Source: an optimization exercise on an open RTL-to-GDS flow (aim: small area). Production flows keep margins and buffers that such runs may drop.
The RTL was checked by simulation tests, not by an equivalence proof against the original design.
Some runs may be left out. An edit can pass the tests and still lose a function that they never use.
In run 4 the design's own scripts or RTL, not TritonCTS, make the clock network.
The flow treats the clock pin as an ideal source. Dropping or thinning the clock tree relies on that and would not hold on a real chip.

--- flow/run.sh ---
#!/bin/bash
# Own layout flow: the standard flow (standard.sh) with two changes:
#  - synthesis: the standard flow's synthesis script unchanged, except that ABC's cell mapping uses
#    flow/area.abc (area-oriented mapping) instead of ORFS's abc_area.script;
#  - placement: the port buffers are the smallest buffer cell (buf_1).
# Registers, their names and cells are the standard synthesis's.
set -euo pipefail
here=$(pwd)
{ head -n 1 synth_recipe.tcl; cat flow/abc_override.tcl; tail -n +2 synth_recipe.tcl; } > my_synth.tcl
sed "s#SYNTH_SCRIPT=[^ ]*synth_recipe.tcl#SYNTH_SCRIPT=$here/my_synth.tcl#" standard.sh > my_standard.sh
grep -q "SYNTH_SCRIPT=$here/my_synth.tcl" my_standard.sh
export MY_ABC_SCRIPT=$here/flow/area.abc
export BUFFER_PORTS_ARGS="-buffer_cell sky130_fd_sc_hd__buf_1"
bash my_standard.sh > flow.log 2>&1
--- flow/abc_override.tcl ---
# ABC runs with the script named by MY_ABC_SCRIPT in place of the one synth.tcl passes.
proc abc {args} {
  set i [lsearch -exact $args -script]
  if { $i >= 0 } { lset args [expr {$i + 1}] $::env(MY_ABC_SCRIPT) }
  puts "abc (own flow script): $args"
  yosys abc {*}$args
}
--- flow/area.abc ---
strash
dch -f
amap
topo
--- standard.sh ---
#!/bin/bash
# synth_recipe.tcl (not shown) runs the flow's synth.tcl, then flattens the netlist and writes it again
# the make line also repeats each setting of config.mk as NAME=value (left out here)
make -C /OpenROAD-flow-scripts/flow DESIGN_CONFIG=/design/flow/config.mk WORK_HOME=/design/flow/orfs CLKGATE_MAP_FILE= SYNTH_SCRIPT=/design/flow/synth_recipe.tcl "${@:-finish}"
--- config.mk ---
export PLATFORM = sky130hd
export DESIGN_NAME = ball
export DESIGN_NICKNAME = ball
export VERILOG_FILES = /design/flow/design.v
export SDC_FILE = /design/flow/constraint.sdc
export NUM_CORES = 4
export LEC_CHECK = 0
export ABC_AREA = 1
export CAP_MARGIN = 20
export CORE_MARGIN = 2
export CORE_UTILIZATION = 40
export CTS_CLUSTER_DIAMETER = 200
export CTS_CLUSTER_SIZE = 30
export SLEW_MARGIN = 20
--- constraint.sdc ---
create_clock -name core_clock -period 10.0 [get_ports {Clk}]
set_input_delay 2.0000 -clock core_clock [delete_from_list [all_inputs] [get_ports {Clk}]]
set_output_delay 2.0000 -clock core_clock [all_outputs]
set_load 0.01 [all_outputs]
--- design.v ---
module ball ( input Clk, Reset, frame_clk,
              input [15:0] keycode,
              input [9:0] DrawX, DrawY,
              output logic [9:0] ballX, ballY,
              output left_out, attack_out );
  logic fcd;
  logic [9:0] X, Y;
  logic mv, ax, ng, left, attack;
  wire [9:0] Xn, Yn;
  wire mvn, axn, ngn, leftn, attackn;
  ball_next u_next(.X(X), .Y(Y), .mv(mv), .ax(ax), .ng(ng), .left(left), .attack(attack),
                   .fcd(fcd), .frame_clk(frame_clk), .Reset(Reset), .k(keycode[7:0]),
                   .Xn(Xn), .Yn(Yn), .mvn(mvn), .axn(axn), .ngn(ngn),
                   .leftn(leftn), .attackn(attackn));
  always_ff @(posedge Clk) begin
    fcd <= frame_clk;
    X <= Xn; Y <= Yn;
    mv <= mvn; ax <= axn; ng <= ngn;
    left <= leftn; attack <= attackn;
  end
  assign ballX = X; assign ballY = Y;
  assign left_out = left; assign attack_out = attack;
endmodule
module ball_next(input [9:0] X, input [9:0] Y, input mv, input ax, input ng, input left, input attack, input fcd, input frame_clk, input Reset, input [7:0] k, output [9:0] Xn, output [9:0] Yn, output mvn, output axn, output ngn, output leftn, output attackn);
  wire new_n62, new_n63, new_n64, new_n65, new_n66, new_n67, new_n69,
    new_n70, new_n71, new_n72, new_n73, new_n74, new_n75, new_n77, new_n78,
    new_n79, new_n80, new_n81, new_n82, new_n83, new_n85, new_n86, new_n87,
    new_n88, new_n89, new_n90, new_n91, new_n93, new_n94, new_n95, new_n96,
    new_n97, new_n98, new_n99, new_n101, new_n102, new_n103, new_n104,
    new_n105, new_n106, new_n107, new_n108, new_n109, new_n111, new_n112,
    new_n113, new_n114, new_n115, new_n116, new_n117, new_n118, new_n119,
    new_n120, new_n121, new_n122, new_n124, new_n125, new_n126, new_n127,
    new_n128, new_n129, new_n130, new_n131, new_n132, new_n133, new_n135,
    new_n136, new_n137, new_n138, new_n139, new_n140, new_n141, new_n142,
    new_n143, new_n144, new_n145, new_n146, new_n148, new_n149, new_n150,
    new_n151, new_n152, new_n153, new_n154, new_n155, new_n156, new_n158,
    new_n159, new_n160, new_n161, new_n163, new_n164, new_n165, new_n166,
    new_n167, new_n168, new_n169, new_n171, new_n172, new_n173, new_n174,
    new_n175, new_n176, new_n177, new_n179, new_n180, new_n181, new_n182,
    new_n183, new_n184, new_n185, new_n186, new_n188, new_n189, new_n190,
    new_n191, new_n192, new_n193, new_n194, new_n196, new_n197, new_n198,
    new_n199, new_n200, new_n201, new_n202, new_n204, new_n205, new_n206,
    new_n207, new_n208, new_n209, new_n210, new_n211, new_n212, new_n214,
    new_n215, new_n216, new_n217, new_n218, new_n219, new_n220, new_n221,
    new_n222, new_n223, new_n224, new_n225, new_n226, new_n227, new_n229,
    new_n230, new_n231, new_n232, new_n233, new_n234, new_n235, new_n236,
    new_n237, new_n238, new_n239, new_n240, new_n241, new_n242, new_n243,
    new_n244, new_n245, new_n246, new_n247, new_n248, new_n249, new_n250,
    new_n252, new_n253, new_n254, new_n255, new_n256, new_n257, new_n258,
    new_n259, new_n260, new_n261, new_n262, new_n263, new_n265, new_n266,
    new_n267, new_n268, new_n269, new_n270, new_n271, new_n272, new_n273,
    new_n274, new_n275, new_n276, new_n277, new_n278, new_n279, new_n280,
    new_n281, new_n282, new_n283, new_n284, new_n285, new_n286, new_n287,
    new_n288, new_n289, new_n290, new_n291, new_n292, new_n293, new_n294,
    new_n295, new_n296, new_n297, new_n298, new_n299, new_n300, new_n301,
    new_n302, new_n303, new_n304, new_n305, new_n306, new_n307, new_n308,
    new_n309, new_n310, new_n311, new_n312, new_n313, new_n314, new_n315,
    new_n316, new_n317, new_n318, new_n319, new_n320, new_n321, new_n322,
    new_n323, new_n324, new_n325, new_n326, new_n327, new_n328, new_n329,
    new_n330, new_n331, new_n332, new_n333, new_n334, new_n335, new_n336,
    new_n337, new_n338, new_n339, new_n340, new_n341, new_n342, new_n343,
    new_n344, new_n345, new_n346, new_n347, new_n348, new_n349, new_n350,
    new_n351, new_n352, new_n353, new_n354, new_n355, new_n356, new_n357,
    new_n358, new_n359, new_n360, new_n361, new_n362, new_n363, new_n364,
    new_n365, new_n366, new_n367, new_n368, new_n369, new_n370, new_n371,
    new_n372, new_n373, new_n374, new_n375, new_n376, new_n377, new_n378,
    new_n379, new_n380, new_n381, new_n382, new_n383, new_n384, new_n385,
    new_n386, new_n387, new_n388, new_n389, new_n390, new_n391, new_n392,
    new_n393, new_n394, new_n395, new_n396, new_n397, new_n398, new_n399,
    new_n400, new_n401, new_n402, new_n403, new_n404, new_n405, new_n406,
    new_n407, new_n408, new_n409, new_n410, new_n411, new_n412, new_n413,
    new_n414, new_n415, new_n416, new_n417, new_n418, new_n419, new_n420,
    new_n421, new_n422, new_n423, new_n424, new_n425, new_n426, new_n427,
    new_n428, new_n429, new_n430, new_n431, new_n432, new_n433, new_n434,
    new_n435, new_n436, new_n437, new_n438, new_n439, new_n440, new_n441,
    new_n442, new_n443, new_n444, new_n445, new_n446, new_n447, new_n448,
    new_n449, new_n450, new_n451, new_n452, new_n453, new_n454, new_n455,
    new_n456, new_n457, new_n458, new_n459, new_n460, new_n461, new_n462,
    new_n463, new_n464, new_n465, new_n466, new_n467, new_n468, new_n469,
    new_n470, new_n471, new_n472, new_n473, new_n474, new_n475, new_n476,
    new_n477, new_n478, new_n479, new_n480, new_n481, new_n482, new_n483,
    new_n484, new_n485, new_n486, new_n487, new_n488, new_n489, new_n490,
    new_n491, new_n492, new_n493, new_n494, new_n495, new_n496, new_n497,
    new_n498, new_n499, new_n500, new_n501, new_n502, new_n503, new_n504,
    new_n505, new_n506, new_n507, new_n508, new_n509, new_n510, new_n511,
    new_n512, new_n513, new_n514, new_n515, new_n516, new_n517, new_n518,
    new_n519, new_n520, new_n521, new_n522, new_n523, new_n524, new_n525,
    new_n526, new_n527, new_n528, new_n529, new_n530, new_n531, new_n532,
    new_n533, new_n534, new_n535, new_n536, new_n537, new_n538, new_n539,
    new_n540, new_n541, new_n542, new_n543, new_n544, new_n545, new_n546,
    new_n547, new_n548, new_n549, new_n550, new_n551, new_n552, new_n553,
    new_n554, new_n555, new_n556, new_n557, new_n558, new_n559, new_n560,
    new_n561, new_n562, new_n563, new_n564, new_n565, new_n566, new_n567,
    new_n568, new_n569, new_n570, new_n571, new_n572, new_n573, new_n574,
    new_n575, new_n576, new_n577, new_n578, new_n579, new_n580, new_n581,
    new_n582, new_n583, new_n584, new_n585, new_n586, new_n587, new_n588,
    new_n589, new_n590, new_n591, new_n592, new_n593, new_n594, new_n595,
    new_n596, new_n597, new_n598, new_n599, new_n600, new_n601, new_n602,
    new_n603, new_n604, new_n605, new_n606, new_n607, new_n608, new_n609,
    new_n610, new_n611, new_n612, new_n613, new_n614, new_n615, new_n616,
    new_n617, new_n618, new_n619, new_n620, new_n621, new_n622, new_n623,
    new_n624, new_n625, new_n626, new_n627, new_n628, new_n629, new_n630,
    new_n631, new_n632, new_n633, new_n634, new_n635, new_n636, new_n637,
    new_n638, new_n639, new_n640, new_n641, new_n642, new_n643, new_n644,
    new_n645, new_n646, new_n647, new_n648, new_n649, new_n650, new_n651,
    new_n652, new_n653, new_n654, new_n655, new_n656, new_n657, new_n658,
    new_n659, new_n660, new_n661, new_n662, new_n663, new_n664, new_n665,
    new_n666, new_n667, new_n668, new_n669, new_n670, new_n671, new_n672,
    new_n673, new_n674, new_n675, new_n676, new_n677, new_n678, new_n679,
    new_n680, new_n681, new_n682, new_n683, new_n684, new_n685, new_n686,
    new_n687, new_n688, new_n689, new_n690, new_n691, new_n692, new_n693,
    new_n694, new_n695, new_n696, new_n697, new_n698, new_n699, new_n700,
    new_n701, new_n702, new_n703, new_n704, new_n705, new_n706, new_n707,
    new_n708, new_n709, new_n710, new_n711, new_n712, new_n713, new_n714,
    new_n716, new_n717, new_n719, new_n720, new_n721, new_n722, new_n723,
    new_n724, new_n725, new_n726, new_n727, new_n728, new_n729, new_n730,
    new_n731, new_n732, new_n733, new_n734, new_n735, new_n736, new_n737,
    new_n738, new_n739, new_n740, new_n741, new_n742, new_n743, new_n744,
    new_n745, new_n746, new_n747, new_n749, new_n750, new_n751, new_n752,
    new_n754, new_n755, new_n756;
  assign new_n62 = ~fcd & frame_clk;
  assign new_n63 = mv & new_n62;
  assign new_n64 = ax & new_n63;
  assign new_n65 = X[0] & new_n64;
  assign new_n66 = ~X[0] & ~new_n64;
  assign new_n67 = ~Reset & ~new_n66;
  assign Xn[0] = ~new_n65 & new_n67;
  assign new_n69 = X[0] & ~ng;
  assign new_n70 = ~X[0] & ng;
  assign new_n71 = ~new_n69 & ~new_n70;
  assign new_n72 = new_n64 & ~new_n71;
  assign new_n73 = X[1] & new_n72;
  assign new_n74 = ~X[1] & ~new_n72;
  assign new_n75 = ~Reset & ~new_n74;
  assign Xn[1] = ~new_n73 & new_n75;
  assign new_n77 = ~X[0] & ~X[1];
  assign new_n78 = X[0] & X[1];
  assign new_n79 = ~new_n77 & ~new_n78;
  assign new_n80 = new_n72 & ~new_n79;
  assign new_n81 = X[2] & new_n80;
  assign new_n82 = ~X[2] & ~new_n80;
  assign new_n83 = ~Reset & ~new_n82;
  assign Xn[2] = ~new_n81 & new_n83;
  assign new_n85 = ~X[1] & ~X[2];
  assign new_n86 = X[1] & X[2];
  assign new_n87 = ~new_n85 & ~new_n86;
  assign new_n88 = new_n80 & ~new_n87;
  assign new_n89 = X[3] & new_n88;
  assign new_n90 = ~X[3] & ~new_n88;
  assign new_n91 = ~Reset & ~new_n90;
  assign Xn[3] = ~new_n89 & new_n91;
  assign new_n93 = X[0] & ~X[3];
  assign new_n94 = ~X[0] & X[3];
  assign new_n95 = ~new_n93 & ~new_n94;
  assign new_n96 = new_n88 & new_n95;
  assign new_n97 = X[4] & new_n96;
  assign new_n98 = ~X[4] & ~new_n96;
  assign new_n99 = ~Reset & ~new_n98;
  assign Xn[4] = ~new_n97 & new_n99;
  assign new_n101 = ~X[2] & ~X[3];
  assign new_n102 = ~X[4] & new_n101;
  assign new_n103 = X[2] & X[3];
  assign new_n104 = X[4] & new_n103;
  assign new_n105 = ~new_n102 & ~new_n104;
  assign new_n106 = new_n88 & ~new_n105;
  assign new_n107 = X[5] & new_n106;
  assign new_n108 = ~X[5] & ~new_n106;
  assign new_n109 = ~Reset & ~new_n108;
  assign Xn[5] = ~new_n107 & new_n109;
  assign new_n111 = ~new_n77 & new_n103;
  assign new_n112 = ~X[4] & ~new_n111;
  assign new_n113 = X[5] & ~new_n112;
  assign new_n114 = ~X[4] & ~X[5];
  assign new_n115 = X[1] & new_n103;
  assign new_n116 = X[0] & new_n115;
  assign new_n117 = new_n114 & ~new_n116;
  assign new_n118 = ~new_n113 & ~new_n117;
  assign new_n119 = new_n106 & ~new_n118;
  assign new_n120 = X[6] & ~new_n119;
  assign new_n121 = ~X[6] & new_n119;
  assign new_n122 = ~Reset & ~new_n121;
  assign Xn[6] = new_n120 | ~new_n122;
  assign new_n124 = X[4] & X[5];
  assign new_n125 = X[6] & new_n124;
  assign new_n126 = new_n78 & new_n125;
  assign new_n127 = ~X[6] & new_n114;
  assign new_n128 = ~X[3] & new_n127;
  assign new_n129 = ~new_n126 & ~new_n128;
  assign new_n130 = new_n96 & ~new_n129;
  assign new_n131 = X[7] & new_n130;
  assign new_n132 = ~X[7] & ~new_n130;
  assign new_n133 = ~Reset & ~new_n132;
  assign Xn[7] = ~new_n131 & new_n133;
  assign new_n135 = X[6] & X[7];
  assign new_n136 = ~X[4] & X[5];
  assign new_n137 = new_n101 & new_n136;
  assign new_n138 = X[7] & ~new_n137;
  assign new_n139 = X[3] & new_n124;
  assign new_n140 = X[6] & new_n139;
  assign new_n141 = ~new_n138 & ~new_n140;
  assign new_n142 = ~new_n135 & ~new_n141;
  assign new_n143 = new_n130 & ~new_n142;
  assign new_n144 = X[8] & ~new_n143;
  assign new_n145 = ~X[8] & new_n143;
  assign new_n146 = ~Reset & ~new_n145;
  assign Xn[8] = new_n144 | ~new_n146;
  assign new_n148 = X[7] & X[8];
  assign new_n149 = ~ng & ~new_n148;
  assign new_n150 = ~X[7] & ~X[8];
  assign new_n151 = ng & ~new_n150;
  assign new_n152 = ~new_n149 & ~new_n151;
  assign new_n153 = new_n130 & new_n152;
  assign new_n154 = ~X[9] & ~new_n153;
  assign new_n155 = X[9] & new_n153;
  assign new_n156 = ~Reset & ~new_n155;
  assign Xn[9] = ~new_n154 & new_n156;
  assign new_n158 = ~ax & new_n63;
  assign new_n159 = Y[0] & new_n158;
  assign new_n160 = ~Y[0] & ~new_n158;
  assign new_n161 = ~Reset & ~new_n160;
  assign Yn[0] = ~new_n159 & new_n161;
  assign new_n163 = Y[0] & ~ng;
  assign new_n164 = ~Y[0] & ng;
  assign new_n165 = ~new_n163 & ~new_n164;
  assign new_n166 = new_n158 & ~new_n165;
  assign new_n167 = Y[1] & new_n166;
  assign new_n168 = ~Y[1] & ~new_n166;
  assign new_n169 = ~Reset & ~new_n168;
  assign Yn[1] = ~new_n167 & new_n169;
  assign new_n171 = ~Y[0] & ~Y[1];
  assign new_n172 = Y[0] & Y[1];
  assign new_n173 = ~new_n171 & ~new_n172;
  assign new_n174 = new_n166 & ~new_n173;
  assign new_n175 = ~Y[2] & ~new_n174;
  assign new_n176 = Y[2] & new_n174;
  assign new_n177 = ~Reset & ~new_n176;
  assign Yn[2] = ~new_n175 & new_n177;
  assign new_n179 = Y[1] & Y[2];
  assign new_n180 = Y[0] & new_n179;
  assign new_n181 = ~Y[2] & new_n171;
  assign new_n182 = ~new_n180 & ~new_n181;
  assign new_n183 = new_n166 & ~new_n182;
  assign new_n184 = Y[3] & new_n183;
  assign new_n185 = ~Y[3] & ~new_n183;
  assign new_n186 = ~Reset & ~new_n185;
  assign Yn[3] = ~new_n184 & new_n186;
  assign new_n188 = ~Y[2] & ~Y[3];
  assign new_n189 = Y[2] & Y[3];
  assign new_n190 = ~new_n188 & ~new_n189;
  assign new_n191 = new_n183 & ~new_n190;
  assign new_n192 = ~Y[4] & new_n191;
  assign new_n193 = Y[4] & ~new_n191;
  assign new_n194 = ~Reset & ~new_n193;
  assign Yn[4] = new_n192 | ~new_n194;
  assign new_n196 = ~Y[4] & new_n188;
  assign new_n197 = Y[4] & new_n189;
  assign new_n198 = ~new_n196 & ~new_n197;
  assign new_n199 = new_n183 & ~new_n198;
  assign new_n200 = Y[5] & ~new_n199;
  assign new_n201 = ~Y[5] & new_n199;
  assign new_n202 = ~Reset & ~new_n201;
  assign Yn[5] = new_n200 | ~new_n202;
  assign new_n204 = ~Y[1] & ~Y[2];
  assign new_n205 = Y[3] & ~new_n204;
  assign new_n206 = ~Y[5] & new_n205;
  assign new_n207 = ~Y[3] & Y[5];
  assign new_n208 = ~new_n206 & ~new_n207;
  assign new_n209 = new_n199 & new_n208;
  assign new_n210 = ~Y[6] & new_n209;
  assign new_n211 = Y[6] & ~new_n209;
  assign new_n212 = ~Reset & ~new_n211;
  assign Yn[6] = new_n210 | ~new_n212;
  assign new_n214 = Y[4] & Y[5];
  assign new_n215 = ~new_n188 & new_n214;
  assign new_n216 = Y[6] & ~new_n215;
  assign new_n217 = ~Y[2] & ~new_n172;
  assign new_n218 = ~Y[4] & ~new_n217;
  assign new_n219 = ~Y[3] & ~new_n218;
  assign new_n220 = ~Y[4] & ~Y[5];
  assign new_n221 = new_n219 & new_n220;
  assign new_n222 = ~Y[6] & ~new_n221;
  assign new_n223 = ~new_n216 & ~new_n222;
  assign new_n224 = new_n191 & new_n223;
  assign new_n225 = Y[7] & ~new_n224;
  assign new_n226 = ~Y[7] & new_n224;
  assign new_n227 = ~Reset & ~new_n226;
  assign Yn[7] = new_n225 | ~new_n227;
  assign new_n229 = ~Y[6] & ~Y[7];
  assign new_n230 = Y[1] & new_n189;
  assign new_n231 = ~Y[4] & ~new_n230;
  assign new_n232 = Y[5] & ~new_n231;
  assign new_n233 = new_n229 & ~new_n232;
  assign new_n234 = Y[2] & Y[4];
  assign new_n235 = Y[6] & Y[7];
  assign new_n236 = Y[3] & Y[5];
  assign new_n237 = new_n235 & new_n236;
  assign new_n238 = new_n234 & new_n237;
  assign new_n239 = ~new_n233 & ~new_n238;
  assign new_n240 = Y[4] & Y[6];
  assign new_n241 = ~Y[1] & ~Y[5];
  assign new_n242 = new_n188 & new_n241;
  assign new_n243 = new_n240 & ~new_n242;
  assign new_n244 = ~new_n189 & new_n220;
  assign new_n245 = ~new_n243 & ~new_n244;
  assign new_n246 = new_n191 & ~new_n245;
  assign new_n247 = ~new_n239 & new_n246;
  assign new_n248 = ~Y[8] & ~new_n247;
  assign new_n249 = Y[8] & new_n247;
  assign new_n250 = ~Reset & ~new_n249;
  assign Yn[8] = ~new_n248 & new_n250;
  assign new_n252 = Y[8] & new_n235;
  assign new_n253 = ~new_n217 & new_n252;
  assign new_n254 = ~Y[7] & ~Y[8];
  assign new_n255 = ~Y[5] & new_n254;
  assign new_n256 = ~Y[6] & new_n255;
  assign new_n257 = Y[2] & ~new_n171;
  assign new_n258 = new_n256 & ~new_n257;
  assign new_n259 = ~new_n253 & ~new_n258;
  assign new_n260 = new_n209 & ~new_n259;
  assign new_n261 = ~Y[9] & ~new_n260;
  assign new_n262 = Y[9] & new_n260;
  assign new_n263 = ~Reset & ~new_n262;
  assign Yn[9] = ~new_n261 & new_n263;
  assign new_n265 = ~X[5] & ~X[6];
  assign new_n266 = X[3] & ~new_n85;
  assign new_n267 = ~X[4] & ~X[6];
  assign new_n268 = ~new_n266 & new_n267;
  assign new_n269 = ~new_n265 & ~new_n268;
  assign new_n270 = X[9] & new_n150;
  assign new_n271 = ~new_n269 & new_n270;
  assign new_n272 = ~X[9] & new_n148;
  assign new_n273 = new_n114 & ~new_n115;
  assign new_n274 = X[6] & ~new_n273;
  assign new_n275 = new_n115 & new_n136;
  assign new_n276 = ~new_n115 & new_n124;
  assign new_n277 = ~new_n275 & ~new_n276;
  assign new_n278 = ~new_n274 & new_n277;
  assign new_n279 = new_n272 & ~new_n278;
  assign new_n280 = ~new_n271 & ~new_n279;
  assign new_n281 = new_n180 & ~new_n280;
  assign new_n282 = ~new_n265 & ~new_n267;
  assign new_n283 = ~new_n274 & new_n282;
  assign new_n284 = new_n148 & ~new_n283;
  assign new_n285 = ~new_n103 & new_n267;
  assign new_n286 = X[7] & ~X[8];
  assign new_n287 = ~new_n265 & new_n286;
  assign new_n288 = ~new_n285 & new_n287;
  assign new_n289 = ~X[7] & X[8];
  assign new_n290 = new_n127 & new_n289;
  assign new_n291 = ~new_n288 & ~new_n290;
  assign new_n292 = ~X[6] & ~new_n139;
  assign new_n293 = new_n289 & ~new_n292;
  assign new_n294 = X[8] & new_n124;
  assign new_n295 = ~X[2] & ~X[7];
  assign new_n296 = ~new_n266 & ~new_n295;
  assign new_n297 = new_n294 & new_n296;
  assign new_n298 = ~new_n293 & ~new_n297;
  assign new_n299 = new_n291 & new_n298;
  assign new_n300 = ~new_n284 & new_n299;
  assign new_n301 = ~X[9] & ~new_n300;
  assign new_n302 = ~X[7] & ~X[9];
  assign new_n303 = ~X[8] & new_n302;
  assign new_n304 = new_n114 & ~new_n266;
  assign new_n305 = X[6] & ~new_n304;
  assign new_n306 = new_n303 & ~new_n305;
  assign new_n307 = ~new_n271 & ~new_n306;
  assign new_n308 = ~new_n301 & new_n307;
  assign new_n309 = ~new_n113 & ~new_n308;
  assign new_n310 = X[6] & ~new_n309;
  assign new_n311 = Y[2] & new_n171;
  assign new_n312 = ~Y[5] & new_n311;
  assign new_n313 = Y[1] & Y[5];
  assign new_n314 = new_n217 & new_n313;
  assign new_n315 = ~new_n312 & ~new_n314;
  assign new_n316 = ~new_n266 & new_n290;
  assign new_n317 = new_n302 & ~new_n316;
  assign new_n318 = ~new_n315 & new_n317;
  assign new_n319 = ~new_n310 & new_n318;
  assign new_n320 = ~new_n281 & ~new_n319;
  assign new_n321 = ~Y[4] & ~Y[6];
  assign new_n322 = ~Y[5] & new_n240;
  assign new_n323 = ~new_n321 & ~new_n322;
  assign new_n324 = ~Y[8] & ~new_n220;
  assign new_n325 = ~Y[3] & Y[7];
  assign new_n326 = new_n324 & new_n325;
  assign new_n327 = ~new_n323 & new_n326;
  assign new_n328 = ~new_n320 & new_n327;
  assign new_n329 = ~new_n269 & ~new_n308;
  assign new_n330 = Y[4] & ~Y[7];
  assign new_n331 = ~new_n321 & ~new_n330;
  assign new_n332 = ~Y[8] & new_n242;
  assign new_n333 = ~new_n331 & new_n332;
  assign new_n334 = new_n220 & new_n229;
  assign new_n335 = new_n230 & new_n334;
  assign new_n336 = new_n306 & new_n335;
  assign new_n337 = ~new_n333 & ~new_n336;
  assign new_n338 = ~X[8] & ~X[9];
  assign new_n339 = ~new_n135 & new_n338;
  assign new_n340 = X[3] & X[4];
  assign new_n341 = ~new_n85 & new_n340;
  assign new_n342 = new_n150 & new_n265;
  assign new_n343 = ~new_n341 & new_n342;
  assign new_n344 = ~new_n339 & ~new_n343;
  assign new_n345 = ~new_n337 & ~new_n344;
  assign new_n346 = ~new_n329 & new_n345;
  assign new_n347 = X[7] & ~X[9];
  assign new_n348 = ~Y[4] & ~new_n269;
  assign new_n349 = new_n347 & ~new_n348;
  assign new_n350 = X[8] & ~X[9];
  assign new_n351 = ~new_n271 & ~new_n350;
  assign new_n352 = ~new_n349 & new_n351;
  assign new_n353 = ~Y[1] & new_n189;
  assign new_n354 = new_n254 & new_n353;
  assign new_n355 = ~new_n323 & new_n354;
  assign new_n356 = ~new_n352 & new_n355;
  assign new_n357 = ~new_n346 & ~new_n356;
  assign new_n358 = Y[0] & ~new_n357;
  assign new_n359 = ~new_n101 & new_n125;
  assign new_n360 = ~new_n265 & ~new_n359;
  assign new_n361 = ~Y[2] & ~new_n360;
  assign new_n362 = X[4] & new_n86;
  assign new_n363 = new_n148 & new_n265;
  assign new_n364 = ~new_n362 & new_n363;
  assign new_n365 = X[4] & new_n364;
  assign new_n366 = X[2] & new_n365;
  assign new_n367 = ~Y[0] & ~new_n366;
  assign new_n368 = ~new_n361 & ~new_n367;
  assign new_n369 = ~new_n340 & new_n364;
  assign new_n370 = ~new_n293 & ~new_n369;
  assign new_n371 = Y[5] & Y[6];
  assign new_n372 = ~Y[3] & Y[8];
  assign new_n373 = new_n371 & new_n372;
  assign new_n374 = ~Y[4] & new_n373;
  assign new_n375 = Y[1] & ~new_n217;
  assign new_n376 = new_n374 & new_n375;
  assign new_n377 = ~new_n370 & new_n376;
  assign new_n378 = ~new_n368 & new_n377;
  assign new_n379 = ~Y[7] & Y[8];
  assign new_n380 = ~Y[6] & new_n379;
  assign new_n381 = ~Y[3] & new_n214;
  assign new_n382 = new_n380 & new_n381;
  assign new_n383 = new_n311 & new_n382;
  assign new_n384 = new_n172 & new_n188;
  assign new_n385 = new_n334 & new_n384;
  assign new_n386 = ~new_n383 & ~new_n385;
  assign new_n387 = new_n180 & new_n382;
  assign new_n388 = new_n293 & new_n387;
  assign new_n389 = new_n386 & ~new_n388;
  assign new_n390 = ~new_n378 & new_n389;
  assign new_n391 = ~new_n308 & ~new_n390;
  assign new_n392 = new_n259 & ~new_n391;
  assign new_n393 = X[6] & new_n115;
  assign new_n394 = ~X[5] & ~new_n104;
  assign new_n395 = Y[0] & ~new_n394;
  assign new_n396 = ~new_n393 & new_n395;
  assign new_n397 = ~Y[4] & new_n241;
  assign new_n398 = new_n235 & new_n397;
  assign new_n399 = ~new_n396 & new_n398;
  assign new_n400 = ~Y[6] & ~new_n215;
  assign new_n401 = Y[3] & new_n182;
  assign new_n402 = Y[4] & new_n401;
  assign new_n403 = ~new_n205 & new_n220;
  assign new_n404 = ~new_n188 & new_n403;
  assign new_n405 = ~new_n232 & ~new_n404;
  assign new_n406 = ~new_n402 & new_n405;
  assign new_n407 = new_n400 & ~new_n406;
  assign new_n408 = new_n324 & new_n407;
  assign new_n409 = ~new_n399 & ~new_n408;
  assign new_n410 = ~Y[1] & new_n142;
  assign new_n411 = Y[1] & ~new_n269;
  assign new_n412 = ~X[7] & ~Y[0];
  assign new_n413 = ~new_n126 & new_n412;
  assign new_n414 = ~new_n359 & new_n413;
  assign new_n415 = ~new_n411 & new_n414;
  assign new_n416 = ~new_n410 & ~new_n415;
  assign new_n417 = ~Y[2] & Y[3];
  assign new_n418 = new_n338 & new_n417;
  assign new_n419 = ~new_n416 & new_n418;
  assign new_n420 = ~new_n409 & new_n419;
  assign new_n421 = ~Y[2] & Y[4];
  assign new_n422 = new_n172 & new_n421;
  assign new_n423 = new_n115 & new_n124;
  assign new_n424 = ~X[6] & new_n302;
  assign new_n425 = ~new_n423 & new_n424;
  assign new_n426 = ~new_n344 & ~new_n425;
  assign new_n427 = ~new_n272 & ~new_n426;
  assign new_n428 = new_n128 & ~new_n426;
  assign new_n429 = new_n139 & new_n286;
  assign new_n430 = new_n373 & ~new_n429;
  assign new_n431 = ~new_n428 & new_n430;
  assign new_n432 = ~new_n427 & new_n431;
  assign new_n433 = X[8] & ~new_n118;
  assign new_n434 = ~X[8] & ~new_n269;
  assign new_n435 = new_n237 & new_n347;
  assign new_n436 = ~new_n274 & new_n435;
  assign new_n437 = ~new_n434 & new_n436;
  assign new_n438 = ~new_n433 & new_n437;
  assign new_n439 = ~new_n86 & new_n128;
  assign new_n440 = new_n382 & ~new_n439;
  assign new_n441 = new_n271 & new_n440;
  assign new_n442 = ~new_n438 & ~new_n441;
  assign new_n443 = ~new_n432 & new_n442;
  assign new_n444 = new_n422 & ~new_n443;
  assign new_n445 = Y[0] & new_n374;
  assign new_n446 = ~X[6] & ~X[8];
  assign new_n447 = new_n382 & ~new_n446;
  assign new_n448 = ~new_n445 & ~new_n447;
  assign new_n449 = new_n115 & new_n127;
  assign new_n450 = ~X[9] & ~new_n449;
  assign new_n451 = ~new_n291 & new_n450;
  assign new_n452 = ~new_n448 & new_n451;
  assign new_n453 = ~Y[5] & new_n219;
  assign new_n454 = Y[6] & ~new_n453;
  assign new_n455 = new_n244 & new_n454;
  assign new_n456 = X[9] & ~new_n102;
  assign new_n457 = ~Y[0] & Y[8];
  assign new_n458 = ~new_n456 & new_n457;
  assign new_n459 = ~new_n427 & new_n458;
  assign new_n460 = new_n455 & new_n459;
  assign new_n461 = ~new_n452 & ~new_n460;
  assign new_n462 = ~Y[1] & Y[2];
  assign new_n463 = ~new_n461 & new_n462;
  assign new_n464 = ~new_n444 & ~new_n463;
  assign new_n465 = ~new_n420 & new_n464;
  assign new_n466 = new_n392 & new_n465;
  assign new_n467 = ~new_n358 & new_n466;
  assign new_n468 = ~new_n328 & new_n467;
  assign new_n469 = new_n111 & new_n278;
  assign new_n470 = ~Y[9] & new_n379;
  assign new_n471 = ~new_n230 & new_n255;
  assign new_n472 = Y[8] & ~new_n400;
  assign new_n473 = ~new_n471 & ~new_n472;
  assign new_n474 = ~new_n383 & ~new_n473;
  assign new_n475 = new_n470 & ~new_n474;
  assign new_n476 = Y[0] & Y[2];
  assign new_n477 = new_n236 & new_n476;
  assign new_n478 = new_n233 & ~new_n477;
  assign new_n479 = Y[3] & new_n218;
  assign new_n480 = ~Y[5] & ~new_n219;
  assign new_n481 = ~new_n479 & new_n480;
  assign new_n482 = new_n478 & ~new_n481;
  assign new_n483 = new_n475 & ~new_n482;
  assign new_n484 = ~new_n220 & new_n407;
  assign new_n485 = ~Y[3] & ~new_n180;
  assign new_n486 = Y[5] & ~new_n485;
  assign new_n487 = ~Y[6] & ~new_n486;
  assign new_n488 = new_n171 & new_n188;
  assign new_n489 = new_n240 & ~new_n488;
  assign new_n490 = Y[4] & ~new_n189;
  assign new_n491 = ~new_n489 & new_n490;
  assign new_n492 = ~Y[8] & ~Y[9];
  assign new_n493 = Y[7] & new_n492;
  assign new_n494 = ~new_n491 & new_n493;
  assign new_n495 = ~new_n487 & new_n494;
  assign new_n496 = ~new_n454 & new_n495;
  assign new_n497 = ~new_n484 & new_n496;
  assign new_n498 = ~new_n483 & ~new_n497;
  assign new_n499 = new_n135 & ~new_n498;
  assign new_n500 = ~X[4] & new_n148;
  assign new_n501 = X[0] & ~X[5];
  assign new_n502 = new_n492 & ~new_n501;
  assign new_n503 = new_n500 & new_n502;
  assign new_n504 = new_n239 & new_n503;
  assign new_n505 = ~new_n499 & ~new_n504;
  assign new_n506 = new_n469 & ~new_n505;
  assign new_n507 = ~X[0] & new_n365;
  assign new_n508 = ~X[7] & new_n93;
  assign new_n509 = X[7] & new_n94;
  assign new_n510 = ~new_n508 & ~new_n509;
  assign new_n511 = X[1] & ~X[6];
  assign new_n512 = new_n294 & new_n511;
  assign new_n513 = ~new_n510 & new_n512;
  assign new_n514 = ~new_n507 & ~new_n513;
  assign new_n515 = ~new_n181 & ~new_n486;
  assign new_n516 = ~Y[4] & ~new_n515;
  assign new_n517 = ~new_n171 & new_n197;
  assign new_n518 = new_n245 & ~new_n517;
  assign new_n519 = ~new_n487 & new_n518;
  assign new_n520 = ~new_n516 & new_n519;
  assign new_n521 = ~new_n514 & new_n520;
  assign new_n522 = new_n126 & new_n148;
  assign new_n523 = ~new_n223 & new_n522;
  assign new_n524 = ~new_n521 & ~new_n523;
  assign new_n525 = X[2] & ~X[3];
  assign new_n526 = new_n470 & new_n525;
  assign new_n527 = ~new_n524 & new_n526;
  assign new_n528 = ~new_n506 & ~new_n527;
  assign new_n529 = new_n468 & ~new_n528;
  assign new_n530 = X[2] & new_n364;
  assign new_n531 = X[1] & ~X[2];
  assign new_n532 = X[5] & new_n531;
  assign new_n533 = new_n293 & new_n532;
  assign new_n534 = ~new_n530 & ~new_n533;
  assign new_n535 = ~new_n196 & new_n371;
  assign new_n536 = new_n93 & ~new_n535;
  assign new_n537 = ~new_n534 & new_n536;
  assign new_n538 = X[3] & new_n85;
  assign new_n539 = ~X[6] & X[9];
  assign new_n540 = new_n501 & new_n539;
  assign new_n541 = new_n538 & new_n540;
  assign new_n542 = ~new_n475 & new_n541;
  assign new_n543 = ~new_n537 & ~new_n542;
  assign new_n544 = X[4] & ~new_n543;
  assign new_n545 = X[6] & new_n469;
  assign new_n546 = new_n286 & new_n545;
  assign new_n547 = ~Y[2] & ~new_n401;
  assign new_n548 = ~X[7] & ~new_n547;
  assign new_n549 = ~new_n180 & new_n489;
  assign new_n550 = ~new_n548 & new_n549;
  assign new_n551 = X[7] & new_n476;
  assign new_n552 = ~Y[4] & ~new_n179;
  assign new_n553 = new_n207 & new_n552;
  assign new_n554 = ~new_n551 & new_n553;
  assign new_n555 = ~new_n207 & new_n421;
  assign new_n556 = new_n207 & new_n234;
  assign new_n557 = ~new_n555 & ~new_n556;
  assign new_n558 = ~new_n206 & new_n557;
  assign new_n559 = ~new_n554 & new_n558;
  assign new_n560 = X[0] & new_n302;
  assign new_n561 = ~X[0] & X[7];
  assign new_n562 = ~new_n560 & ~new_n561;
  assign new_n563 = ~X[1] & ~X[6];
  assign new_n564 = new_n103 & new_n563;
  assign new_n565 = ~new_n562 & new_n564;
  assign new_n566 = ~Y[6] & ~new_n214;
  assign new_n567 = ~X[4] & ~new_n566;
  assign new_n568 = ~new_n291 & new_n567;
  assign new_n569 = new_n565 & new_n568;
  assign new_n570 = ~new_n559 & new_n569;
  assign new_n571 = ~new_n550 & new_n570;
  assign new_n572 = ~new_n546 & ~new_n571;
  assign new_n573 = ~new_n544 & new_n572;
  assign new_n574 = new_n386 & ~new_n573;
  assign new_n575 = X[0] & new_n286;
  assign new_n576 = new_n531 & new_n575;
  assign new_n577 = ~X[0] & new_n86;
  assign new_n578 = new_n150 & new_n577;
  assign new_n579 = ~new_n576 & ~new_n578;
  assign new_n580 = new_n142 & ~new_n579;
  assign new_n581 = new_n136 & new_n580;
  assign new_n582 = X[9] & new_n525;
  assign new_n583 = new_n127 & new_n582;
  assign new_n584 = ~X[2] & ~X[6];
  assign new_n585 = Y[5] & new_n584;
  assign new_n586 = new_n429 & new_n585;
  assign new_n587 = ~new_n583 & ~new_n586;
  assign new_n588 = new_n77 & ~new_n587;
  assign new_n589 = new_n124 & new_n303;
  assign new_n590 = new_n565 & new_n589;
  assign new_n591 = new_n78 & new_n525;
  assign new_n592 = Y[5] & new_n591;
  assign new_n593 = new_n364 & new_n592;
  assign new_n594 = ~new_n590 & ~new_n593;
  assign new_n595 = ~new_n588 & new_n594;
  assign new_n596 = Y[6] & ~new_n406;
  assign new_n597 = ~new_n595 & new_n596;
  assign new_n598 = ~new_n581 & ~new_n597;
  assign new_n599 = ~new_n574 & new_n598;
  assign new_n600 = ~new_n223 & new_n470;
  assign new_n601 = ~new_n599 & new_n600;
  assign new_n602 = X[3] & new_n114;
  assign new_n603 = ~X[3] & Y[7];
  assign new_n604 = new_n124 & new_n603;
  assign new_n605 = ~new_n401 & new_n604;
  assign new_n606 = new_n484 & new_n605;
  assign new_n607 = ~new_n602 & ~new_n606;
  assign new_n608 = Y[8] & ~new_n334;
  assign new_n609 = ~Y[9] & ~new_n608;
  assign new_n610 = ~new_n483 & ~new_n609;
  assign new_n611 = new_n254 & ~new_n371;
  assign new_n612 = ~new_n489 & new_n611;
  assign new_n613 = ~new_n478 & new_n612;
  assign new_n614 = ~new_n254 & ~new_n333;
  assign new_n615 = ~new_n613 & ~new_n614;
  assign new_n616 = new_n295 & new_n338;
  assign new_n617 = ~new_n615 & new_n616;
  assign new_n618 = ~new_n610 & new_n617;
  assign new_n619 = ~new_n607 & new_n618;
  assign new_n620 = ~X[6] & new_n148;
  assign new_n621 = new_n104 & new_n620;
  assign new_n622 = new_n497 & new_n621;
  assign new_n623 = ~new_n217 & new_n236;
  assign new_n624 = new_n233 & ~new_n623;
  assign new_n625 = new_n492 & ~new_n624;
  assign new_n626 = ~new_n475 & ~new_n625;
  assign new_n627 = new_n473 & new_n583;
  assign new_n628 = ~new_n613 & new_n627;
  assign new_n629 = ~new_n626 & new_n628;
  assign new_n630 = ~new_n622 & ~new_n629;
  assign new_n631 = ~new_n619 & new_n630;
  assign new_n632 = ~X[0] & X[1];
  assign new_n633 = ~new_n631 & new_n632;
  assign new_n634 = ~new_n333 & new_n340;
  assign new_n635 = new_n235 & ~new_n403;
  assign new_n636 = ~new_n612 & ~new_n635;
  assign new_n637 = new_n634 & new_n636;
  assign new_n638 = new_n580 & new_n637;
  assign new_n639 = ~X[0] & new_n285;
  assign new_n640 = new_n269 & new_n639;
  assign new_n641 = ~new_n545 & ~new_n640;
  assign new_n642 = ~new_n238 & new_n286;
  assign new_n643 = ~new_n641 & new_n642;
  assign new_n644 = ~new_n638 & ~new_n643;
  assign new_n645 = ~new_n478 & ~new_n644;
  assign new_n646 = ~new_n401 & new_n455;
  assign new_n647 = ~new_n484 & ~new_n646;
  assign new_n648 = ~X[3] & new_n563;
  assign new_n649 = ~new_n114 & ~new_n648;
  assign new_n650 = ~X[0] & new_n287;
  assign new_n651 = ~new_n649 & new_n650;
  assign new_n652 = new_n589 & new_n591;
  assign new_n653 = ~new_n651 & ~new_n652;
  assign new_n654 = Y[7] & ~new_n653;
  assign new_n655 = ~new_n647 & new_n654;
  assign new_n656 = ~new_n645 & ~new_n655;
  assign new_n657 = new_n492 & ~new_n656;
  assign new_n658 = ~new_n221 & new_n252;
  assign new_n659 = new_n256 & ~new_n517;
  assign new_n660 = ~Y[9] & ~new_n659;
  assign new_n661 = ~new_n658 & new_n660;
  assign new_n662 = ~X[0] & ~new_n661;
  assign new_n663 = new_n125 & ~new_n662;
  assign new_n664 = ~new_n626 & new_n640;
  assign new_n665 = ~new_n663 & ~new_n664;
  assign new_n666 = X[9] & ~new_n665;
  assign new_n667 = X[0] & ~new_n661;
  assign new_n668 = new_n127 & new_n303;
  assign new_n669 = ~new_n667 & new_n668;
  assign new_n670 = new_n449 & new_n560;
  assign new_n671 = ~X[2] & new_n513;
  assign new_n672 = ~new_n670 & ~new_n671;
  assign new_n673 = new_n483 & ~new_n672;
  assign new_n674 = ~Y[8] & new_n238;
  assign new_n675 = ~new_n380 & ~new_n674;
  assign new_n676 = new_n651 & ~new_n675;
  assign new_n677 = ~X[8] & new_n267;
  assign new_n678 = new_n560 & new_n677;
  assign new_n679 = ~new_n608 & new_n678;
  assign new_n680 = ~new_n612 & new_n679;
  assign new_n681 = ~new_n676 & ~new_n680;
  assign new_n682 = ~Y[9] & new_n538;
  assign new_n683 = ~new_n681 & new_n682;
  assign new_n684 = ~new_n673 & ~new_n683;
  assign new_n685 = ~new_n669 & new_n684;
  assign new_n686 = ~new_n666 & new_n685;
  assign new_n687 = ~new_n657 & new_n686;
  assign new_n688 = ~new_n633 & new_n687;
  assign new_n689 = ~new_n601 & new_n688;
  assign new_n690 = ~new_n529 & new_n689;
  assign new_n691 = k[2] & ~k[3];
  assign new_n692 = ~k[5] & ~k[6];
  assign new_n693 = ~k[7] & new_n692;
  assign new_n694 = ~k[0] & ~k[1];
  assign new_n695 = ~k[4] & new_n694;
  assign new_n696 = new_n693 & new_n695;
  assign new_n697 = new_n691 & new_n696;
  assign new_n698 = k[1] & new_n693;
  assign new_n699 = k[0] & ~k[4];
  assign new_n700 = new_n691 & new_n699;
  assign new_n701 = new_n698 & new_n700;
  assign new_n702 = ~new_n697 & ~new_n701;
  assign new_n703 = new_n468 & ~new_n702;
  assign new_n704 = new_n62 & ~new_n703;
  assign new_n705 = new_n690 & new_n704;
  assign new_n706 = ~k[2] & k[3];
  assign new_n707 = ~new_n691 & ~new_n706;
  assign new_n708 = ~k[0] & k[4];
  assign new_n709 = ~new_n707 & new_n708;
  assign new_n710 = new_n698 & new_n709;
  assign new_n711 = new_n468 & ~new_n710;
  assign new_n712 = new_n705 & new_n711;
  assign new_n713 = ~mv & ~new_n62;
  assign new_n714 = ~Reset & ~new_n713;
  assign mvn = ~new_n712 & new_n714;
  assign new_n716 = ~ax & ~new_n62;
  assign new_n717 = ~Reset & ~new_n716;
  assign axn = ~new_n705 & new_n717;
  assign new_n719 = ~Reset & new_n62;
  assign new_n720 = k[3] & new_n710;
  assign new_n721 = ~new_n697 & ~new_n720;
  assign new_n722 = new_n468 & ~new_n721;
  assign new_n723 = ~Y[4] & ~Y[8];
  assign new_n724 = ~new_n476 & ~new_n723;
  assign new_n725 = ~Y[5] & ~new_n724;
  assign new_n726 = ~Y[0] & new_n234;
  assign new_n727 = ~new_n371 & ~new_n422;
  assign new_n728 = ~new_n726 & new_n727;
  assign new_n729 = ~new_n725 & new_n728;
  assign new_n730 = ~new_n468 & new_n729;
  assign new_n731 = ~new_n722 & ~new_n730;
  assign new_n732 = new_n690 & ~new_n731;
  assign new_n733 = ~X[5] & new_n148;
  assign new_n734 = X[5] & ~X[8];
  assign new_n735 = X[3] & ~new_n734;
  assign new_n736 = ~new_n733 & new_n735;
  assign new_n737 = ~X[2] & X[7];
  assign new_n738 = ~new_n265 & ~new_n737;
  assign new_n739 = ~X[1] & ~new_n738;
  assign new_n740 = new_n150 & new_n531;
  assign new_n741 = ~new_n739 & ~new_n740;
  assign new_n742 = ~new_n736 & new_n741;
  assign new_n743 = ~new_n690 & new_n742;
  assign new_n744 = ~new_n732 & ~new_n743;
  assign new_n745 = new_n719 & ~new_n744;
  assign new_n746 = ~Reset & ~new_n62;
  assign new_n747 = ng & new_n746;
  assign ngn = new_n745 | new_n747;
  assign new_n749 = new_n62 & new_n701;
  assign new_n750 = left & ~new_n749;
  assign new_n751 = new_n62 & new_n697;
  assign new_n752 = ~new_n750 & ~new_n751;
  assign leftn = ~Reset & ~new_n752;
  assign new_n754 = attack & new_n746;
  assign new_n755 = new_n706 & new_n719;
  assign new_n756 = new_n696 & new_n755;
  assign attackn = new_n754 | new_n756;
endmodule
### Gate-type map, run 1

Scale: 6 px per um.
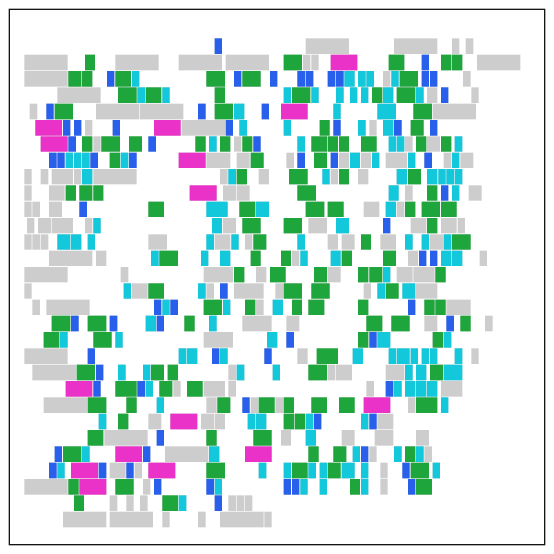
adder and majority cells: marked magenta, cells 15. NOR gates: marked cyan, cells 129. inverting AOI/OAI gates: marked green, cells 128, where spread over the die. inverters: marked blue, cells 71, where spread over the die.

### Clock wiring as the flow saved it, run 1

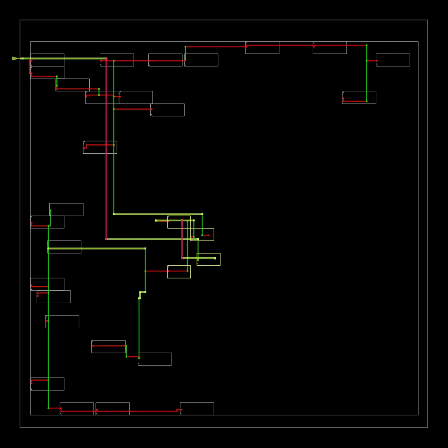
Seq cells: 26
clkbuf count: 4
clk latency of the worst-skew pair: 0.28 ns

### Pin placement, run 1

Scale: 6 px per um. Pins as bars across the die edge, other pins in grey.
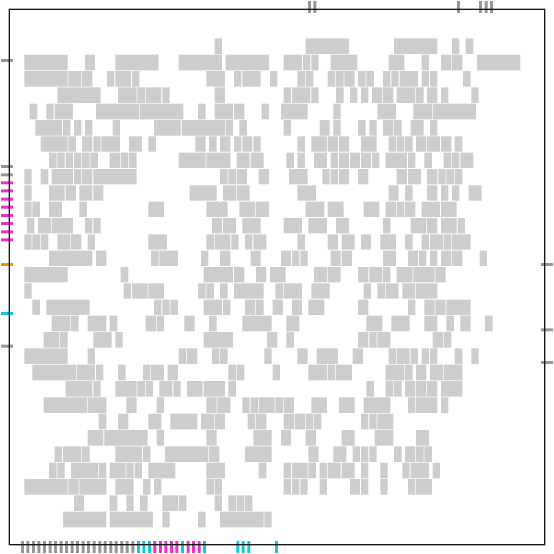
`left_out`: marked orange, pins 1, direction output, edge left. `keycode`: marked magenta, pins 16, direction input, edge 8 left, 8 bottom. `ballX`: marked cyan, pins 10, direction output, edge 9 bottom, 1 left.

### Close-up of the layout, run 1

Region (32, 50) to (57, 75) um. Cells in grey, sequential cells in the stronger grey; small squares are vias.
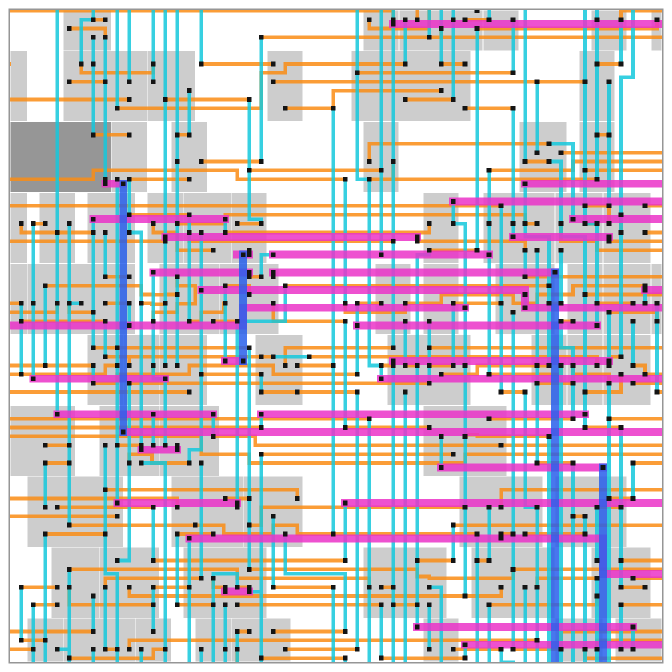
met3: marked magenta. met2: marked cyan. met4: marked blue. met1: marked orange.
64 logic cells have their middle in the window. Most frequent: nor2_1 (13), clkinv_1 (6), o21ai_0 (6). Sequential cells in the window: 1. Netlist names of flops here include `Y` (1).

-- run 1: cell usage after synthesis, types with 3 or more instances --
master,n
a211oi_1,12
a21oi_1,16
a221oi_1,5
a222oi_1,3
a22oi_1,3
a31oi_1,13
and3_1,4
clkinv_1,71
dfxtp_1,26
ha_1,15
nand2_1,34
nand3_1,13
nor2_1,91
nor3_1,28
nor4_1,6
o211ai_1,3
o21a_1,4
o21ai_0,35
o221ai_1,15
o22a_1,3
o22ai_1,5
o31ai_1,3
o32a_1,3
o32ai_1,8
or2_0,3
or3_1,7
or4_1,3
-- run 1: through the flow --
step	cells	utilization, %	setup WS (ns)
6_report	590	46.32	5.162
3_3_place_gp	586	45.53	5.342
5_1_grt	590	46.32	4.900
2_1_floorplan	456	-	6.242
4_1_cts	590	46.32	5.432
3_5_place_dp	586	45.53	5.458
-- run 1: sequential cells by signal (all words and copies together) (netlist names) --
signal / count
left: 1
fcd: 1
Y: 10
attack: 1
mv: 1
ng: 1
ax: 1
X: 10
-- run 1: metal layers --
metal  GRT usage, %  vias to the layer above  routed length [um]
li1               -                     1772                   -
met1          47.64                     1788                5412
met2          50.27                      309                5606
met3          5.263                       59                1415
met4          12.62                        0                 574
met5              0                        -                   0
-- run 1: area by class of cell --
cell class              instances  area [um^2]
fillers                       785         3707
flip-flops and latches         26        520.5
well taps                      96        120.1
inverters                      71        266.5
clock buffers                   4        55.05
multi-input cells             359         2102
repair buffers                 34        135.1
-- run 1: kinds of logic (layout without fill, tap and decap cells) --
family	Yosys count	count (layout)	share of synthesized area (%)
buffers and inverters	71	109	9.225
AOI/OAI and AO/OA	145	145	35.08
and+or+nand+nor	199	199	31.18
DFF	26	26	18.02
adders and majority gates	15	15	6.496
-- run 1: worst paths after layout --
kind	startpoint	endpoint	cells past startpoint	slack, ns
worst max-delay path	X[3]	ng	18	5.16
worst min-delay path	attack	attack	2	0.47
worst max register to register	X[3]	ng	18	5.16
worst min register to register	attack	attack	2	0.47
==> flow_metrics.env, run 1 <==
export IMPL_status="finished clean"
export IMPL_cts_sinks=26
export IMPL_yosys_area_top_type="dfxtp_1"
export IMPL_timing_fmax_mhz=206.7
export IMPL_grt_pass1_vias=3609
export IMPL_synth_cell_types=45
export IMPL_grt_overflow_total=0
export IMPL_hold_buffers=0
export IMPL_final_period_utilization_pct=48.38
export IMPL_cp_slowest_cell="dfxtp_1"
export IMPL_dpl_hpwl_um=9858
export IMPL_vias=3928
export IMPL_synthTopCellsByArea="dfxtp_1 18%, nor2_1 12%, clkinv_1 9.2%, ha_1 6.5%, o21ai_0 6.1%"
export IMPL_seq_area_frac_synth_pct=18.02
export IMPL_cpPeakStageDelay_ns=0.64
export IMPL_hp_class="reg -> reg"
export IMPL_finalCriticalPeriod_ns=4.838
export IMPL_path_max_fanout=11
export IMPL_slew_headroom_pct=47.25
export IMPL_critical_path_top_delay_family="compound AO/OA/AOI/OAI gates"
export IMPL_synthFlopType="dfxtp_1"
export IMPL_core_um2=6907
export IMPL_hold_viol_final=0
export IMPL_drt_pass1_iterations=8
export IMPL_placed_cell_area_um2=3144
export IMPL_cts_tree="yes"
export IMPL_grt_pass1_wl_um=20150
export IMPL_viasPerCell=6.658
export IMPL_crit_path_start_kind="flip-flop"
export IMPL_ys_async_sr_fraction_pct=0
export IMPL_postCtsSetupBuffers=0
export IMPL_worst_pin_slew_ns=0.7840
export IMPL_path_clk_slew_ns=0.11
export IMPL_wl_um=13010
export IMPL_initial_core_util_pct=41.83
export IMPL_layout_commonest_cell="nor2_1"
export IMPL_antenna_found_initial=0
export IMPL_syn_area_um2=2889
export IMPL_area_delta_synth_final_pct=10.74
export IMPL_yosys_warnings=1
export IMPL_grt_usage_pct=33.31
export IMPL_synthesis_instances=456
export IMPL_synth_top_area_share_pct=18.02
export IMPL_cp_cell_sequence="clkinv_1 > nor2_1 > clkinv_1 > nor2_1 > clkinv_1 > nor2_1 > nor2_1 > and3_1 > o21ai_0 > a211oi_1 > o221ai_1 > a21boi_0 > o221ai_1 > o21ai_0 > clkinv_1 > o21ai_0 > a31oi_1 > o32ai_1"
export IMPL_hold_slack_ns=0.4740
export IMPL_crit_required_ns=10.20
export IMPL_root_buffer="clkbuf_8"
export IMPL_final_cell_mix="91 x nor2_1, 71 x clkinv_1, 35 x o21ai_0"
export IMPL_rsz0062_at_grt="no"
export IMPL_io_buffer_count=32
export IMPL_critPathKind="reg -> reg"
export IMPL_ctsResizeCount=0
export IMPL_clockBufferDepth=2
export IMPL_drc=0
export IMPL_die_x_um=88.99
export IMPL_setup_tns_final_ns=0
export IMPL_die_area_um2=7918
export IMPL_critPathBufInv=4
export IMPL_io_pins=61
export IMPL_die_h_um=88.99
export IMPL_dr_first_iter_drc_count=671
export IMPL_synth_edf_count=0
export IMPL_syn_nets=510
export IMPL_cts_max_level=1
export IMPL_n_antenna_cell=0
export IMPL_drive_gt1_share_pct=1.215
export IMPL_cts_buffers_inserted=3
export IMPL_grt_max_degree=17
export IMPL_critPathCaptureType="flip-flop"
export IMPL_wl_per_cell_um=22.05
export IMPL_place_gp_congestion=1.080
export IMPL_fin_skew_ns=0.003999
export IMPL_syn_avg_cell_area_um2=6.336
export IMPL_ant_nets=0
export IMPL_arrival_ns=5.03
export IMPL_layout_nets=549
export IMPL_row_count=30
export IMPL_cap_violations=0
export IMPL_fin_area_um2=3199
export IMPL_synth_seq_cells=26
export IMPL_slew_violations=0
export IMPL_setup_viol=0
## Run 2: what changed since run 1
--- a/flow/run.sh
+++ b/flow/run.sh
@@ -2,6 +2,8 @@
 # Own layout flow: the standard flow (standard.sh) with two changes:
 #  - synthesis: the standard flow's synthesis script unchanged, except that ABC's cell mapping uses
 #    flow/area.abc (area-oriented mapping) instead of ORFS's abc_area.script;
+#    and yosys's full/half-adder extraction is off (ADDER_MAP_FILE empty), so ABC maps
+#    all of the logic;
 #  - placement: the port buffers are the smallest buffer cell (buf_1).
 # Registers, their names and cells are the standard synthesis's.
 set -euo pipefail
@@ -10,5 +12,6 @@
 sed "s#SYNTH_SCRIPT=[^ ]*synth_recipe.tcl#SYNTH_SCRIPT=$here/my_synth.tcl#" standard.sh > my_standard.sh
 grep -q "SYNTH_SCRIPT=$here/my_synth.tcl" my_standard.sh
 export MY_ABC_SCRIPT=$here/flow/area.abc
+export ADDER_MAP_FILE=
 export BUFFER_PORTS_ARGS="-buffer_cell sky130_fd_sc_hd__buf_1"
 bash my_standard.sh > flow.log 2>&1
--- a/config.mk
+++ b/config.mk
@@ -9,6 +9,4 @@
 export CAP_MARGIN = 20
 export CORE_MARGIN = 2
 export CORE_UTILIZATION = 40
-export CTS_CLUSTER_DIAMETER = 200
-export CTS_CLUSTER_SIZE = 30
 export SLEW_MARGIN = 20
==> flow_metrics.env, run 2 <==
export IMPL_wl_um=12340
export IMPL_setup_viol=0
export IMPL_setup_tns_final_ns=0
export IMPL_timing_fmax_mhz=223.6
export IMPL_synth_edf_count=0
export IMPL_ant_nets=0
export IMPL_synth_most_common_cell="nor2_1"
export IMPL_yosys_warnings=1
export IMPL_drc=0
export IMPL_n_antenna_cell=0
export IMPL_grt_overflow_total=0
export IMPL_syn_nets=487
export IMPL_critPathBufInv=2
export IMPL_hold_viol_final=0
export IMPL_grt_max_degree=18
export IMPL_hp_class="reg -> reg"
export IMPL_top_layer_used="met4"
export IMPL_final_cell_mix="99 x nor2_1, 68 x clkinv_1, 36 x o21ai_0"
export IMPL_status="finished clean"
export IMPL_grt_met1_usage_pct=45.79
export IMPL_arrival_ns=4.65
export IMPL_cp_slowest_cell="dfxtp_1"
export IMPL_place_gp_congestion=1.056
export IMPL_io_buffer_count=32
export IMPL_grt_usage_pct=33.14
export IMPL_synth_cell_types=39
export IMPL_crit_path_start_kind="flip-flop"
export IMPL_clockBufferDepth=2
export IMPL_ctsResizeCount=0
export IMPL_initial_core_util_pct=40.84
export IMPL_io_pins=61
export IMPL_synth_seq_cells=26
export IMPL_layout_commonest_cell="nor2_1"
export IMPL_drt_pass1_iterations=5
export IMPL_row_count=30
export IMPL_core_um2=6719
export IMPL_gr_usage_met3_pct=6.286
export IMPL_seq_area_frac_synth_pct=18.97
export IMPL_synthesis_instances=448
export IMPL_top_usage_layer="met2"
export IMPL_grt_pass1_vias=3523
export IMPL_postCtsSetupBuffers=0
export IMPL_viasPerCell=6.991
export IMPL_dpl_hpwl_um=9602
export IMPL_cpPeakStageDelay_ns=0.65
export IMPL_synthFlopType="dfxtp_1"
export IMPL_cts_max_level=1
export IMPL_ys_async_sr_fraction_pct=0
export IMPL_path_max_fanout=13
export IMPL_antenna_found_initial=0
export IMPL_fin_cells=564
export IMPL_cts_buffers_inserted=3
export IMPL_crit_required_ns=10.17
export IMPL_cap_violations=0
export IMPL_die_area_um2=7539
export IMPL_critPathCaptureType="flip-flop"
export IMPL_largestRegisters="X: 10 flops, Y: 10 flops"
export IMPL_synthTopCellsByArea="dfxtp_1 19%, nor2_1 14%, clkinv_1 9.3%, o21ai_0 6.6%, nor3_1 5.5%"
export IMPL_syn_area_um2=2744
export IMPL_critPathKind="reg -> reg"
export IMPL_fin_skew_ns=0.01280
export IMPL_hold_buffers=0
export IMPL_dpl_cell_count=560
export IMPL_cts_sinks=26
export IMPL_path_clk_slew_ns=0.11
export IMPL_drive_gt1_share_pct=0.8264
export IMPL_finalCriticalPeriod_ns=4.473
export IMPL_wl_met3_um=1535
export IMPL_rsz0062_at_grt="no"
export IMPL_layout_nets=524
export IMPL_cp_cell_sequence="clkinv_1 > nor2_1 > clkinv_1 > nor3_1 > nand3_1 > a21oi_1 > or4_1 > o32ai_1 > a222oi_1 > nor2_1 > o311ai_0 > o2111a_1 > o21ai_0 > nor3_1 > a31oi_1"
export IMPL_critical_path_top_delay_family="compound AO/OA/AOI/OAI gates"
export IMPL_dr_first_iter_drc_count=646
export IMPL_regToRegSetupSlack_ns=5.53
export IMPL_grtUsageMet2_pct=48.30
export IMPL_worst_pin_slew_ns=0.7354
export IMPL_wl_met2_um=5103
export IMPL_final_period_utilization_pct=44.73
export IMPL_fill_cells=747
export IMPL_crit_start="Y[4]"
export IMPL_yosys_area_top_type="dfxtp_1"
## run 2: cell count changes after synthesis, moves of 3 or more
cell / previous run / this run
o32a_1: 3 / 6
ha_1: 15 / 0
o32ai_1: 8 / 4
nand2_1: 34 / 31
or4_1: 3 / 8
clkinv_1: 71 / 68
o211ai_1: 3 / 8
or3_1: 7 / 4
nor2_1: 91 / 99
o311ai_0: 0 / 3
nand4_1: 2 / 5
a31oi_1: 13 / 7
a21oi_1: 16 / 20
## run 2: cell type report
type / count / area (um^2) / area share (%)
Clock inverter: 1 / 30.03 / 0.9893
Tap cell: 80 / 100.1 / 3.298
Sequential cell: 26 / 520.5 / 17.15
Timing Repair Buffer: 32 / 120.1 / 3.957
Clock buffer: 3 / 41.29 / 1.360
Inverter: 68 / 255.2 / 8.409
Multi-Input combinational cell: 354 / 1968 / 64.84
## run 2: kinds of logic after synthesis
| kind of cell | count (synthesis) | synth area share (%) |
|---|---|---|
| AND/OR/NAND/NOR | 204 | 33.15 |
| flip-flops | 26 | 18.97 |
| AO/OA/AOI/OAI | 150 | 38.58 |
| buffers and inverters | 68 | 9.302 |
## run 2: path summary, 6_finish.rpt
check / end / depth (start not counted)
setup reg to reg: mv / 15
setup / recovery: mv / 15
hold / removal: attack / 2
hold reg to reg: attack / 2
## run 2: metrics by stage
step	instance area, um^2	hold WS [ns]	setup slack [ns]	utilization (%)
floorplan	2744	0.4801	6.074	-
global placement	2964	0.4652	5.470	44.12
detailed placement	2964	0.4703	5.435	44.12
CTS	3035	0.4922	5.718	45.18
global route	3035	0.5262	5.282	45.18
finish	3035	0.4882	5.527	45.18
## run 2: tightest hold or removal path, stage by stage (launching register included)
cell	delay [ns]
dfxtp_1	0.34
clkinv_1	0.05
o32ai_1	0.07
### Drive-strength map, run 2

Scale: 4 px per um.
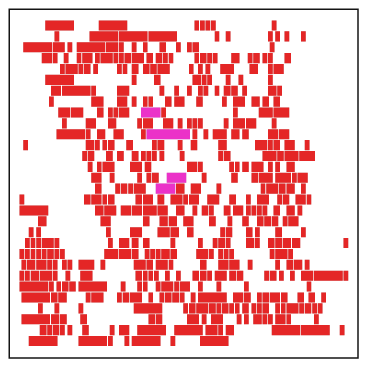
drive 6 and up: marked magenta, cells 4, most used clkbuf_8. drive 1 or less: marked red, cells 480, most used nor2_1.

### Gate-type map, run 2

Scale: 6 px per um.
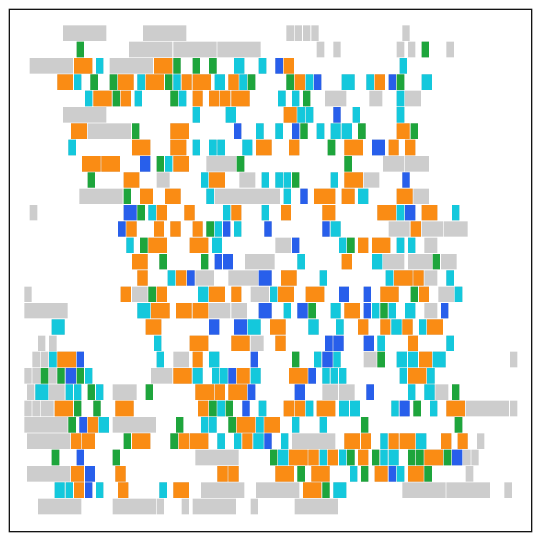
NOR gates: marked cyan, cells 136. NAND gates: marked blue, cells 50. inverters: marked green, cells 68, where spread over the die. inverting AOI/OAI gates: marked orange, cells 133.

### Close-up of the layout, run 2

Region (31, 48) to (56, 73) um. Cells in grey, sequential cells in the stronger grey; small squares are vias.
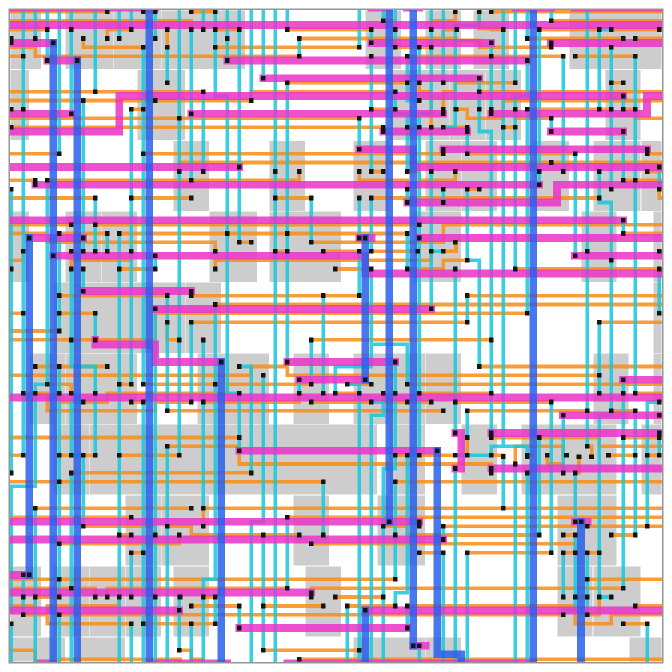
met1: marked orange. met3: marked magenta. met2: marked cyan. met4: marked blue.
56 logic cells have their middle in the window. Sequential cells in the window: 0. Most frequent: nor2_1 (22), nand2_1 (7).

## Run 3: what changed since run 2
==> flow/run.sh (replaced) <==
#!/bin/bash
# Own layout flow: the standard flow (standard.sh) with these changes:
#  - synthesis: the standard flow's synthesis script unchanged, except that ABC's cell mapping uses
#    flow/area.abc (area-oriented mapping) instead of ORFS's abc_area.script,
#    and yosys's full/half-adder extraction is off (ADDER_MAP_FILE empty), so ABC maps
#    all of the logic;
#  - placement: the port buffers are the smallest buffer cell (buf_1);
#  - clock tree: after CTS, flow/clock_trim.tcl leaves one clock buffer driving all registers.
# Registers, their names and cells are the standard synthesis's.
set -euo pipefail
here=$(pwd)
{ head -n 1 synth_recipe.tcl; cat flow/abc_override.tcl; tail -n +2 synth_recipe.tcl; } > my_synth.tcl
sed "s#SYNTH_SCRIPT=[^ ]*synth_recipe.tcl#SYNTH_SCRIPT=$here/my_synth.tcl#" standard.sh > my_standard.sh
grep -q "SYNTH_SCRIPT=$here/my_synth.tcl" my_standard.sh
export MY_ABC_SCRIPT=$here/flow/area.abc
export ADDER_MAP_FILE=
export BUFFER_PORTS_ARGS="-buffer_cell sky130_fd_sc_hd__buf_1"
bash my_standard.sh cts > flow_to_cts.log 2>&1
cts_odb=$here/orfs/results/$FLOW_PLATFORM/ball/base/4_cts.odb
cp "$cts_odb" "$here/4_cts_before_trim.odb"
TRIM_ODB="$cts_odb" FLOW_CLK_PORT=Clk openroad -no_init -exit $here/flow/clock_trim.tcl > clock_trim.log 2>&1 || true
bash my_standard.sh > flow.log 2>&1
==> flow/clock_trim.tcl (new file) <==
# After CTS: the clock tree of this small design becomes a single buffer. The root clock
# buffer (the only cell the clock port drives) drives every register's clock pin directly;
# the sink-cluster buffers and CTS's dummy loads are removed. All registers keep the same
# clock arrival (one buffer stage); the clock port still drives only the root buffer, which
# becomes a clkbuf_16.
set odb_file $::env(TRIM_ODB)
read_db $odb_file
set block [ord::get_db_block]
set clk_port_net [$block findNet $::env(FLOW_CLK_PORT)]
set roots {}
foreach it [$clk_port_net getITerms] { lappend roots [$it getInst] }
if { [llength $roots] != 1 } { puts "clock_trim: clock port drives [llength $roots] cells, leaving the tree as it is"; exit 0 }
set root [lindex $roots 0]
set root_out [[$root findITerm X] getNet]
set dead_insts {}
set dead_nets {}
foreach it [$root_out getITerms] {
  set inst [$it getInst]
  if { $inst == $root } { continue }
  set mname [[$inst getMaster] getName]
  if { [string match "*clkbuf*" $mname] || [string match "*clkinv*" $mname] } {
    set out_it [$inst findITerm X]
    if { $out_it == "NULL" || $out_it == "" } { set out_it [$inst findITerm Y] }
    if { $out_it != "NULL" && $out_it != "" } {
      set leaf_net [$out_it getNet]
      if { $leaf_net != "NULL" && $leaf_net != "" } {
        foreach lit [$leaf_net getITerms] {
          set li [$lit getInst]
          if { $li == $inst } { continue }
          set lm [[$li getMaster] getName]
          $lit disconnect
          if { [string match "*clkbuf*" $lm] || [string match "*clkinv*" $lm] } {
            lappend dead_insts $li
          } else {
            $lit connect $root_out
          }
        }
        lappend dead_nets $leaf_net
      }
    }
    lappend dead_insts $inst
  }
}
set n 0
foreach i [lsort -unique $dead_insts] { odb::dbInst_destroy $i; incr n }
foreach net [lsort -unique $dead_nets] { odb::dbNet_destroy $net }
# the single buffer drives all the registers: make it the strongest clock buffer and legalise
set db [ord::get_db]
set big [$db findMaster sky130_fd_sc_hd__clkbuf_16]
$root swapMaster $big
detailed_placement
check_placement
set sinks 0
foreach it [$root_out getITerms] { incr sinks }
puts "clock_trim: removed $n clock cells; root [$root getName] ([[$root getMaster] getName]) now has [expr {$sinks - 1}] sinks"
write_db $odb_file
==> flow_metrics.env, run 3 <==
export IMPL_status="finished clean"
export IMPL_ctsResizeCount=0
export IMPL_setup_viol=0
export IMPL_worst_pin_slew_ns=0.7168
export IMPL_arrival_ns=4.58
export IMPL_synth_top_area_share_pct=18.97
export IMPL_dp_slack_ns=5.435
export IMPL_slew_headroom_pct=52.22
export IMPL_synthTopCellsByArea="dfxtp_1 19%, nor2_1 14%, clkinv_1 9.3%, o21ai_0 6.6%, nor3_1 5.5%"
export IMPL_cp_cell_sequence="clkinv_1 > nor2_1 > clkinv_1 > nor3_1 > nand3_1 > a21oi_1 > or4_1 > o32ai_1 > a222oi_1 > nor2_1 > o311ai_0 > o2111a_1 > o21ai_0 > nor3_1 > a31oi_1"
export IMPL_layout_commonest_cell="nor2_1"
export IMPL_io_pins=61
export IMPL_wl_per_cell_um=22.20
export IMPL_final_cell_mix="99 x nor2_1, 68 x clkinv_1, 36 x o21ai_0"
export IMPL_layout_nets=522
export IMPL_row_count=30
export IMPL_hold_viol_final=0
export IMPL_grt_max_degree=28
export IMPL_critPathCaptureType="flip-flop"
export IMPL_rsz0062_at_grt="no"
export IMPL_place_gp_congestion=1.056
export IMPL_vias=3920
export IMPL_critical_path_top_delay_family="compound AO/OA/AOI/OAI gates"
export IMPL_fin_cells=562
export IMPL_ys_async_sr_fraction_pct=0
export IMPL_critPathBufInv=2
export IMPL_dpl_hpwl_um=9602
export IMPL_die_h_um=86.83
export IMPL_synth_most_common_cell="nor2_1"
export IMPL_slew_violations=0
export IMPL_synth_common_cells="99 x nor2_1, 68 x clkinv_1, 36 x o21ai_0"
export IMPL_syn_area_um2=2744
export IMPL_path_clk_slew_ns=0.12
export IMPL_fill_cells=745
export IMPL_hold_buffers=0
export IMPL_drt_pass1_iterations=6
export IMPL_path_max_fanout=13
export IMPL_synth_cell_types=39
export IMPL_cap_violations=0
export IMPL_synth_seq_cells=26
export IMPL_synthesis_instances=448
export IMPL_synthFlopType="dfxtp_1"
## run 3: cell counts after synthesis
No cell type changed its count.
## run 3: worst register-to-register path, delay by kind of cell, from the launching register on
family / cells / cell delay (ns)
AO/OA/AOI/OAI: 7 / 1.56
AND/OR/NAND/NOR: 6 / 1.54
flip-flops: 1 / 0.66
buffers and inverters: 2 / 0.63
## run 3: path summary, 6_finish.rpt
| path | slack, ns | cells past startpoint | start | endpoint |
|---|---|---|---|---|
| setup / recovery | 5.48 | 15 | Y[4] | mv |
| hold / removal | 0.50 | 2 | attack | attack |
| setup reg to reg | 5.48 | 15 | Y[4] | mv |
| hold reg to reg | 0.50 | 2 | attack | attack |
## run 3: kinds of logic after synthesis
kind of cell | share of synthesized area (%)
compound gates | 38.58
buf+inv | 9.302
flops | 18.97
simple gates | 33.15
## run 3: cell type report
class	instances	area [um^2]	share of cell area, %
Clock buffer	1	25.02	0.8288
Clock inverter	1	30.03	0.9946
Inverter	68	255.2	8.454
Multi-Input combinational cell	354	1968	65.19
Sequential cell	26	520.5	17.24
Tap cell	80	100.1	3.315
Timing Repair Buffer	32	120.1	3.978
## run 3: per-layer routing
metal / track usage, % / wire length, um / vias to the layer above
li1: - / - / 1763
met1: 49.02 / 4991 / 1759
met2: 51.35 / 5237 / 335
met3: 5.238 / 1500 / 63
met4: 16.05 / 745 / 0
met5: 0 / 0 / -
## run 3: per-stage QoR
stage	hold WS [ns]	area [um^2]
after floorplan	0.4801	2744
after global placement	0.4652	2964
after detailed placement	0.4703	2964
after CTS	0.4922	3035
after global routing	0.5273	3019
final	0.4968	3019
### Drive-strength map, run 3

Scale: 4 px per um.
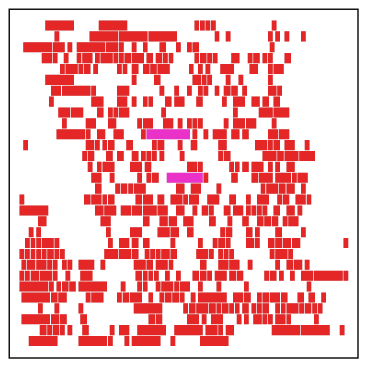
drive 1 or less: marked red, cells 480, most used nor2_1. drive 6 and up: marked magenta, cells 2.

### Close-up of the layout, run 3

Region (31, 48) to (56, 73) um. Cells in grey, sequential cells in the stronger grey; small squares are vias.
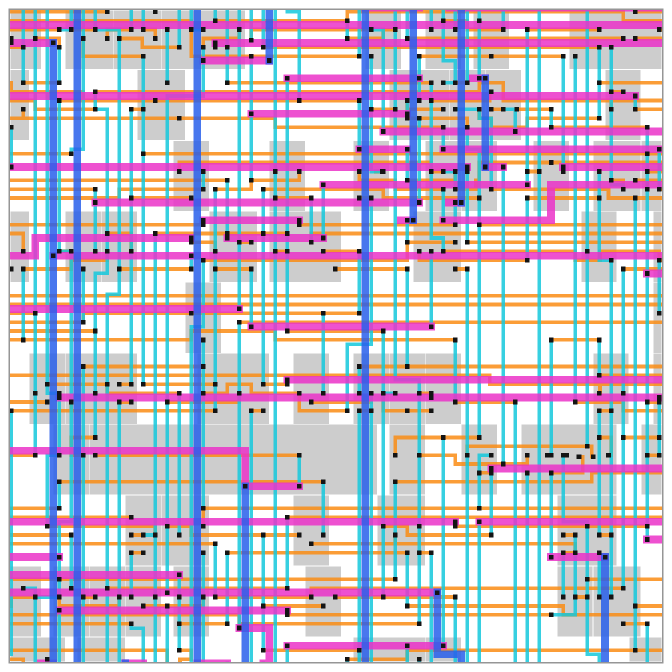
met2: marked cyan. met1: marked orange. met4: marked blue. met3: marked magenta.
Most frequent: nor2_1 (22), nand2_1 (7). Sequential cells in the window: 0. 55 logic cells have their middle in the window.

### Clock wiring as the flow saved it, run 3

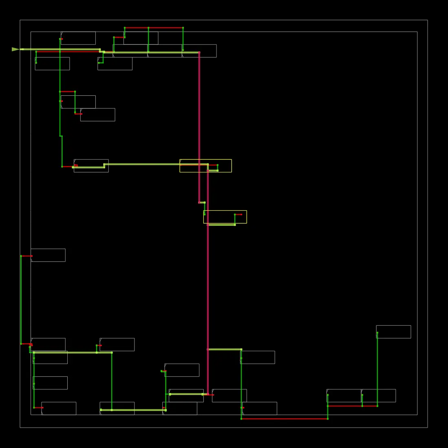
Clock Skew: 0.001507 ns
clk latency of the worst-skew pair: 0.18 ns

## Run 4: large edit since run 3, in outline
design.v: 817 -> 804 lines; modules unchanged: 0
  ball: edited, 23 -> 25 lines
  ball_next: edited, 794 -> 779 lines
==> module ball as of run 4 <==
module ball ( input Clk, Reset, frame_clk,
              input [15:0] keycode,
              input [9:0] DrawX, DrawY,
              output logic [9:0] ballX, ballY,
              output left_out, attack_out );
  logic fcd;
  logic [9:0] X;
  logic [8:0] Y;   
  logic mv, ax, ng, left, attack;
  wire [9:0] Xn;
  wire [8:0] Yn;
  wire mvn, axn, ngn, leftn, attackn;
  ball_next u_next(.X(X), .Y(Y), .mv(mv), .ax(ax), .ng(ng), .left(left), .attack(attack),
                   .fcd(fcd), .frame_clk(frame_clk), .Reset(Reset), .k(keycode[7:0]),
                   .Xn(Xn), .Yn(Yn), .mvn(mvn), .axn(axn), .ngn(ngn),
                   .leftn(leftn), .attackn(attackn));
  always_ff @(posedge Clk) begin
    fcd <= frame_clk;
    X <= Xn; Y <= Yn;
    mv <= mvn; ax <= axn; ng <= ngn;
    left <= leftn; attack <= attackn;
  end
  assign ballX = X; assign ballY = {1'b0, Y};
  assign left_out = left; assign attack_out = attack;
endmodule
==> flow_metrics.env, run 4 <==
export IMPL_status="finished clean"
export IMPL_drt_pass1_iterations=7
export IMPL_synthTopCellsByArea="dfxtp_1 19%, nor2_1 16%, clkinv_1 8.6%, o21ai_0 6.5%, nor3_1 5.6%"
export IMPL_synthesis_instances=457
export IMPL_setup_viol=0
export IMPL_slew_headroom_pct=32.96
export IMPL_clk_latency_ns=0.17
export IMPL_fin_skew_ns=0.007810
export IMPL_ant_nets=0
export IMPL_rr_startpoint="Y[3]"
export IMPL_syn_avg_cell_area_um2=5.906
export IMPL_rsz0062_at_grt="no"
export IMPL_dp_slack_ns=5.278
export IMPL_critPathCaptureType="flip-flop"
export IMPL_holdPathEnd="ax"
export IMPL_hold_viol_final=0
export IMPL_grt_pass1_vias=3543
export IMPL_synth_most_common_cell="nor2_1"
export IMPL_vias=4038
export IMPL_largest_reg_flops=10
export IMPL_critical_path_top_delay_family="compound AO/OA/AOI/OAI gates"
export IMPL_path_max_fanout=13
export IMPL_crit_required_ns=10.09
export IMPL_setup_tns_final_ns=0
export IMPL_grt_overflow_total=0
export IMPL_arrival_ns=4.72
export IMPL_seq_area_frac_synth_pct=18.54
export IMPL_drc=0
export IMPL_io_pins=61
export IMPL_layout_nets=530
export IMPL_fin_area_um2=2937
export IMPL_cpPeakStageDelay_ns=0.61
export IMPL_layout_commonest_cell="nor2_1"
export IMPL_viasPerCell=7.134
export IMPL_slew_violations=0
export IMPL_largestRegisters="X: 10 flops, Y: 9 flops"
export IMPL_dpl_hpwl_um=9236
export IMPL_die_area_um2=7420
export IMPL_syn_area_um2=2699
export IMPL_final_cell_mix="112 x nor2_1, 62 x clkinv_1, 38 x nand2_1"
export IMPL_wl_per_cell_um=21.55
export IMPL_crit_path_start_kind="flip-flop"
export IMPL_die_h_um=86.14
export IMPL_yosys_area_top_type="dfxtp_1"
export IMPL_finalCriticalPeriod_ns=4.634
export IMPL_ctsResizeCount=0
export IMPL_row_count=29
export IMPL_final_period_utilization_pct=46.34
export IMPL_hold_start="ax"
export IMPL_n_antenna_cell=0
==> run 4: changes by cell type in the layout (fill, tap and decap cells not counted), sizes merged, moves of 4 or more <==
cell,previous run,this run
a21oi,20,25
a31oi,7,18
clkinv,68,62
nand2,31,38
nand4,5,0
nor2,99,112
nor4,5,9
o2111ai,1,5
o21a,5,9
o221ai,16,9
o32a,6,0
or4,8,0
==> run 4: worst max path at each step <==
stage               from    to  cells after the start
6_report            Y[3]    ng                     17
4_1_cts             Y[3]    ng                     17
5_1_grt             Y[3]    ng                     17
3_5_place_dp   frame_clk  Y[8]                     15
3_3_place_gp   frame_clk  Y[8]                     15
2_1_floorplan  frame_clk  X[9]                     15
==> run 4: cells by family after synthesis <==
family | after synthesis | synth area share [%]
and+or+nand+nor | 212 | 33.47
AOI/OAI and AO/OA | 156 | 38.94
other | 1 | 0.1389
DFF | 25 | 18.54
buffers and inverters | 63 | 8.901
==> run 4: metrics by stage <==
| stage | utilization, % | hold slack, ns | std cells |
|---|---|---|---|
| 6_report | 45.72 | 0.5156 | 566 |
| 5_1_grt | 45.72 | 0.5629 | 566 |
| 4_1_cts | 46.09 | 0.5134 | 569 |
| 3_5_place_dp | 45.33 | 0.4955 | 565 |
| 3_3_place_gp | 45.33 | 0.4953 | 565 |
| 2_1_floorplan | - | 0.4814 | 457 |
==> run 4: per-layer routing <==
layer	up-vias	part of all wire, %	global-route usage [%]
met3	99	14	8.277
met1	1765	38	47.20
met2	406	41	50.32
met5	-	0	0
met4	0	7.1	16.16
li1	1768	-	-
==> run 4: layout make-up <==
class	instances	area [um^2]	area share, %
timing repair buffer	32	123.9	4.218
tap	77	96.34	3.281
sequential	25	500.5	17.04
multi-input combinational	369	1958	66.68
clock buffer	1	25.02	0.8522
inverter	62	232.7	7.925
==> run 4: tightest hold or removal path: cells and delay by family (launching register included) <==
kind / cells / cell delay [ns]
AND/OR/NAND/NOR: 2 / 0.14
flip-flops: 1 / 0.34
### Clock wiring as the flow saved it, run 4

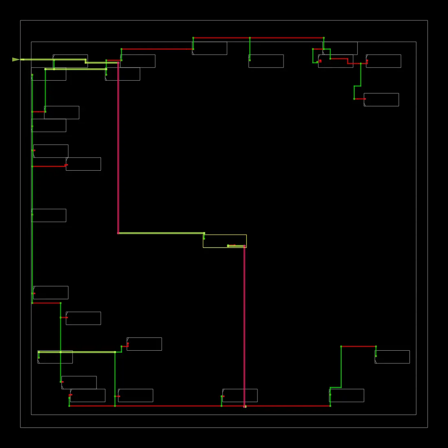
TritonCTS Sinks: 25
clkbuf count: 1

### Drive-strength map, run 4

Scale: 4 px per um.
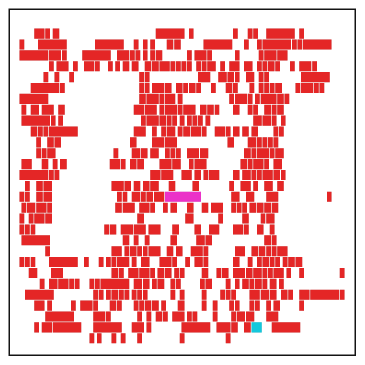
drive 1 or less: marked red, cells 487, most used nor2_1. drive 3 to 4: marked cyan, cells 1, most used buf_4. drive 6 and up: marked magenta, cells 1, most used clkbuf_16.

### Gate-type map, run 4

Scale: 6 px per um.
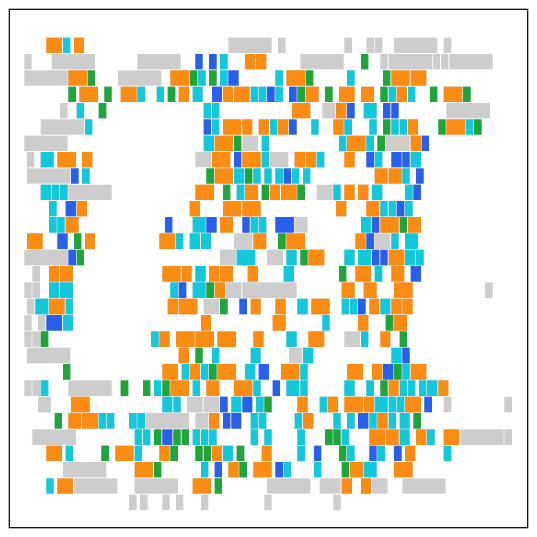
NOR gates: marked cyan, cells 154, where spread over the die. inverters: marked green, cells 62. NAND gates: marked blue, cells 53. inverting AOI/OAI gates: marked orange, cells 141, where spread over the die.

==> run 5: too many edits to list; what changed since run 4 <==
design.v: 804 -> 793 lines; modules unchanged: 1
  ball_next: edited, 779 -> 768 lines
==> flow_metrics.env, run 5 <==
export IMPL_drc=0
export IMPL_synth_mux_area_share_pct=0
export IMPL_antenna_found_initial=0
export IMPL_synthFlopType="dfxtp_1"
export IMPL_vias=3925
export IMPL_synth_edf_count=0
export IMPL_largest_reg_flops=10
export IMPL_largestRegisters="X: 10 flops, Y: 9 flops"
export IMPL_synth_common_cells="106 x nor2_1, 58 x clkinv_1, 33 x nand2_1"
export IMPL_setup_viol=0
export IMPL_status="finished clean"
export IMPL_io_buffer_count=31
export IMPL_synth_cell_types=44
export IMPL_timing_fmax_mhz=181.4
export IMPL_synth_seq_cells=25
export IMPL_yosys_warnings=1
export IMPL_cp_slowest_cell="dfxtp_1"
export IMPL_critPathBufInv=4
export IMPL_wl_met1_um=4538
export IMPL_synth_top_family_by_area="compound AO/OA/AOI/OAI gates"
export IMPL_ctsResizeCount=0
export IMPL_layout_commonest_cell="nor2_1"
export IMPL_path_clk_slew_ns=0.12
export IMPL_final_cell_mix="106 x nor2_1, 58 x clkinv_1, 33 x nand2_1"
export IMPL_cap_violations=0
export IMPL_n_antenna_cell=0
export IMPL_arrival_ns=5.61
export IMPL_ant_nets=0
export IMPL_rsz0062_at_grt="no"
export IMPL_crit_path_start_kind="flip-flop"
export IMPL_ys_async_sr_fraction_pct=0
export IMPL_postCtsSetupBuffers=0
export IMPL_syn_avg_cell_area_um2=6.049
export IMPL_critPathCaptureType="flip-flop"
export IMPL_path_max_fanout=14
export IMPL_initial_core_util_pct=41.44
export IMPL_syn_area_um2=2631
export IMPL_viasPerCell=7.215
export IMPL_final_period_utilization_pct=55.14
export IMPL_yosys_area_top_type="dfxtp_1"
export IMPL_die_x_um=85.11
export IMPL_worst_pin_slew_ns=0.7389
export IMPL_fin_cells=544
export IMPL_hold_buffers=0
export IMPL_dr_first_iter_drc_count=748
export IMPL_grt_overflow_total=0
export IMPL_setup_tns_final_ns=0
export IMPL_wl_per_cell_um=21.91
export IMPL_critPathKind="reg -> reg"
export IMPL_top_layer_used="met4"
export IMPL_synth_simple_area_share_pct=34.62
export IMPL_synth_xor_area_share_pct=0
export IMPL_synth_most_common_cell="nor2_1"
export IMPL_hp_class="reg -> reg"
export IMPL_wl_met3_um=1819
export IMPL_synthesis_instances=435
export IMPL_seq_area_frac_synth_pct=19.02
export IMPL_slew_headroom_pct=50.28
export IMPL_row_count=29
==> run 5: stage by stage <==
| step | cell area, um^2 | util [%] | hold WS [ns] | setup slack [ns] |
|---|---|---|---|---|
| 2_1_floorplan | 2631 | - | 0.4782 | 5.783 |
| 3_3_place_gp | 2836 | 44.67 | 0.4580 | 4.785 |
| 6_report | 2870 | 45.20 | 0.4791 | 4.486 |
| 5_1_grt | 2870 | 45.20 | 0.4994 | 4.149 |
| 3_5_place_dp | 2836 | 44.67 | 0.4603 | 4.985 |
| 4_1_cts | 2887 | 45.46 | 0.4828 | 4.935 |
==> run 5: path summary, 6_finish.rpt <==
kind	start	endpoint	depth (start not counted)
worst min-delay path	attack	attack	2
worst max-delay path	Y[2]	ng	20
worst min register to register	attack	attack	2
worst max register to register	Y[2]	ng	20
==> run 5: cell families (layout without fill, tap and decap cells) <==
| group | count (synthesis) | count (layout) |
|---|---|---|
| other | 1 | 1 |
| AND/OR/NAND/NOR | 208 | 208 |
| buffers and inverters | 59 | 91 |
| flip-flops | 25 | 25 |
| AO/OA/AOI/OAI | 142 | 142 |
==> run 5: metal layers <==
layer	vias to the layer above	track usage, %
li1	1708	-
met3	114	10.12
met4	0	16.59
met5	-	0
met2	413	49.50
met1	1690	46.41
==> run 5: layout make-up <==
class / count / area (um^2)
inverter: 58 / 217.7
fill: 698 / 3480
timing repair buffer: 31 / 116.4
multi-input combinational: 351 / 1906
sequential: 25 / 500.5
clock inverter: 1 / 8.758
clock buffer: 1 / 25.02
tap: 77 / 96.34
==> run 5: worst register-to-register path, cell delays in order, from the launching register on <==
cell	delay (ns)
dfxtp_1	0.71
clkinv_1	0.50
nor2_1	0.44
clkinv_1	0.18
nor2_1	0.24
o22ai_1	0.13
nor2_1	0.36
a31oi_1	0.16
o21ai_0	0.26
a21oi_1	0.17
a221oi_1	0.29
o22ai_1	0.10
o21a_1	0.12
or4_1	0.39
a31oi_1	0.32
clkinv_1	0.28
a31oi_1	0.21
nor3_1	0.14
clkinv_1	0.10
nor2_1	0.05
o32ai_1	0.28
### Drive-strength map, run 5

Scale: 4 px per um.
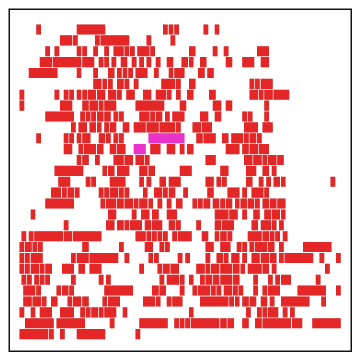
drive 6 and up: marked magenta, cells 2. drive 1 or less: marked red, cells 465, most used nor2_1.

### Gate-type map, run 5

Scale: 6 px per um.
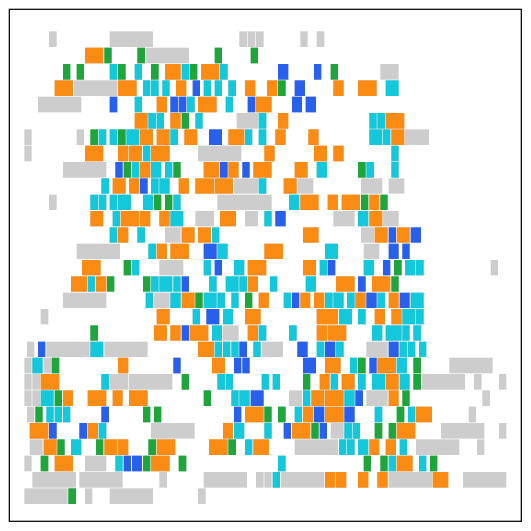
inverting AOI/OAI gates: marked orange, cells 127. NAND gates: marked blue, cells 53. NOR gates: marked cyan, cells 146. inverters: marked green, cells 58, where spread over the die.

### Close-up of the layout, run 5

Region (30, 47) to (55, 72) um. Cells in grey, sequential cells in the stronger grey; small squares are vias.
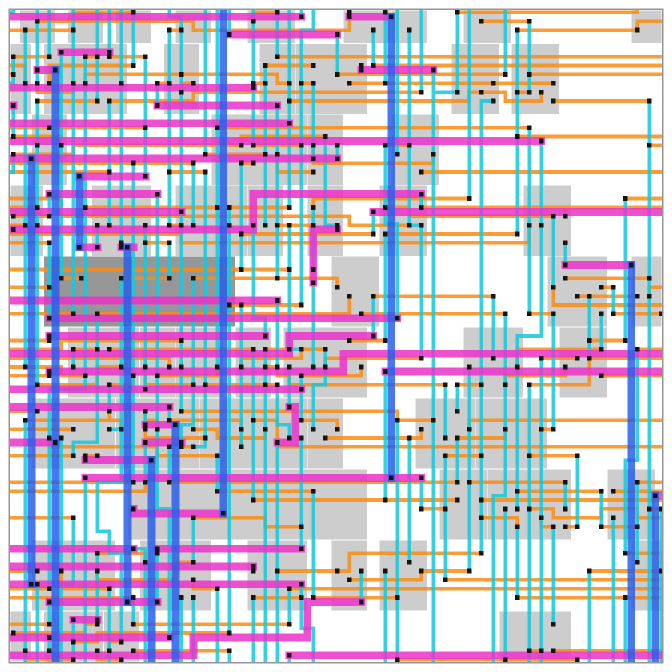
met4: marked blue. met1: marked orange. met3: marked magenta. met2: marked cyan.
Netlist names of flops here include `Y` (1). 47 logic cells have their middle in the window. Most frequent: nor2_1 (9), a31oi_1 (5). Sequential cells in the window: 1.


==> notes/layouts.md <==
Pictures saved along the way, in no particular order.

Pin placement.
Scale: 6 px per um. Pins as bars across the die edge, other pins in grey.
panel A
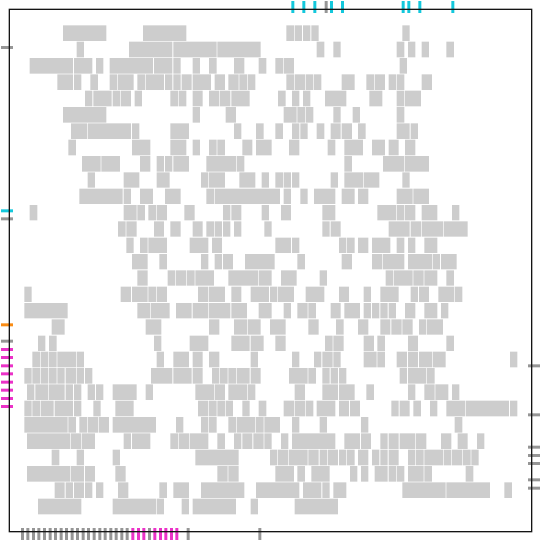
panel B
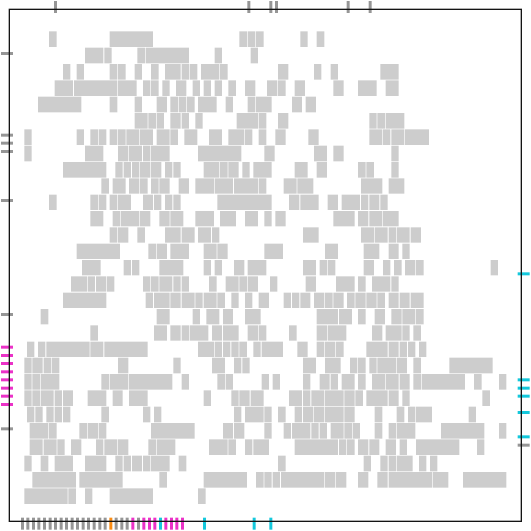
panel C
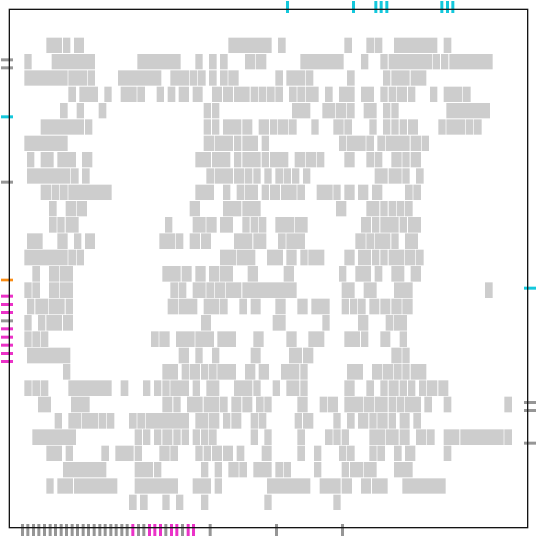
| from | picture |
|---|---|
| run 2 | panel A |
| run 5 | panel B |
| run 4 | panel C |

Key to panel B:
`keycode`: marked magenta, pins 16, direction input, edge 8 left, 8 bottom. `ballX`: marked cyan, pins 10, direction output, edge 6 right, 4 bottom. `left_out`: marked orange, pins 1, direction output, edge bottom.

-- separate check: timing with driven ports --
The flow's constraints put no driver on any port. The routed layouts listed below were extracted and timed again, unchanged, in two steps.
Step 1 sets driving cells, clkbuf_16 on the clock port and buf_2 on the other inputs (assumed; they add their load-dependent delay and slew).
Step 2 moves the port delays by t, midway between the first and last clock arrival at a register: inputs arrive t later, outputs are due t later. That takes back most of the time a late clock gives input paths.
Slacks: ideal ports / drivers / drivers and shift; pairs: ideal ports / drivers.
| run | t (ns) | setup WS [ns] | worst setup path after step 2 | worst slew at a driven data input, ns |
|---|---|---|---|---|
| run 1 | 0.315 | 5.162 / 5.162 / 5.162 | register to register | 0.03 |
| run 2 | 0.311 | 5.527 / 5.527 / 5.365 | input to register | 0.03 |
| run 3 | 0.211 | 5.482 / 5.482 / 5.364 | input to register | 0.03 |
| run 4 | 0.204 | 5.366 / 5.366 / 5.199 | input to register | 0.03 |
| run 5 | 0.215 | 4.486 / 4.486 / 4.486 | register to register | 0.03 |
After both steps setup and hold are still met in every run listed. For run 4, which loses most, drivers alone change the setup slack by 0.000 ns; drivers and shift together by -0.167 ns.
